From an optimization exercise on the open Yosys and OpenROAD flow, aimed at small area and a short achievable clock period; shortcuts taken in it are not production practice.
At most, simulation tests tie the RTL to the original design; equivalence was not proved.
The series may have gaps, and a smaller design here may also do less where the tests do not look.
No functional check of the RTL was part of run 2.

### Gate families picked out, run 1

(3 px per µm)
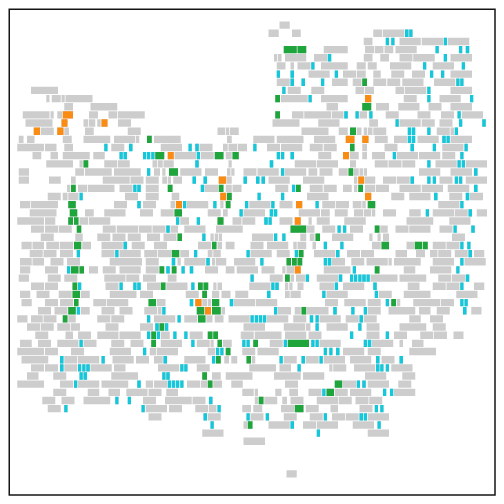
### Register map, names as in the netlist, run 1

(3 px per µm) Other sequential cells in the stronger gray, the rest of the logic in the fainter gray.
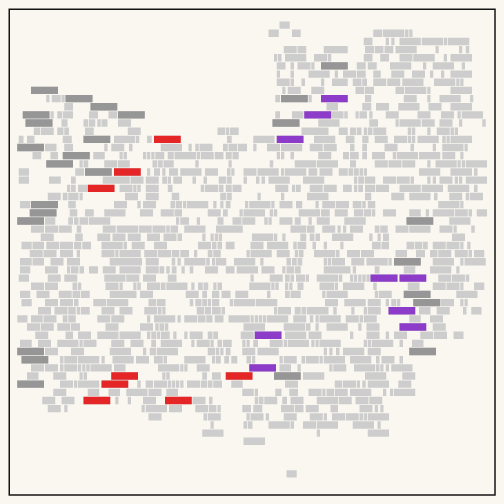
### Clock nets, run 1

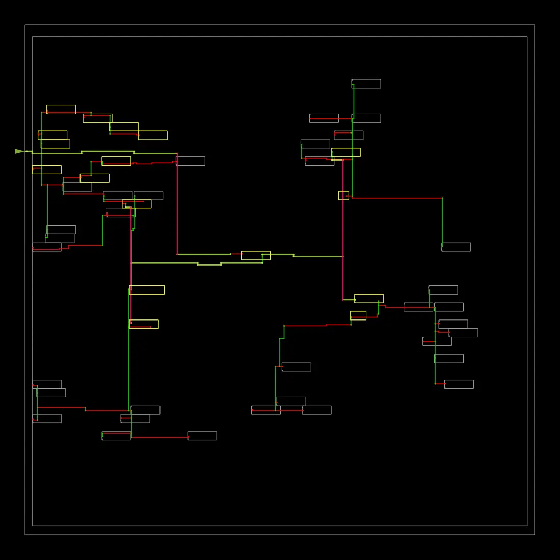
`design/flow/config.mk`:
```
export PLATFORM = sky130hd
export DESIGN_NAME = IIR
export DESIGN_NICKNAME = IIR
export VERILOG_FILES = /design/flow/design.v
export SDC_FILE = /design/flow/constraint.sdc
export NUM_CORES = 4
export LEC_CHECK = 0
export CAP_MARGIN = 20
export CORE_MARGIN = 2
export CORE_UTILIZATION = 40
export SLEW_MARGIN = 20
```
`design/flow/constraint.sdc`:
```
create_clock -name core_clock -period 17.0 [get_ports {clk}]
set_input_delay 3.4000 -clock core_clock [delete_from_list [all_inputs] [get_ports {clk}]]
set_output_delay 3.4000 -clock core_clock [all_outputs]
set_load 0.01 [all_outputs]
```
`design/flow/design.v`:
```
module IIR (
    input               clk,
    input               rst_n,
    input               [7:0] adc,        
    output              [7:0] dac ,        
    output              adc_clk,
    output              dac_clk
);
reg [7:0] clk_divide_counter;
reg clk_1M_reg;
wire clk_1M;
always @(posedge clk or negedge rst_n) begin
    if(!rst_n) begin
        clk_1M_reg <= 1'b0;  
        clk_divide_counter <= 8'd0;  
    end
    else begin
        if(clk_divide_counter == 8'd11) begin  
            clk_1M_reg <= ~clk_1M_reg;  
            clk_divide_counter <= 8'd0;  
        end
        else begin
            clk_divide_counter <= clk_divide_counter + 1'b1;  
        end
    end
end
assign clk_1M = clk_1M_reg;  
assign adc_clk = clk_1M_reg;  
assign dac_clk = clk_1M_reg;  
localparam signed [15:0] A0 = 16'sd276;     
localparam signed [15:0] A1 = 16'sd553;     
localparam signed [15:0] A2 = 16'sd276;     
localparam signed [15:0] B1 = -16'sd4682;   
localparam signed [15:0] B2 = 16'sd1691;    
reg signed [8:0] x_d1, x_d2;
reg signed [8:0] y_d1, y_d2;
wire signed [31:0] term_a0, term_a1, term_a2;
wire signed [31:0] term_b1, term_b2;
wire signed [31:0] y_full;
assign term_a0 = A0 * x;
assign term_a1 = A1 * x_d1;
assign term_a2 = A2 * x_d2;
assign term_b1 = B1 * y_d1;
assign term_b2 = B2 * y_d2;
assign y_full = term_a0 + term_a1 + term_a2 - term_b1 - term_b2;
wire signed [8:0] y;
wire signed [8:0] x;
assign x = {1'b0,adc};  
assign y = {y_full >>> 12};
assign dac = y[7:0];  
wire sample_en = (clk_divide_counter == 8'd11) && !clk_1M_reg;
always @(posedge clk or negedge rst_n) begin
    if (!rst_n) begin
        x_d1 <= 8'd0;
        x_d2 <= 8'd0;
        y_d1 <= 8'd0;
        y_d2 <= 8'd0;
    end else if (sample_en) begin
        x_d1 <= x;
        x_d2 <= x_d1;
        y_d1 <= y;
        y_d2 <= y_d1;
    end
end
endmodule
```
`design/flow/run.sh`:
```
#!/bin/bash
# synth_recipe.tcl (not shown) runs the flow's synth.tcl, then flattens the netlist and writes it again
# the make line also repeats each setting of config.mk as NAME=value (left out here)
make -C /OpenROAD-flow-scripts/flow DESIGN_CONFIG=/design/flow/config.mk WORK_HOME=/design/flow/orfs CLKGATE_MAP_FILE= SYNTH_SCRIPT=/design/flow/synth_recipe.tcl finish
```
==> notes.md, run 1 <==
outcome=complete, no violations; CP max stage delay=0.57 ns; worst setup path class=in -> out; Synth area leader=ha_1; area of the core=24,300 µm²; Final ANT Viol Nets=0; Die Span X=161 µm; FP Rows=57; grt ovf=0; Max Cap Violations=0; Slew HR=55.6%; placed cell count=1,331; Crit Reg-Reg Endpoint=y_d1[8]; Die Area=26,100 µm²; Yosys Warn Count=1; Post-synth ARST share=100%; largest net degree at the start of global routing=44; hold depth=1; CP required=13.60 ns; CTS tree=yes; drt drc=0; fin area=10,600 µm²; CP bufs+invs=6; fin util=43.7%; IO Port Bufs=19; Main synth FF type=dfrtp_1; CTS Hold Buffers Added=0; synth unique cells=56; TritonCTS buffer count=5; Most common cell on crit path=fa_1; clk sinks=43; DR WL/cell=14.7 µm; top-area cell type share of the netlist area=29.4%; Slowest cell on crit path=clkdlybuf4s50_1; number of cells on the critical path=33; top cells by count, synth=258 x inv_1, 233 x ha_1, 133 x fa_1; vias in the first global route=6,979; Cell Area, Synth=9920 µm²; kind of cell adding the most delay to the critical path=adder cells; max-slew violation count=0; hold path start=clk_divide_counter[0]; initial antenna violation count=0; Resized cells post-CTS=0; biggest regs=y_d1: 9 flops, y_d2: 9 flops; critical path launch point type=input port; Initial Util=40.8%; fillers=2,365; via count=6,452; Ports=20; share of cells above drive strength 1=5.12%; final net count=1,390; initial DRC count=185; fmax=63.4 MHz; Data arrival, critical path=12.38 ns; Post-CTS Repair Setup Buffers=0; Slew @ Worst Pin=0.657 ns; Fin Setup TNS=0 ns; ANT cells=0; Reg clk slew, reported paths=0.07 ns; Worst Setup End Kind=primary output; Clock Path Buffers=2; Tot GR Track Use=16.7%; final instance count without filler cells=1,339; register-to-register setup slack=7.62 ns; Avg Cell Area, Syn=9.92 µm²; Area Growth Syn to Fin=7.10%; unrepaired setup endpoints after global routing=no; Area after DPL=10,400 µm²; min-delay worst type=reg -> reg; Seq cells post-synth=43; post-synthesis sequential area ratio=10.9%; Routed Wire Length=19,700 µm; clk latency of the worst-skew pair=0.31 ns; die height=161 µm; EDFF count, synth=0; GP Congestion=0.822; H-tree Lvls=2; cells after synthesis=1,000; hold path endpoint=clk_divide_counter[0]; HPWL after detailed placement=17,500 µm; Final Hold Viols=0; r2r startpoint=y_d1[0]; top-count cell post-synth=inv_1; top post-synthesis cells by area=ha_1 29%, fa_1 27%, dfrtp_1 11%, inv_1 9.8%, xnor2_1 4.3%; Final period util=92.8%; worst reg2reg path depth=35; DR pass1 iterations=4
## Picture notes: 'Gate families picked out'
color	family	cells	most used
orange	and/or cells	20	and3_1
green	aoi and oai cells	84	a21oi_1
cyan	inv cells	258	inv_1

## Picture notes: 'Register map, names as in the netlist'
color	name in the netlist	sequential cells
red	x_d2	8
purple	y_d2	9

## Picture notes: 'Clock nets'
number of sequential cells: 43

==> run 1: layout make-up <==
| class | count | area, µm² | area share, % |
|---|---|---|---|
| clock buffers | 6 | 139 | 1.31 |
| repair buffers | 21 | 200 | 1.89 |
| flip-flops and latches | 43 | 1080 | 10.1 |
| well taps | 324 | 405 | 3.82 |
| clock inverters | 2 | 38.8 | 0.365 |
| inverters | 258 | 968 | 9.12 |
| multi-input cells | 685 | 7790 | 73.4 |
==> run 1: stage by stage <==
step,hold slack (ns),setup WS [ns]
floorplan,0.446,2.65
global placement,0.470,1.34
detailed placement,0.473,1.19
CTS,0.484,1.18
global route,0.520,0.636
finish,0.478,1.22
==> run 1: how the worst max path moves through the flow <==
stage / startpoint / endpoint / slack (ns)
after global placement: adc[1] / dac[7] / 1.34
after global routing: adc[3] / dac[7] / 0.64
after detailed placement: adc[3] / dac[7] / 1.19
after CTS: adc[3] / dac[7] / 1.18
final: adc[3] / dac[7] / 1.22
after floorplan: adc[1] / dac[7] / 2.65
==> run 1: layout by cell type, fill, tap and decap left out, types with 2 or more instances in the layout <==
cell             instances
inv_1                  258
ha_1                   233
fa_1                   133
xnor2_1                 49
dfrtp_1                 43
a21oi_1                 31
nor2_1                  28
mux2_2                  25
nand2_1                 24
o21ai_0                 22
clkdlybuf4s50_1         18
nor3_1                  15
xor2_1                  14
nand3_1                 12
o21a_1                  10
a21o_1                   9
o21bai_1                 7
and3_1                   6
nor2b_1                  6
or2_2                    5
clkbuf_16                5
a211oi_1                 4
o211ai_1                 3
and2_1                   3
or3_1                    3
nor4_1                   3
a31oi_1                  3
nand2b_1                 3
a31o_2                   3
nand4_1                  2
a21boi_0                 2
o311a_1                  2
buf_4                    2
==> run 1: per-layer routing <==
metal / part of all wire, % / global-route usage (%) / up-vias
met1: 49 / 22.6 / 3122
met4: 1.9 / 3.86 / 0
li1: - / - / 3242
met3: 1.8 / 1.93 / 24
met2: 48 / 28.7 / 64
met5: 0 / 0 / -
==> run 1: worst reg2reg max path, delay by kind of cell, from the launching register on <==
kind	cells	cell delay [ns]
AOI/OAI and AO/OA	9	1.80
xor gates and xnor gates	2	0.46
adders and majority gates	13	5.41
buffers and inverters	7	0.44
DFF	1	0.57
muxes	1	0.26
and+or+nand+nor	3	0.29
==> run 1: kinds of logic after synthesis <==
kind of cell,synth area share (%)
AOI/OAI and AO/OA,7.51
buffers and inverters,10.6
xor gates and xnor gates,5.79
DFF,10.9
and+or+nand+nor,5.75
adders and majority gates,56.3
muxes,3.20
### Cell classes on the final placement, run 1

(3 px per µm) Fill, decap, tap and diode cells in gray.
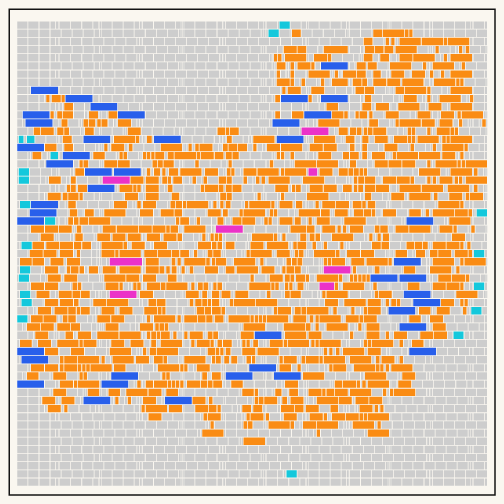

## Run 2: files that changed since run 1, shown whole
==> design/flow/design.v <==
module IIR (
    input              clk,
    input              rst_n,
    input        [7:0] adc,
    output       [7:0] dac,
    output             adc_clk,
    output             dac_clk
);
reg [3:0] c;
reg       s;
always @(posedge clk or negedge rst_n)
    if (!rst_n) begin c <= 4'd0; s <= 1'b0; end
    else if (c == 4'd11) begin c <= 4'd0; s <= ~s; end
    else c <= c + 4'd1;
assign adc_clk = s;
assign dac_clk = s;
wire en = (c == 4'd11) & ~s;
reg [7:0] x1;
reg [8:0] y1, y2;
reg [9:0] w;    
always @(posedge clk or negedge rst_n)
    if (!rst_n) w <= 10'd0;
    else if (en) w <= wn;
wire [9:0] wn = {c300, s299, s297, s295, s293, s291, s289, s287, s285, x1[0]};
wire [8:0] y = acc[20:12];
assign dac = y[7:0];
always @(posedge clk or negedge rst_n)
    if (!rst_n) begin x1 <= 8'd0; y1 <= 9'd0; y2 <= 9'd0; end
    else if (en) begin x1 <= adc; y1 <= y; y2 <= y1; end
wire i1;
wire i2;
wire i3;
wire i4;
wire i5;
wire i6;
wire i7;
wire i8;
wire i9;
wire i10;
wire s11;
wire c12;
wire s13;
wire c14;
wire s15;
wire c16;
wire s17;
wire c18;
wire s19;
wire c20;
wire s21;
wire c22;
wire s23;
wire c24;
wire s25;
wire c26;
wire s27;
wire c28;
wire s29;
wire c30;
wire s31;
wire c32;
wire s33;
wire c34;
wire s35;
wire c36;
wire s37;
wire c38;
wire s39;
wire c40;
wire s41;
wire c42;
wire s43;
wire c44;
wire s45;
wire c46;
wire s47;
wire c48;
wire s49;
wire c50;
wire s51;
wire c52;
wire s53;
wire c54;
wire s55;
wire c56;
wire s57;
wire c58;
wire s59;
wire c60;
wire s61;
wire c62;
wire s63;
wire c64;
wire s65;
wire c66;
wire s67;
wire c68;
wire s69;
wire c70;
wire s71;
wire c72;
wire s73;
wire c74;
wire s75;
wire c76;
wire s77;
wire c78;
wire s79;
wire c80;
wire s81;
wire c82;
wire s83;
wire c84;
wire s85;
wire c86;
wire s87;
wire c88;
wire s89;
wire c90;
wire s91;
wire c92;
wire s93;
wire c94;
wire s95;
wire c96;
wire s97;
wire c98;
wire s99;
wire c100;
wire s101;
wire c102;
wire s103;
wire c104;
wire s105;
wire c106;
wire s107;
wire c108;
wire s109;
wire c110;
wire s111;
wire c112;
wire s113;
wire c114;
wire s115;
wire c116;
wire s117;
wire c118;
wire s119;
wire c120;
wire s121;
wire c122;
wire s123;
wire c124;
wire s125;
wire c126;
wire s127;
wire c128;
wire s129;
wire c130;
wire s131;
wire c132;
wire s133;
wire c134;
wire s135;
wire c136;
wire s137;
wire c138;
wire s139;
wire c140;
wire s141;
wire c142;
wire s143;
wire c144;
wire s145;
wire c146;
wire s147;
wire c148;
wire s149;
wire c150;
wire s151;
wire c152;
wire s153;
wire c154;
wire s155;
wire c156;
wire s157;
wire c158;
wire s159;
wire c160;
wire s161;
wire c162;
wire s163;
wire c164;
wire s165;
wire c166;
wire s167;
wire c168;
wire s169;
wire c170;
wire s171;
wire c172;
wire s173;
wire c174;
wire s175;
wire c176;
wire s177;
wire c178;
wire s179;
wire c180;
wire s181;
wire c182;
wire s183;
wire c184;
wire s185;
wire c186;
wire s187;
wire c188;
wire s189;
wire c190;
wire s191;
wire c192;
wire s193;
wire c194;
wire s195;
wire c196;
wire s197;
wire c198;
wire s199;
wire c200;
wire s201;
wire c202;
wire s203;
wire c204;
wire s205;
wire c206;
wire s207;
wire c208;
wire s209;
wire c210;
wire s211;
wire c212;
wire s213;
wire c214;
wire s215;
wire c216;
wire s217;
wire c218;
wire s219;
wire c220;
wire s221;
wire c222;
wire s223;
wire c224;
wire s225;
wire c226;
wire s227;
wire c228;
wire s229;
wire c230;
wire s231;
wire c232;
wire s233;
wire c234;
wire s235;
wire c236;
wire s237;
wire c238;
wire s239;
wire c240;
wire s241;
wire c242;
wire s243;
wire c244;
wire s245;
wire c246;
wire s247;
wire c248;
wire s249;
wire c250;
wire s251;
wire c252;
wire s253;
wire c254;
wire s255;
wire c256;
wire s257;
wire c258;
wire s259;
wire c260;
wire s261;
wire c262;
wire s263;
wire c264;
wire s265;
wire c266;
wire s267;
wire c268;
wire s269;
wire c270;
wire s271;
wire c272;
wire s273;
wire c274;
wire s275;
wire c276;
wire s277;
wire c278;
wire s279;
wire c280;
wire s281;
wire c282;
wire s283;
wire c284;
wire s285;
wire c286;
wire s287;
wire c288;
wire s289;
wire c290;
wire s291;
wire c292;
wire s293;
wire c294;
wire s295;
wire c296;
wire s297;
wire c298;
wire s299;
wire c300;
wire [20:0] ra = {s283, s281, s277, c262, s261, s249, s235, c202, c182, c160, c138, s137, c92, c72, s71, s53, s37, c18, s17, s11, x1[0]};
wire [20:0] rb = {1'b0, 1'b0, 1'b0, s271, 1'b0, 1'b0, 1'b0, s219, s201, s181, s159, 1'b0, s113, s91, 1'b0, 1'b0, 1'b0, s25, 1'b0, 1'b0, y2[0]};
wire [20:0] acc = ra + rb;
assign i1 = ~y1[8];
assign i2 = ~y2[8];
assign i3 = ~y2[0];
assign i4 = ~y2[1];
assign i5 = ~y2[2];
assign i6 = ~y2[3];
assign i7 = ~y2[4];
assign i8 = ~y2[5];
assign i9 = ~y2[6];
assign i10 = ~y2[7];
iir_fa us11 (.a(x1[1]), .b(y1[0]), .c(y2[1]), .s(s11), .co(c12));
iir_fa us13 (.a(w[0]), .b(x1[2]), .c(y1[1]), .s(s13), .co(c14));
iir_fa us15 (.a(y2[2]), .b(y2[0]), .c(c12), .s(s15), .co(c16));
iir_fa us17 (.a(s13), .b(s15), .c(adc[0]), .s(s17), .co(c18));
iir_fa us19 (.a(w[1]), .b(x1[3]), .c(y1[2]), .s(s19), .co(c20));
iir_fa us21 (.a(y1[0]), .b(y2[3]), .c(y2[1]), .s(s21), .co(c22));
iir_fa us23 (.a(c14), .b(s19), .c(s21), .s(s23), .co(c24));
iir_fa us25 (.a(c16), .b(s23), .c(adc[1]), .s(s25), .co(c26));
iir_fa us27 (.a(w[2]), .b(w[0]), .c(x1[4]), .s(s27), .co(c28));
iir_fa us29 (.a(y1[3]), .b(y1[1]), .c(y2[4]), .s(s29), .co(c30));
iir_fa us31 (.a(y2[2]), .b(c20), .c(c22), .s(s31), .co(c32));
iir_fa us33 (.a(s27), .b(s29), .c(c24), .s(s33), .co(c34));
iir_fa us35 (.a(s31), .b(s33), .c(adc[2]), .s(s35), .co(c36));
iir_fa us37 (.a(adc[0]), .b(c26), .c(s35), .s(s37), .co(c38));
assign s39 = ~(w[3] ^ w[1]);
assign c40 = w[3] | w[1];
iir_fa us41 (.a(x1[5]), .b(y1[4]), .c(y1[2]), .s(s41), .co(c42));
iir_fa us43 (.a(y2[5]), .b(y2[3]), .c(i3), .s(s43), .co(c44));
iir_fa us45 (.a(s39), .b(c28), .c(c30), .s(s45), .co(c46));
iir_fa us47 (.a(s41), .b(s43), .c(c32), .s(s47), .co(c48));
iir_fa us49 (.a(s45), .b(c34), .c(s47), .s(s49), .co(c50));
iir_fa us51 (.a(s49), .b(adc[3]), .c(adc[1]), .s(s51), .co(c52));
iir_fa us53 (.a(c36), .b(s51), .c(c38), .s(s53), .co(c54));
iir_fa us55 (.a(w[4]), .b(w[2]), .c(x1[6]), .s(s55), .co(c56));
iir_fa us57 (.a(y1[5]), .b(y1[3]), .c(y1[0]), .s(s57), .co(c58));
iir_fa us59 (.a(y2[6]), .b(y2[4]), .c(i4), .s(s59), .co(c60));
iir_fa us61 (.a(c40), .b(c42), .c(s55), .s(s61), .co(c62));
iir_fa us63 (.a(s57), .b(c44), .c(s59), .s(s63), .co(c64));
iir_fa us65 (.a(c46), .b(s61), .c(s63), .s(s65), .co(c66));
iir_fa us67 (.a(c48), .b(s65), .c(c50), .s(s67), .co(c68));
iir_fa us69 (.a(s67), .b(adc[4]), .c(adc[2]), .s(s69), .co(c70));
iir_fa us71 (.a(c52), .b(s69), .c(c54), .s(s71), .co(c72));
assign s73 = ~(w[5] ^ w[3]);
assign c74 = w[5] | w[3];
iir_fa us75 (.a(x1[7]), .b(y1[6]), .c(y1[4]), .s(s75), .co(c76));
iir_fa us77 (.a(y1[1]), .b(y2[7]), .c(y2[5]), .s(s77), .co(c78));
iir_fa us79 (.a(i5), .b(i3), .c(s73), .s(s79), .co(c80));
iir_fa us81 (.a(c56), .b(c58), .c(s75), .s(s81), .co(c82));
iir_fa us83 (.a(s77), .b(c60), .c(s79), .s(s83), .co(c84));
iir_fa us85 (.a(c62), .b(s81), .c(c64), .s(s85), .co(c86));
iir_fa us87 (.a(s83), .b(c66), .c(s85), .s(s87), .co(c88));
iir_fa us89 (.a(s87), .b(c68), .c(adc[5]), .s(s89), .co(c90));
iir_fa us91 (.a(adc[3]), .b(c70), .c(s89), .s(s91), .co(c92));
assign s93 = ~(w[6] ^ w[4]);
assign c94 = w[6] | w[4];
iir_fa us95 (.a(w[0]), .b(y1[7]), .c(y1[5]), .s(s95), .co(c96));
iir_fa us97 (.a(y1[2]), .b(y2[6]), .c(i2), .s(s97), .co(c98));
iir_fa us99 (.a(i6), .b(i4), .c(c74), .s(s99), .co(c100));
iir_fa us101 (.a(s93), .b(c76), .c(c78), .s(s101), .co(c102));
iir_fa us103 (.a(s95), .b(s97), .c(c80), .s(s103), .co(c104));
iir_fa us105 (.a(s99), .b(c82), .c(s101), .s(s105), .co(c106));
iir_fa us107 (.a(s103), .b(c84), .c(s105), .s(s107), .co(c108));
iir_fa us109 (.a(c86), .b(s107), .c(c88), .s(s109), .co(c110));
iir_fa us111 (.a(s109), .b(adc[6]), .c(adc[4]), .s(s111), .co(c112));
iir_fa us113 (.a(adc[0]), .b(c90), .c(s111), .s(s113), .co(c114));
iir_fa us115 (.a(w[7]), .b(w[5]), .c(w[1]), .s(s115), .co(c116));
iir_fa us117 (.a(y1[6]), .b(y1[3]), .c(y1[0]), .s(s117), .co(c118));
iir_fa us119 (.a(y2[7]), .b(y2[0]), .c(i1), .s(s119), .co(c120));
iir_fa us121 (.a(i7), .b(i5), .c(c94), .s(s121), .co(c122));
iir_fa us123 (.a(c96), .b(s115), .c(s117), .s(s123), .co(c124));
iir_fa us125 (.a(c98), .b(s119), .c(c100), .s(s125), .co(c126));
iir_fa us127 (.a(s121), .b(c102), .c(s123), .s(s127), .co(c128));
iir_fa us129 (.a(c104), .b(s125), .c(c106), .s(s129), .co(c130));
iir_fa us131 (.a(s127), .b(c108), .c(s129), .s(s131), .co(c132));
iir_fa us133 (.a(s131), .b(c110), .c(adc[7]), .s(s133), .co(c134));
iir_fa us135 (.a(adc[5]), .b(adc[1]), .c(c112), .s(s135), .co(c136));
iir_fa us137 (.a(s133), .b(c114), .c(s135), .s(s137), .co(c138));
iir_fa us139 (.a(w[8]), .b(w[6]), .c(w[2]), .s(s139), .co(c140));
iir_fa us141 (.a(y1[7]), .b(y1[4]), .c(y1[1]), .s(s141), .co(c142));
iir_fa us143 (.a(y2[1]), .b(i2), .c(i8), .s(s143), .co(c144));
iir_fa us145 (.a(i6), .b(c116), .c(c118), .s(s145), .co(c146));
iir_fa us147 (.a(s139), .b(s141), .c(c120), .s(s147), .co(c148));
iir_fa us149 (.a(s143), .b(c122), .c(c124), .s(s149), .co(c150));
iir_fa us151 (.a(s145), .b(s147), .c(c126), .s(s151), .co(c152));
iir_fa us153 (.a(s149), .b(c128), .c(s151), .s(s153), .co(c154));
iir_fa us155 (.a(c130), .b(s153), .c(c132), .s(s155), .co(c156));
iir_fa us157 (.a(s155), .b(adc[6]), .c(adc[2]), .s(s157), .co(c158));
iir_fa us159 (.a(c134), .b(s157), .c(c136), .s(s159), .co(c160));
assign s161 = ~(w[9] ^ w[7]);
assign c162 = w[9] | w[7];
iir_fa us163 (.a(w[3]), .b(y1[5]), .c(y1[2]), .s(s163), .co(c164));
iir_fa us165 (.a(y2[2]), .b(i1), .c(i9), .s(s165), .co(c166));
iir_fa us167 (.a(i7), .b(i3), .c(s161), .s(s167), .co(c168));
iir_fa us169 (.a(c140), .b(c142), .c(s163), .s(s169), .co(c170));
iir_fa us171 (.a(c144), .b(s165), .c(s167), .s(s171), .co(c172));
iir_fa us173 (.a(c146), .b(c148), .c(s169), .s(s173), .co(c174));
iir_fa us175 (.a(s171), .b(c150), .c(s173), .s(s175), .co(c176));
iir_fa us177 (.a(c152), .b(s175), .c(c154), .s(s177), .co(c178));
iir_fa us179 (.a(s177), .b(c156), .c(adc[7]), .s(s179), .co(c180));
iir_fa us181 (.a(adc[3]), .b(c158), .c(s179), .s(s181), .co(c182));
assign s183 = ~(w[8] ^ w[4]);
assign c184 = w[8] | w[4];
iir_fa us185 (.a(y1[6]), .b(y1[3]), .c(y1[0]), .s(s185), .co(c186));
iir_fa us187 (.a(y2[3]), .b(i10), .c(i8), .s(s187), .co(c188));
iir_fa us189 (.a(i4), .b(c162), .c(s183), .s(s189), .co(c190));
iir_fa us191 (.a(c164), .b(s185), .c(c166), .s(s191), .co(c192));
iir_fa us193 (.a(s187), .b(c168), .c(s189), .s(s193), .co(c194));
iir_fa us195 (.a(c170), .b(s191), .c(c172), .s(s195), .co(c196));
iir_fa us197 (.a(s193), .b(c174), .c(s195), .s(s197), .co(c198));
iir_fa us199 (.a(c176), .b(s197), .c(c178), .s(s199), .co(c200));
iir_fa us201 (.a(s199), .b(adc[4]), .c(c180), .s(s201), .co(c202));
iir_fa us203 (.a(w[9]), .b(w[5]), .c(y1[7]), .s(s203), .co(c204));
iir_fa us205 (.a(y1[4]), .b(y1[1]), .c(y2[8]), .s(s205), .co(c206));
iir_fa us207 (.a(y2[4]), .b(i9), .c(i5), .s(s207), .co(c208));
iir_fa us209 (.a(c184), .b(c186), .c(s203), .s(s209), .co(c210));
iir_fa us211 (.a(s205), .b(c188), .c(s207), .s(s211), .co(c212));
iir_fa us213 (.a(c190), .b(c192), .c(s209), .s(s213), .co(c214));
iir_fa us215 (.a(s211), .b(c194), .c(s213), .s(s215), .co(c216));
iir_fa us217 (.a(c196), .b(s215), .c(c198), .s(s217), .co(c218));
iir_fa us219 (.a(s217), .b(c200), .c(adc[5]), .s(s219), .co(c220));
iir_fa us221 (.a(w[6]), .b(y1[5]), .c(y1[2]), .s(s221), .co(c222));
iir_fa us223 (.a(y2[5]), .b(i1), .c(i10), .s(s223), .co(c224));
iir_fa us225 (.a(i6), .b(c204), .c(c206), .s(s225), .co(c226));
iir_fa us227 (.a(s221), .b(c208), .c(s223), .s(s227), .co(c228));
iir_fa us229 (.a(c210), .b(s225), .c(c212), .s(s229), .co(c230));
iir_fa us231 (.a(s227), .b(c214), .c(s229), .s(s231), .co(c232));
iir_fa us233 (.a(c216), .b(s231), .c(c218), .s(s233), .co(c234));
iir_fa us235 (.a(s233), .b(adc[6]), .c(c220), .s(s235), .co(c236));
iir_fa us237 (.a(w[7]), .b(y1[6]), .c(y1[3]), .s(s237), .co(c238));
iir_fa us239 (.a(y2[8]), .b(y2[6]), .c(i7), .s(s239), .co(c240));
iir_fa us241 (.a(c222), .b(s237), .c(c224), .s(s241), .co(c242));
iir_fa us243 (.a(s239), .b(c226), .c(c228), .s(s243), .co(c244));
iir_fa us245 (.a(s241), .b(c230), .c(s243), .s(s245), .co(c246));
iir_fa us247 (.a(c232), .b(s245), .c(c234), .s(s247), .co(c248));
iir_fa us249 (.a(adc[7]), .b(s247), .c(c236), .s(s249), .co(c250));
assign s251 = ~(w[8] ^ y1[7]);
assign c252 = w[8] | y1[7];
iir_fa us253 (.a(y1[4]), .b(y2[7]), .c(i8), .s(s253), .co(c254));
iir_fa us255 (.a(s251), .b(c238), .c(c240), .s(s255), .co(c256));
iir_fa us257 (.a(s253), .b(c242), .c(s255), .s(s257), .co(c258));
iir_fa us259 (.a(c244), .b(s257), .c(c246), .s(s259), .co(c260));
iir_fa us261 (.a(s259), .b(c248), .c(c250), .s(s261), .co(c262));
assign s263 = ~(w[9] ^ y1[5]);
assign c264 = w[9] | y1[5];
iir_fa us265 (.a(i1), .b(i2), .c(i9), .s(s265), .co(c266));
iir_fa us267 (.a(c252), .b(s263), .c(c254), .s(s267), .co(c268));
iir_fa us269 (.a(s265), .b(c256), .c(s267), .s(s269), .co(c270));
iir_fa us271 (.a(c258), .b(s269), .c(c260), .s(s271), .co(c272));
iir_fa us273 (.a(y1[6]), .b(i10), .c(c264), .s(s273), .co(c274));
iir_fa us275 (.a(c266), .b(s273), .c(c268), .s(s275), .co(c276));
iir_fa us277 (.a(s275), .b(c270), .c(c272), .s(s277), .co(c278));
iir_fa us279 (.a(y1[7]), .b(y2[8]), .c(c274), .s(s279), .co(c280));
iir_fa us281 (.a(s279), .b(c276), .c(c278), .s(s281), .co(c282));
iir_fa us283 (.a(i1), .b(c280), .c(c282), .s(s283), .co(c284));
assign s285 = adc[0] ^ x1[1];
assign c286 = adc[0] & x1[1];
iir_fa us287 (.a(adc[1]), .b(x1[2]), .c(c286), .s(s287), .co(c288));
iir_fa us289 (.a(adc[2]), .b(x1[3]), .c(c288), .s(s289), .co(c290));
iir_fa us291 (.a(adc[3]), .b(x1[4]), .c(c290), .s(s291), .co(c292));
iir_fa us293 (.a(adc[4]), .b(x1[5]), .c(c292), .s(s293), .co(c294));
iir_fa us295 (.a(adc[5]), .b(x1[6]), .c(c294), .s(s295), .co(c296));
iir_fa us297 (.a(adc[6]), .b(x1[7]), .c(c296), .s(s297), .co(c298));
assign s299 = adc[7] ^ c298;
assign c300 = adc[7] & c298;
endmodule
module iir_fa (input a, input b, input c, output s, output co);
assign s = a ^ b ^ c;
assign co = (a & b) | (a & c) | (b & c);
endmodule
==> design/flow/config.mk <==
export PLATFORM = sky130hd
export DESIGN_NAME = IIR
export DESIGN_NICKNAME = IIR
export VERILOG_FILES = /design/flow/design.v
export SDC_FILE = /design/flow/constraint.sdc
export NUM_CORES = 4
export LEC_CHECK = 0
export CAP_MARGIN = 20
export CORE_MARGIN = 2
export CORE_UTILIZATION = 40
export SLEW_MARGIN = 20
export SYNTH_HIERARCHICAL = 1
export SYNTH_MINIMUM_KEEP_SIZE = 0
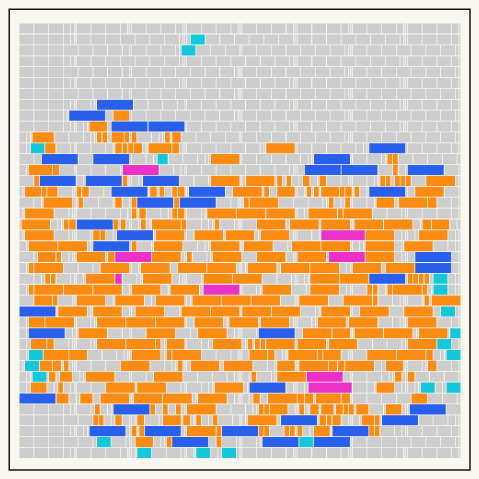
*Cell classes on the final placement, run 2*
(4 px per µm) Fill, decap, tap and diode cells in gray.
color	class	cells
orange	remaining logic cells	316
cyan	remaining buffers and delay cells	20
magenta	clock drivers and dummy loads	8
blue	registers	41

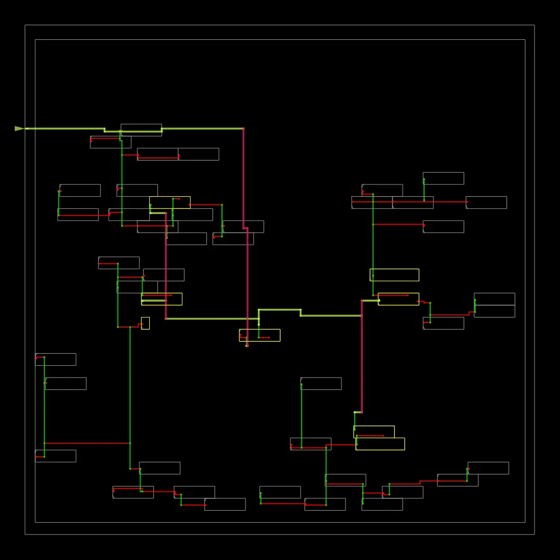
*Clock nets, run 2*
clock buffers: 5
number of sequential cells: 41

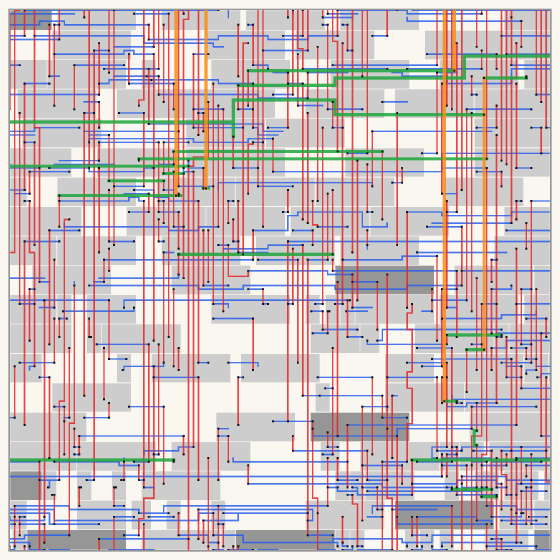
*Zoomed window, run 2*
Window x 32 to 82, y 9 to 59 µm. Cells in gray, sequential cells in the stronger gray; small squares are vias.
color	layer
red	M2
blue	M1
orange	M4
green	M3
netlist names of flops here include	w (3), x1 (2)
most frequent	fa_1 (68), inv_1 (12), nand2_1 (12)
cells with their middle in the window	120
sequential cells in the window	5

==> run 2 against run 1 <==
Effect of this change:
- maximum frequency is 45% higher
- sequential share of layout area is 8.9 points higher
- count of clock-buffer cells in the layout is 1 lower
- largest cell class unchanged
==> notes.md, run 2 <==
crit-path max FO=6; fmax=91.6 MHz (+45%); fin area=5390 µm² (-49%); Data arrival, critical path=7.52 ns (-4.86 ns); Die Span X=115 µm (-29%); Fin Hold WS=0.458 ns (-0.0198 ns); via count=2,817 (-56%); worst setup path class=in -> out; top-area cell type share of the netlist area=55.4% (+26 points); fin util=44.8% (+1.2 points); pre-CTS WS=6.11 ns (+4.92 ns); clk sinks=41 (-4.7%); final net count=548 (-61%); ANT cells=0 (unchanged); largest net degree at the start of global routing=55 (+25%); critical path launch point type=input port; Final ANT Viol Nets=0 (unchanged); worst reg2reg path depth=15 (-57%); Fin Setup TNS=0 ns (unchanged); grt ovf=0 (unchanged); Worst Setup End Kind=primary output; top post-synthesis cells by area=fa_1 55%, dfrtp_1 21%, ha_1 4.6%, nand2_1 4.5%, inv_1 2.7%; vias per std cell=5.30; IO Port Bufs=19 (unchanged); most flop-heavy register=w; most common cell after layout, fill and taps aside=fa_1; area of the core=12,000 µm² (-51%); biggest regs=w: 10 flops, y1: 9 flops, y2: 9 flops; Final period util=64.2% (-29 points); setup ws final=6.08 ns (+4.86 ns); CTS tree=yes; cells after synthesis=374 (-63%); Final Hold Viols=0 (unchanged); DR pass1 iterations=4 (unchanged); top cells by count, synth=136 x fa_1, 59 x nand2_1, 41 x dfrtp_1; Tot GR Track Use=18.4% (+1.6 points); post-synthesis xor/xnor area fraction=1.40% (-4.4 points); adder-cell share of the synthesized area=60.0% (+3.8 points); outcome=complete, no violations; Routed Wire Length=10,600 µm (-46%); Slew HR=55.2% (-0.42 points); hold depth=1 (unchanged); H-tree Lvls=2 (unchanged); Root Buffer=clkbuf_16; DR WL/cell=19.9 µm (+35%); Seq cells post-synth=41 (-4.7%); Die Area=13,200 µm² (-49%); Yosys Warn Count=7 (+6); post-synthesis sequential area ratio=20.9% (+10 points); unrepaired setup endpoints after global routing=no; TritonCTS buffer count=5 (unchanged); first-pass GRT wire length=17,800 µm; Area after DPL=5190 µm² (-50%); post-synthesis mux area share=2.14% (-1.1 points); Post-CTS Repair Setup Buffers=0 (unchanged); CTS Hold Buffers Added=0 (unchanged); Max Cap Violations=0 (unchanged); Area Growth Syn to Fin=9.68%; GP Congestion=0.902 (+9.7%); drt drc=0 (unchanged); vias in the first global route=3,311 (-53%); Ports=20 (unchanged); Resized cells post-CTS=0 (unchanged); top-count cell post-synth=fa_1; Final Critical Period=10.92 ns; worst clock skew=0.00780 ns; synth unique cells=32 (-43%); max-slew violation count=0 (unchanged); CP required=13.60 ns (about the same); Cell Area, Synth=4910 µm² (-50%); share of cells above drive strength 1=5.97% (+0.85 points); Main synth FF type=dfrtp_1; Setup-failing EPs final=0; Clock Path Buffers=2 (unchanged); Post-synth ARST share=100% (unchanged); die height=115 µm (-29%); most frequent cells in the layout=136 x fa_1, 59 x nand2_1, 41 x dfrtp_1, 35 x inv_1, 19 x o21ai_0; initial DRC count=118 (-36%); min-delay worst type=reg -> reg; Synth area leader=fa_1; Reg clk slew, reported paths=0.06 ns (about the same); initial antenna violation count=0 (unchanged); EDFF count, synth=0 (unchanged); HPWL after detailed placement=8770 µm (-50%); Slew @ Worst Pin=0.672 ns (+0.0147 ns); largest family of logic cells by synthesized area=adder cells; Avg Cell Area, Syn=13.1 µm² (+32%); number of flip-flops in the largest register=10; clk latency of the worst-skew pair=0.30 ns (about the same); Simple-Gate Fraction of Synth Area=7.03% (+1.3 points); Compound-Gate Fraction of Synth Area=3.80% (-3.7 points); FP Rows=40 (-30%); Initial Util=40.9% (+0.11 points)
==> run 2: cell types whose count changed after synthesis, moves of 12 or more <==
cell	previous run	this run
xor2_1	14	2
ha_1	233	18
inv_1	258	35
xnor2_1	49	4
nor3_1	15	0
a21oi_1	31	6
mux2_2	25	8
nor2_1	29	5
nand2_1	24	59
==> run 2: path summary, 6_finish.rpt <==
path | from | endpoint | slack [ns]
setup / recovery | adc[2] | dac[7] | 6.08
hold / removal | c[0] | c[0] | 0.46
setup reg to reg | y1[2] | y1[7] | 10.71
hold reg to reg | c[0] | c[0] | 0.46
max in group asynchronous | rst_n | y2[0] | 13.49
min in group asynchronous | rst_n | y1[1] | 3.11
==> run 2: metal layers <==
layer  part of all wire, %  vias to the layer above  GRT usage (%)
li1                      -                     1172              -
met1                    43                     1566           24.9
met2                    51                       65           31.0
met3                   4.0                       14           3.32
met4                   1.7                        0           4.50
met5                     0                        -              0
==> run 2: stage by stage <==
stage / instances
final: 532
after global routing: 532
after CTS: 532
after detailed placement: 524
after global placement: 524
after floorplan: 374
==> run 2: logic make-up (layout without fill, tap and decap cells) <==
logic type                 after synthesis  in the layout
AOI/OAI and AO/OA                       31             31
DFF                                     41             41
xor gates and xnor gates                 7              7
buffers and inverters                   52             63
muxes                                    9              9
and+or+nand+nor                         80             80
adders and majority gates              154            154
==> run 2: cell type report <==
type / instances / area [µm²]
clock buffer: 5 / 125
clock inverter: 3 / 65.1
fill: 1120 / 6630
inverter: 35 / 131
multi-input combinational: 281 / 3660
sequential: 41 / 1030
tap: 147 / 184
timing repair buffer: 20 / 195
==> run 2: critical path, cell delays in order <==
cell and delay [ns]:
clkdlybuf4s50_1 0.65, fa_1 0.48, fa_1 0.39, fa_1 0.39
fa_1 0.38, ha_1 0.30, nand3_1 0.07, o21ai_1 0.29
a31o_4 0.27, a22o_4 0.16, xor2_2 0.16, clkdlybuf4s50_1 0.56
==> run 2: Yosys stat by module, one instance, submodules excluded <==
module,flip-flops and latches,area [µm²],times used,cells
iir_fa,0,20.0,136,1
IIR,41,2190,1,238
### Gate families picked out, run 2

(4 px per µm)
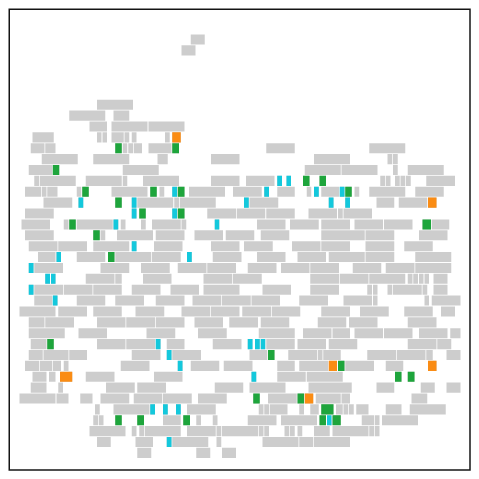

## Run 3: files that changed since run 2, shown whole
==> design/flow/design.v <==
module IIR (
    input              clk,
    input              rst_n,
    input        [7:0] adc,
    output       [7:0] dac,
    output             adc_clk,
    output             dac_clk
);
reg [3:0] c;
reg       s;
always @(posedge clk or negedge rst_n)
    if (!rst_n) begin c <= 4'd0; s <= 1'b0; end
    else if (c == 4'd11) begin c <= 4'd0; s <= ~s; end
    else c <= c + 4'd1;
assign adc_clk = s;
assign dac_clk = s;
wire en = (c == 4'd11) & ~s;
reg [7:0] x1;
reg [8:0] y1, y2;
reg [7:0] x2;
always @(posedge clk or negedge rst_n)
    if (!rst_n) x2 <= 8'd0;
    else if (en) x2 <= x1;
wire [8:0] y = acc[20:12];
assign dac = y[7:0];
always @(posedge clk or negedge rst_n)
    if (!rst_n) begin x1 <= 8'd0; y1 <= 9'd0; y2 <= 9'd0; end
    else if (en) begin x1 <= adc; y1 <= y; y2 <= y1; end
wire i1;
wire i2;
wire i3;
wire i4;
wire i5;
wire i6;
wire i7;
wire i8;
wire i9;
wire i10;
wire s11;
wire c12;
wire s13;
wire c14;
wire s15;
wire c16;
wire s17;
wire c18;
wire s19;
wire c20;
wire s21;
wire c22;
wire s23;
wire c24;
wire s25;
wire c26;
wire s27;
wire c28;
wire s29;
wire c30;
wire s31;
wire c32;
wire s33;
wire c34;
wire s35;
wire c36;
wire s37;
wire c38;
wire s39;
wire c40;
wire s41;
wire c42;
wire s43;
wire c44;
wire s45;
wire c46;
wire s47;
wire c48;
wire s49;
wire c50;
wire s51;
wire c52;
wire s53;
wire c54;
wire s55;
wire c56;
wire s57;
wire c58;
wire s59;
wire c60;
wire s61;
wire c62;
wire s63;
wire c64;
wire s65;
wire c66;
wire s67;
wire c68;
wire s69;
wire c70;
wire s71;
wire c72;
wire s73;
wire c74;
wire s75;
wire c76;
wire s77;
wire c78;
wire s79;
wire c80;
wire s81;
wire c82;
wire s83;
wire c84;
wire s85;
wire c86;
wire s87;
wire c88;
wire s89;
wire c90;
wire s91;
wire c92;
wire s93;
wire c94;
wire s95;
wire c96;
wire s97;
wire c98;
wire s99;
wire c100;
wire s101;
wire c102;
wire s103;
wire c104;
wire s105;
wire c106;
wire s107;
wire c108;
wire s109;
wire c110;
wire s111;
wire c112;
wire s113;
wire c114;
wire s115;
wire c116;
wire s117;
wire c118;
wire s119;
wire c120;
wire s121;
wire c122;
wire s123;
wire c124;
wire s125;
wire c126;
wire s127;
wire c128;
wire s129;
wire c130;
wire s131;
wire c132;
wire s133;
wire c134;
wire s135;
wire c136;
wire s137;
wire c138;
wire s139;
wire c140;
wire s141;
wire c142;
wire s143;
wire c144;
wire s145;
wire c146;
wire s147;
wire c148;
wire s149;
wire c150;
wire s151;
wire c152;
wire s153;
wire c154;
wire s155;
wire c156;
wire s157;
wire c158;
wire s159;
wire c160;
wire s161;
wire c162;
wire s163;
wire c164;
wire s165;
wire c166;
wire s167;
wire c168;
wire s169;
wire c170;
wire s171;
wire c172;
wire s173;
wire c174;
wire s175;
wire c176;
wire s177;
wire c178;
wire s179;
wire c180;
wire s181;
wire c182;
wire s183;
wire c184;
wire s185;
wire c186;
wire s187;
wire c188;
wire s189;
wire c190;
wire s191;
wire c192;
wire s193;
wire c194;
wire s195;
wire c196;
wire s197;
wire c198;
wire s199;
wire c200;
wire s201;
wire c202;
wire s203;
wire c204;
wire s205;
wire c206;
wire s207;
wire c208;
wire s209;
wire c210;
wire s211;
wire c212;
wire s213;
wire c214;
wire s215;
wire c216;
wire s217;
wire c218;
wire s219;
wire c220;
wire s221;
wire c222;
wire s223;
wire c224;
wire s225;
wire c226;
wire s227;
wire c228;
wire s229;
wire c230;
wire s231;
wire c232;
wire s233;
wire c234;
wire s235;
wire c236;
wire s237;
wire c238;
wire s239;
wire c240;
wire s241;
wire c242;
wire s243;
wire c244;
wire s245;
wire c246;
wire s247;
wire c248;
wire s249;
wire c250;
wire s251;
wire c252;
wire s253;
wire c254;
wire s255;
wire c256;
wire s257;
wire c258;
wire s259;
wire c260;
wire s261;
wire c262;
wire s263;
wire c264;
wire s265;
wire c266;
wire s267;
wire c268;
wire s269;
wire c270;
wire s271;
wire c272;
wire s273;
wire c274;
wire s275;
wire c276;
wire s277;
wire c278;
wire s279;
wire c280;
wire s281;
wire c282;
wire s283;
wire c284;
wire s285;
wire c286;
wire s287;
wire c288;
wire s289;
wire c290;
wire s291;
wire c292;
wire s293;
wire c294;
wire s295;
wire c296;
wire s297;
wire c298;
wire s299;
wire c300;
wire s301;
wire c302;
wire s303;
wire c304;
wire s305;
wire c306;
wire s307;
wire c308;
wire s309;
wire c310;
wire s311;
wire c312;
wire s313;
wire c314;
wire s315;
wire c316;
wire s317;
wire c318;
wire s319;
wire c320;
wire s321;
wire c322;
wire [20:0] ra = {s321, s319, s315, s309, c288, s287, s271, c234, s233, s209, c158, c130, c104, s103, c60, c42, s41, s27, s17, s11, x1[0]};
wire [20:0] rb = {1'b0, 1'b0, 1'b0, 1'b0, s299, 1'b0, 1'b0, s253, 1'b0, 1'b0, s183, s157, s129, 1'b0, s79, s59, 1'b0, 1'b0, 1'b0, 1'b0, y2[0]};
wire [20:0] acc = ra + rb;
assign i1 = ~y1[8];
assign i2 = ~y2[8];
assign i3 = ~y2[0];
assign i4 = ~y2[1];
assign i5 = ~y2[2];
assign i6 = ~y2[3];
assign i7 = ~y2[4];
assign i8 = ~y2[5];
assign i9 = ~y2[6];
assign i10 = ~y2[7];
iir_fa us11 (.a(x1[1]), .b(y1[0]), .c(y2[1]), .s(s11), .co(c12));
iir_fa us13 (.a(x1[2]), .b(x2[0]), .c(y1[1]), .s(s13), .co(c14));
iir_fa us15 (.a(y2[2]), .b(y2[0]), .c(c12), .s(s15), .co(c16));
iir_fa us17 (.a(s13), .b(s15), .c(adc[0]), .s(s17), .co(c18));
iir_fa us19 (.a(x1[3]), .b(x1[0]), .c(x2[1]), .s(s19), .co(c20));
iir_fa us21 (.a(y1[2]), .b(y1[0]), .c(y2[3]), .s(s21), .co(c22));
iir_fa us23 (.a(y2[1]), .b(c14), .c(s19), .s(s23), .co(c24));
iir_fa us25 (.a(s21), .b(c16), .c(s23), .s(s25), .co(c26));
iir_fa us27 (.a(s25), .b(adc[1]), .c(c18), .s(s27), .co(c28));
iir_fa us29 (.a(x1[4]), .b(x1[1]), .c(x2[2]), .s(s29), .co(c30));
iir_fa us31 (.a(x2[0]), .b(y1[3]), .c(y1[1]), .s(s31), .co(c32));
iir_fa us33 (.a(y2[4]), .b(y2[2]), .c(c20), .s(s33), .co(c34));
iir_fa us35 (.a(c22), .b(s29), .c(s31), .s(s35), .co(c36));
iir_fa us37 (.a(c24), .b(s33), .c(s35), .s(s37), .co(c38));
iir_fa us39 (.a(c26), .b(s37), .c(adc[2]), .s(s39), .co(c40));
iir_fa us41 (.a(adc[0]), .b(s39), .c(c28), .s(s41), .co(c42));
iir_fa us43 (.a(1'b1), .b(x1[5]), .c(x1[2]), .s(s43), .co(c44));
iir_fa us45 (.a(x1[0]), .b(x2[3]), .c(x2[1]), .s(s45), .co(c46));
iir_fa us47 (.a(y1[4]), .b(y1[2]), .c(y2[5]), .s(s47), .co(c48));
iir_fa us49 (.a(y2[3]), .b(i3), .c(c30), .s(s49), .co(c50));
iir_fa us51 (.a(c32), .b(s43), .c(s45), .s(s51), .co(c52));
iir_fa us53 (.a(s47), .b(c34), .c(c36), .s(s53), .co(c54));
iir_fa us55 (.a(s49), .b(s51), .c(c38), .s(s55), .co(c56));
iir_fa us57 (.a(s53), .b(s55), .c(adc[3]), .s(s57), .co(c58));
iir_fa us59 (.a(adc[1]), .b(c40), .c(s57), .s(s59), .co(c60));
iir_fa us61 (.a(x1[6]), .b(x1[3]), .c(x1[1]), .s(s61), .co(c62));
iir_fa us63 (.a(x2[4]), .b(x2[2]), .c(y1[5]), .s(s63), .co(c64));
iir_fa us65 (.a(y1[3]), .b(y1[0]), .c(y2[6]), .s(s65), .co(c66));
iir_fa us67 (.a(y2[4]), .b(i4), .c(c44), .s(s67), .co(c68));
iir_fa us69 (.a(c46), .b(c48), .c(s61), .s(s69), .co(c70));
iir_fa us71 (.a(s63), .b(s65), .c(c50), .s(s71), .co(c72));
iir_fa us73 (.a(c52), .b(s67), .c(s69), .s(s73), .co(c74));
iir_fa us75 (.a(s71), .b(c54), .c(s73), .s(s75), .co(c76));
iir_fa us77 (.a(c56), .b(s75), .c(adc[4]), .s(s77), .co(c78));
iir_fa us79 (.a(adc[2]), .b(c58), .c(s77), .s(s79), .co(c80));
iir_fa us81 (.a(1'b1), .b(x1[7]), .c(x1[4]), .s(s81), .co(c82));
iir_fa us83 (.a(x1[2]), .b(x2[5]), .c(x2[3]), .s(s83), .co(c84));
iir_fa us85 (.a(y1[6]), .b(y1[4]), .c(y1[1]), .s(s85), .co(c86));
iir_fa us87 (.a(y2[7]), .b(y2[5]), .c(i5), .s(s87), .co(c88));
iir_fa us89 (.a(i3), .b(c62), .c(c64), .s(s89), .co(c90));
iir_fa us91 (.a(c66), .b(s81), .c(s83), .s(s91), .co(c92));
iir_fa us93 (.a(s85), .b(s87), .c(c68), .s(s93), .co(c94));
iir_fa us95 (.a(c70), .b(s89), .c(s91), .s(s95), .co(c96));
iir_fa us97 (.a(c72), .b(s93), .c(c74), .s(s97), .co(c98));
iir_fa us99 (.a(s95), .b(c76), .c(s97), .s(s99), .co(c100));
iir_fa us101 (.a(s99), .b(adc[5]), .c(adc[3]), .s(s101), .co(c102));
iir_fa us103 (.a(c78), .b(s101), .c(c80), .s(s103), .co(c104));
iir_fa us105 (.a(1'b1), .b(x1[5]), .c(x1[3]), .s(s105), .co(c106));
iir_fa us107 (.a(x2[6]), .b(x2[4]), .c(x2[0]), .s(s107), .co(c108));
iir_fa us109 (.a(y1[7]), .b(y1[5]), .c(y1[2]), .s(s109), .co(c110));
iir_fa us111 (.a(y2[6]), .b(i2), .c(i6), .s(s111), .co(c112));
iir_fa us113 (.a(i4), .b(c82), .c(c84), .s(s113), .co(c114));
iir_fa us115 (.a(c86), .b(s105), .c(s107), .s(s115), .co(c116));
iir_fa us117 (.a(s109), .b(c88), .c(s111), .s(s117), .co(c118));
iir_fa us119 (.a(c90), .b(c92), .c(s113), .s(s119), .co(c120));
iir_fa us121 (.a(s115), .b(s117), .c(c94), .s(s121), .co(c122));
iir_fa us123 (.a(c96), .b(s119), .c(s121), .s(s123), .co(c124));
iir_fa us125 (.a(c98), .b(s123), .c(c100), .s(s125), .co(c126));
iir_fa us127 (.a(s125), .b(adc[6]), .c(adc[4]), .s(s127), .co(c128));
iir_fa us129 (.a(adc[0]), .b(c102), .c(s127), .s(s129), .co(c130));
iir_fa us131 (.a(x1[6]), .b(x1[4]), .c(x1[0]), .s(s131), .co(c132));
iir_fa us133 (.a(x2[7]), .b(x2[5]), .c(x2[1]), .s(s133), .co(c134));
iir_fa us135 (.a(y1[6]), .b(y1[3]), .c(y1[0]), .s(s135), .co(c136));
iir_fa us137 (.a(y2[7]), .b(y2[0]), .c(i1), .s(s137), .co(c138));
iir_fa us139 (.a(i7), .b(i5), .c(c106), .s(s139), .co(c140));
iir_fa us141 (.a(c108), .b(c110), .c(s131), .s(s141), .co(c142));
iir_fa us143 (.a(s133), .b(s135), .c(c112), .s(s143), .co(c144));
iir_fa us145 (.a(s137), .b(c114), .c(c116), .s(s145), .co(c146));
iir_fa us147 (.a(s139), .b(s141), .c(c118), .s(s147), .co(c148));
iir_fa us149 (.a(s143), .b(c120), .c(s145), .s(s149), .co(c150));
iir_fa us151 (.a(s147), .b(c122), .c(s149), .s(s151), .co(c152));
iir_fa us153 (.a(c124), .b(s151), .c(c126), .s(s153), .co(c154));
iir_fa us155 (.a(s153), .b(adc[7]), .c(adc[5]), .s(s155), .co(c156));
iir_fa us157 (.a(adc[1]), .b(c128), .c(s155), .s(s157), .co(c158));
iir_fa us159 (.a(x1[7]), .b(x1[5]), .c(x1[1]), .s(s159), .co(c160));
iir_fa us161 (.a(x2[6]), .b(x2[2]), .c(y1[7]), .s(s161), .co(c162));
iir_fa us163 (.a(y1[4]), .b(y1[1]), .c(y2[1]), .s(s163), .co(c164));
iir_fa us165 (.a(i2), .b(i8), .c(i6), .s(s165), .co(c166));
iir_fa us167 (.a(c132), .b(c134), .c(c136), .s(s167), .co(c168));
iir_fa us169 (.a(s159), .b(s161), .c(s163), .s(s169), .co(c170));
iir_fa us171 (.a(c138), .b(s165), .c(c140), .s(s171), .co(c172));
iir_fa us173 (.a(c142), .b(s167), .c(c144), .s(s173), .co(c174));
iir_fa us175 (.a(s169), .b(s171), .c(c146), .s(s175), .co(c176));
iir_fa us177 (.a(c148), .b(s173), .c(c150), .s(s177), .co(c178));
iir_fa us179 (.a(s175), .b(c152), .c(s177), .s(s179), .co(c180));
iir_fa us181 (.a(s179), .b(c154), .c(adc[6]), .s(s181), .co(c182));
iir_fa us183 (.a(adc[2]), .b(c156), .c(s181), .s(s183), .co(c184));
iir_fa us185 (.a(1'b1), .b(x1[6]), .c(x1[2]), .s(s185), .co(c186));
iir_fa us187 (.a(x2[7]), .b(x2[3]), .c(y1[5]), .s(s187), .co(c188));
iir_fa us189 (.a(y1[2]), .b(y2[2]), .c(i1), .s(s189), .co(c190));
iir_fa us191 (.a(i9), .b(i7), .c(i3), .s(s191), .co(c192));
iir_fa us193 (.a(c160), .b(c162), .c(c164), .s(s193), .co(c194));
iir_fa us195 (.a(s185), .b(s187), .c(c166), .s(s195), .co(c196));
iir_fa us197 (.a(s189), .b(s191), .c(c168), .s(s197), .co(c198));
iir_fa us199 (.a(c170), .b(s193), .c(s195), .s(s199), .co(c200));
iir_fa us201 (.a(c172), .b(s197), .c(c174), .s(s201), .co(c202));
iir_fa us203 (.a(s199), .b(c176), .c(s201), .s(s203), .co(c204));
iir_fa us205 (.a(c178), .b(s203), .c(c180), .s(s205), .co(c206));
iir_fa us207 (.a(s205), .b(adc[7]), .c(adc[3]), .s(s207), .co(c208));
iir_fa us209 (.a(c182), .b(s207), .c(c184), .s(s209), .co(c210));
iir_fa us211 (.a(1'b1), .b(x1[7]), .c(x1[3]), .s(s211), .co(c212));
iir_fa us213 (.a(x2[4]), .b(y1[6]), .c(y1[3]), .s(s213), .co(c214));
iir_fa us215 (.a(y1[0]), .b(y2[3]), .c(i10), .s(s215), .co(c216));
iir_fa us217 (.a(i8), .b(i4), .c(c186), .s(s217), .co(c218));
iir_fa us219 (.a(c188), .b(s211), .c(s213), .s(s219), .co(c220));
iir_fa us221 (.a(c190), .b(c192), .c(s215), .s(s221), .co(c222));
iir_fa us223 (.a(c194), .b(s217), .c(c196), .s(s223), .co(c224));
iir_fa us225 (.a(s219), .b(s221), .c(c198), .s(s225), .co(c226));
iir_fa us227 (.a(s223), .b(c200), .c(s225), .s(s227), .co(c228));
iir_fa us229 (.a(c202), .b(s227), .c(c204), .s(s229), .co(c230));
iir_fa us231 (.a(s229), .b(c206), .c(adc[4]), .s(s231), .co(c232));
iir_fa us233 (.a(c208), .b(s231), .c(c210), .s(s233), .co(c234));
iir_fa us235 (.a(x1[4]), .b(x2[5]), .c(y1[7]), .s(s235), .co(c236));
iir_fa us237 (.a(y1[4]), .b(y1[1]), .c(y2[8]), .s(s237), .co(c238));
iir_fa us239 (.a(y2[4]), .b(i9), .c(i5), .s(s239), .co(c240));
iir_fa us241 (.a(c212), .b(c214), .c(s235), .s(s241), .co(c242));
iir_fa us243 (.a(s237), .b(c216), .c(s239), .s(s243), .co(c244));
iir_fa us245 (.a(c218), .b(c220), .c(s241), .s(s245), .co(c246));
iir_fa us247 (.a(c222), .b(s243), .c(c224), .s(s247), .co(c248));
iir_fa us249 (.a(s245), .b(c226), .c(s247), .s(s249), .co(c250));
iir_fa us251 (.a(c228), .b(s249), .c(c230), .s(s251), .co(c252));
iir_fa us253 (.a(s251), .b(adc[5]), .c(c232), .s(s253), .co(c254));
iir_fa us255 (.a(x1[5]), .b(x2[6]), .c(y1[5]), .s(s255), .co(c256));
iir_fa us257 (.a(y1[2]), .b(y2[5]), .c(i1), .s(s257), .co(c258));
iir_fa us259 (.a(i10), .b(i6), .c(c236), .s(s259), .co(c260));
iir_fa us261 (.a(c238), .b(s255), .c(c240), .s(s261), .co(c262));
iir_fa us263 (.a(s257), .b(c242), .c(s259), .s(s263), .co(c264));
iir_fa us265 (.a(c244), .b(s261), .c(c246), .s(s265), .co(c266));
iir_fa us267 (.a(s263), .b(c248), .c(s265), .s(s267), .co(c268));
iir_fa us269 (.a(c250), .b(s267), .c(c252), .s(s269), .co(c270));
iir_fa us271 (.a(adc[6]), .b(s269), .c(c254), .s(s271), .co(c272));
iir_fa us273 (.a(x1[6]), .b(x2[7]), .c(y1[6]), .s(s273), .co(c274));
iir_fa us275 (.a(y1[3]), .b(y2[8]), .c(y2[6]), .s(s275), .co(c276));
iir_fa us277 (.a(i7), .b(c256), .c(s273), .s(s277), .co(c278));
iir_fa us279 (.a(s275), .b(c258), .c(c260), .s(s279), .co(c280));
iir_fa us281 (.a(c262), .b(s277), .c(s279), .s(s281), .co(c282));
iir_fa us283 (.a(c264), .b(c266), .c(s281), .s(s283), .co(c284));
iir_fa us285 (.a(c268), .b(s283), .c(adc[7]), .s(s285), .co(c286));
iir_fa us287 (.a(c270), .b(s285), .c(c272), .s(s287), .co(c288));
iir_fa us289 (.a(1'b1), .b(x1[7]), .c(y1[7]), .s(s289), .co(c290));
iir_fa us291 (.a(y1[4]), .b(y2[7]), .c(i8), .s(s291), .co(c292));
iir_fa us293 (.a(c274), .b(c276), .c(s289), .s(s293), .co(c294));
iir_fa us295 (.a(s291), .b(c278), .c(s293), .s(s295), .co(c296));
iir_fa us297 (.a(c280), .b(s295), .c(c282), .s(s297), .co(c298));
iir_fa us299 (.a(c284), .b(s297), .c(c286), .s(s299), .co(c300));
iir_fa us301 (.a(1'b1), .b(y1[5]), .c(i1), .s(s301), .co(c302));
iir_fa us303 (.a(i2), .b(i9), .c(c290), .s(s303), .co(c304));
iir_fa us305 (.a(c292), .b(s301), .c(c294), .s(s305), .co(c306));
iir_fa us307 (.a(s303), .b(c296), .c(s305), .s(s307), .co(c308));
iir_fa us309 (.a(s307), .b(c298), .c(c300), .s(s309), .co(c310));
iir_fa us311 (.a(y1[6]), .b(i10), .c(c302), .s(s311), .co(c312));
iir_fa us313 (.a(c304), .b(s311), .c(c306), .s(s313), .co(c314));
iir_fa us315 (.a(c308), .b(s313), .c(c310), .s(s315), .co(c316));
iir_fa us317 (.a(y1[7]), .b(y2[8]), .c(c312), .s(s317), .co(c318));
iir_fa us319 (.a(s317), .b(c314), .c(c316), .s(s319), .co(c320));
iir_fa us321 (.a(i1), .b(c318), .c(c320), .s(s321), .co(c322));
endmodule
module iir_fa (input a, input b, input c, output s, output co);
assign s = a ^ b ^ c;
assign co = (a & b) | (a & c) | (b & c);
endmodule
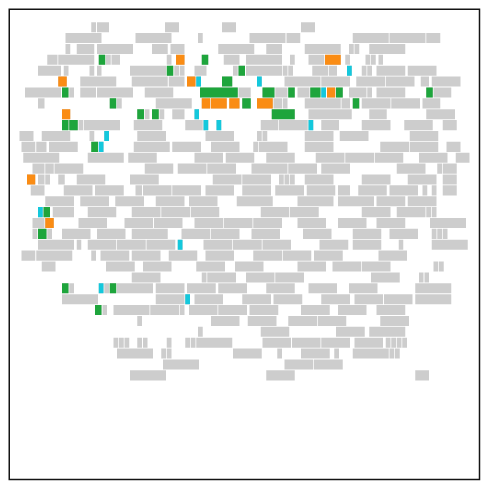
*Gate families picked out, run 3*
(4 px per µm)
color	family	cells	most used
cyan	inv cells	14	inv_1
green	aoi and oai cells	26	o21ai_0
orange	and/or cells	12	or3_1

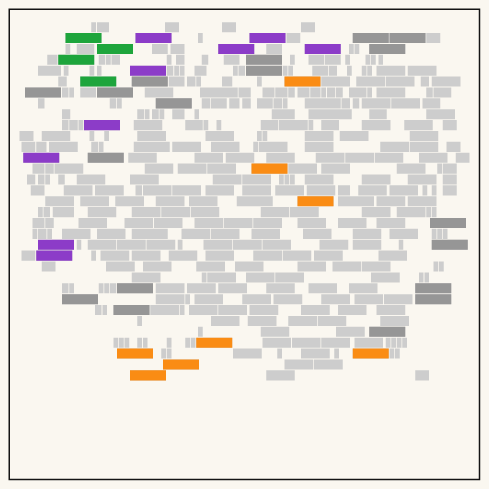
*Register map, names as in the netlist, run 3*
(4 px per µm) Other sequential cells in the stronger gray, the rest of the logic in the fainter gray.
color	name in the netlist	sequential cells
purple	y1	9
green	c	4
orange	x2	8
not colored	18

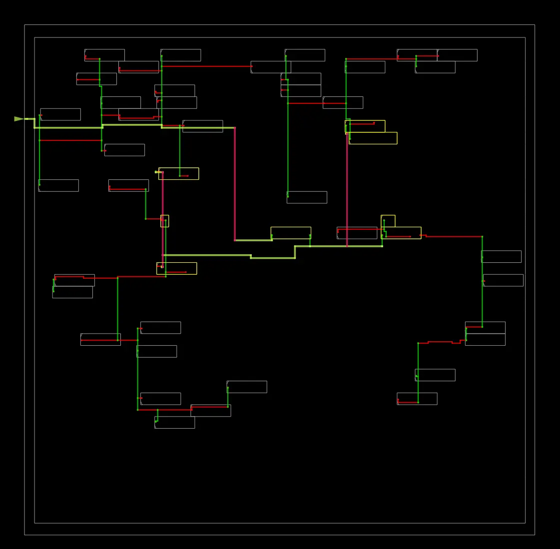
*Clock nets, run 3*
number of sequential cells: 39
clk latency of the worst-skew pair: 0.29 ns

==> run 3 against run 2 <==
Effect of this change:
- flip-flop and latch count decreased by 2
- critical path depth is 6 higher
- critical path type is now reg -> out
- largest cell class unchanged
- highest routed layer unchanged
==> notes.md, run 3 <==
initial DRC count=199 (+69%); Slew @ Worst Pin=0.976 ns (+0.304 ns); Routed Wire Length=12,100 µm (+14%); CP required=13.60 ns (about the same); Max Cap Violations=0 (unchanged); ANT cells=0 (unchanged); top-count cell post-synth=fa_1; Initial Util=40.8% (-0.12 points); Tot GR Track Use=20.2% (+1.9 points); post-synthesis sequential area ratio=19.0% (-1.8 points); hold depth=1 (unchanged); final net count=561 (+2.4%); gr busiest metal=met2; DR pass1 iterations=4 (unchanged); placed cell count=552 (+5.3%); Final Critical Period=11.13 ns (+0.210 ns); worst setup path class=reg -> out; crit-path max FO=7 (+1); outcome=complete, no violations; Die Span X=117 µm (+2.1%); Ports=20 (unchanged); Fin Setup TNS=0 ns (unchanged); Worst Setup End Kind=primary output; Simple-Gate Fraction of Synth Area=8.18% (+1.1 points); max-slew violation count=0 (unchanged); clk sinks=39 (-4.9%); adder-cell share of the synthesized area=62.9% (+2.9 points); most frequent cells in the layout=156 x fa_1, 66 x nand2_1, 39 x dfrtp_1, 18 x clkdlybuf4s50_1, 14 x inv_1; Compound-Gate Fraction of Synth Area=3.96% (+0.16 points); TritonCTS buffer count=5 (unchanged); met3 Use GR=4.27% (+0.95 points); HPWL after detailed placement=9810 µm (+12%); Area Growth Syn to Fin=9.82%; top post-synthesis cells by area=fa_1 61%, dfrtp_1 19%, nand2_1 4.8%, ha_1 2.0%, buf_4 1.3%; Setup-failing EPs final=0 (unchanged); Root Buffer=clkbuf_16; Post-CTS Repair Setup Buffers=0 (unchanged); post-synthesis mux area share=1.61% (-0.53 points); Avg Cell Area, Syn=13.8 µm² (+5.5%); vias in the first global route=3,361 (+1.5%); synth unique cells=38 (+19%); Clock Path Buffers=2 (unchanged); share of cells above drive strength 1=6.96% (+0.98 points); first-pass GRT wire length=19,300 µm (+8.7%); CTS tree=yes; Slew HR=34.9% (-20 points); largest family of logic cells by synthesized area=adder cells; Cell Area, Synth=5120 µm² (+4.3%); Post-synth ARST share=100% (unchanged); DR WL/cell=21.6 µm (+8.3%); Main synth FF type=dfrtp_1; Resized cells post-CTS=0 (unchanged); worst clock skew=0.00685 ns (-0.000955 ns); EDFF count, synth=0 (unchanged); final instance count without filler cells=560 (+5.3%); area of the core=12,600 µm² (+4.6%); Final period util=65.4% (+1.2 points); Final Hold Viols=0 (unchanged); Final ANT Viol Nets=0 (unchanged); biggest regs=y1: 9 flops, y2: 9 flops; initial antenna violation count=0 (unchanged); FP Rows=41 (+2.5%); CTS Hold Buffers Added=0 (unchanged); GP Congestion=0.914 (+1.3%); Seq cells post-synth=39 (-4.9%); post-synthesis xor/xnor area fraction=1.20% (-0.20 points); fmax=89.9 MHz (-1.9%); drt drc=0 (unchanged); vias per std cell=5.12 (-3.3%); grt ovf=0 (unchanged); largest net degree at the start of global routing=46 (-16%); die height=117 µm (+2.1%); top-area cell type share of the netlist area=61.0% (+5.5 points); Data arrival, critical path=7.73 ns (+0.21 ns); critical path launch point type=flop; cells after synthesis=370 (-1.1%); most common cell after layout, fill and taps aside=fa_1; via count=2,868 (+1.8%); Yosys Warn Count=7 (unchanged); met2 Track Usage GR=33.9% (+2.9 points)
==> run 3: final cells by class <==
cell class	count	area (µm²)
Fill cell	1150	6940
Multi-Input combinational cell	307	4020
Sequential cell	39	976
Tap cell	172	215
Timing Repair Buffer	20	193
Clock buffer	5	125
Inverter	14	52.6
Clock inverter	3	43.8
==> run 3: critical path, stage by stage, from the launching register on <==
cell and delay (ns):
dfrtp_1 0.64, fa_1 0.52, fa_1 0.45, fa_1 0.51, fa_1 0.40, fa_1 0.41, fa_1 0.38, fa_1 0.49
fa_1 0.46, fa_1 0.42, fa_1 0.39, fa_1 0.37, ha_1 0.36, and3_4 0.18, and3_4 0.17, a221oi_4 0.41
nor3_1 0.11, or2_2 0.28, clkdlybuf4s50_1 0.48
==> run 3: Yosys stat by module (local to each module, per instance) <==
module  cell area (µm²)  times used
IIR                2000           1
iir_fa             20.0         156
==> run 3: cells by family after synthesis <==
logic type                 after synthesis
AOI/OAI and AO/OA                       29
adders and majority gates              164
muxes                                    7
DFF                                     39
buffers and inverters                   30
and+or+nand+nor                         93
xor gates and xnor gates                 7
other                                    1
==> run 3: worst paths after layout <==
path	start	end	slack [ns]
setup / recovery	x1[2]	dac[7]	5.87
hold / removal	c[0]	c[0]	0.46
setup reg to reg	x1[2]	y1[5]	9.89
hold reg to reg	c[0]	c[0]	0.46
max in group asynchronous	rst_n	x1[7]	13.14
min in group asynchronous	rst_n	s	3.26
==> run 3: layer usage <==
layer  vias to the layer above  wire (µm)
met2                        75       6070
met3                        24        657
met1                      1576       5040
met5                         -          0
li1                       1193          -
met4                         0        320
==> run 3: metrics by stage <==
| stage | setup WS [ns] | hold WS (ns) | utilization [%] | instance area, µm² |
|---|---|---|---|---|
| final | 5.87 | 0.457 | 44.8 | 5630 |
| after global routing | 5.56 | 0.498 | 44.8 | 5630 |
| after CTS | 5.78 | 0.465 | 44.8 | 5630 |
| after detailed placement | 5.94 | 0.455 | 43.4 | 5460 |
| after global placement | 5.96 | 0.447 | 43.4 | 5460 |
| after floorplan | 6.94 | 0.430 | - | 5150 |

==> static timing again, ports no longer ideal <==
In the flow no input, the clock included, has a driving cell. The finished layouts below were timed again as built, in two steps.
Step 1 (the two cells are an assumption about what drives the block):
set clk [get_ports {clk}]
set_driving_cell -lib_cell sky130_fd_sc_hd__clkbuf_16 $clk
set_driving_cell -lib_cell sky130_fd_sc_hd__buf_2 [delete_from_list [all_inputs] $clk]
Step 2, shift: input delay + t, output delay - t, t = (earliest + latest rising clock arrival at the registers) / 2. This alone moves slack from input paths to output paths.
Three values: no drivers, after step 1, after step 2; two values: the first two.
| run | t (ns) | setup slack, ns | worst slew at a driven data input, ns |
|---|---|---|---|
| run 1 | 0.344 | 1.222 / 1.201 / 1.201 | 0.03 |
| run 2 | 0.328 | 6.085 / 6.055 / 6.055 | 0.03 |
| run 3 | 0.327 | 5.875 / 5.838 / 5.909 | 0.03 |
After both steps every run listed still meets setup and hold. For run 2, which loses most, drivers alone change the setup slack by -0.030 ns; drivers and shift together by -0.030 ns.
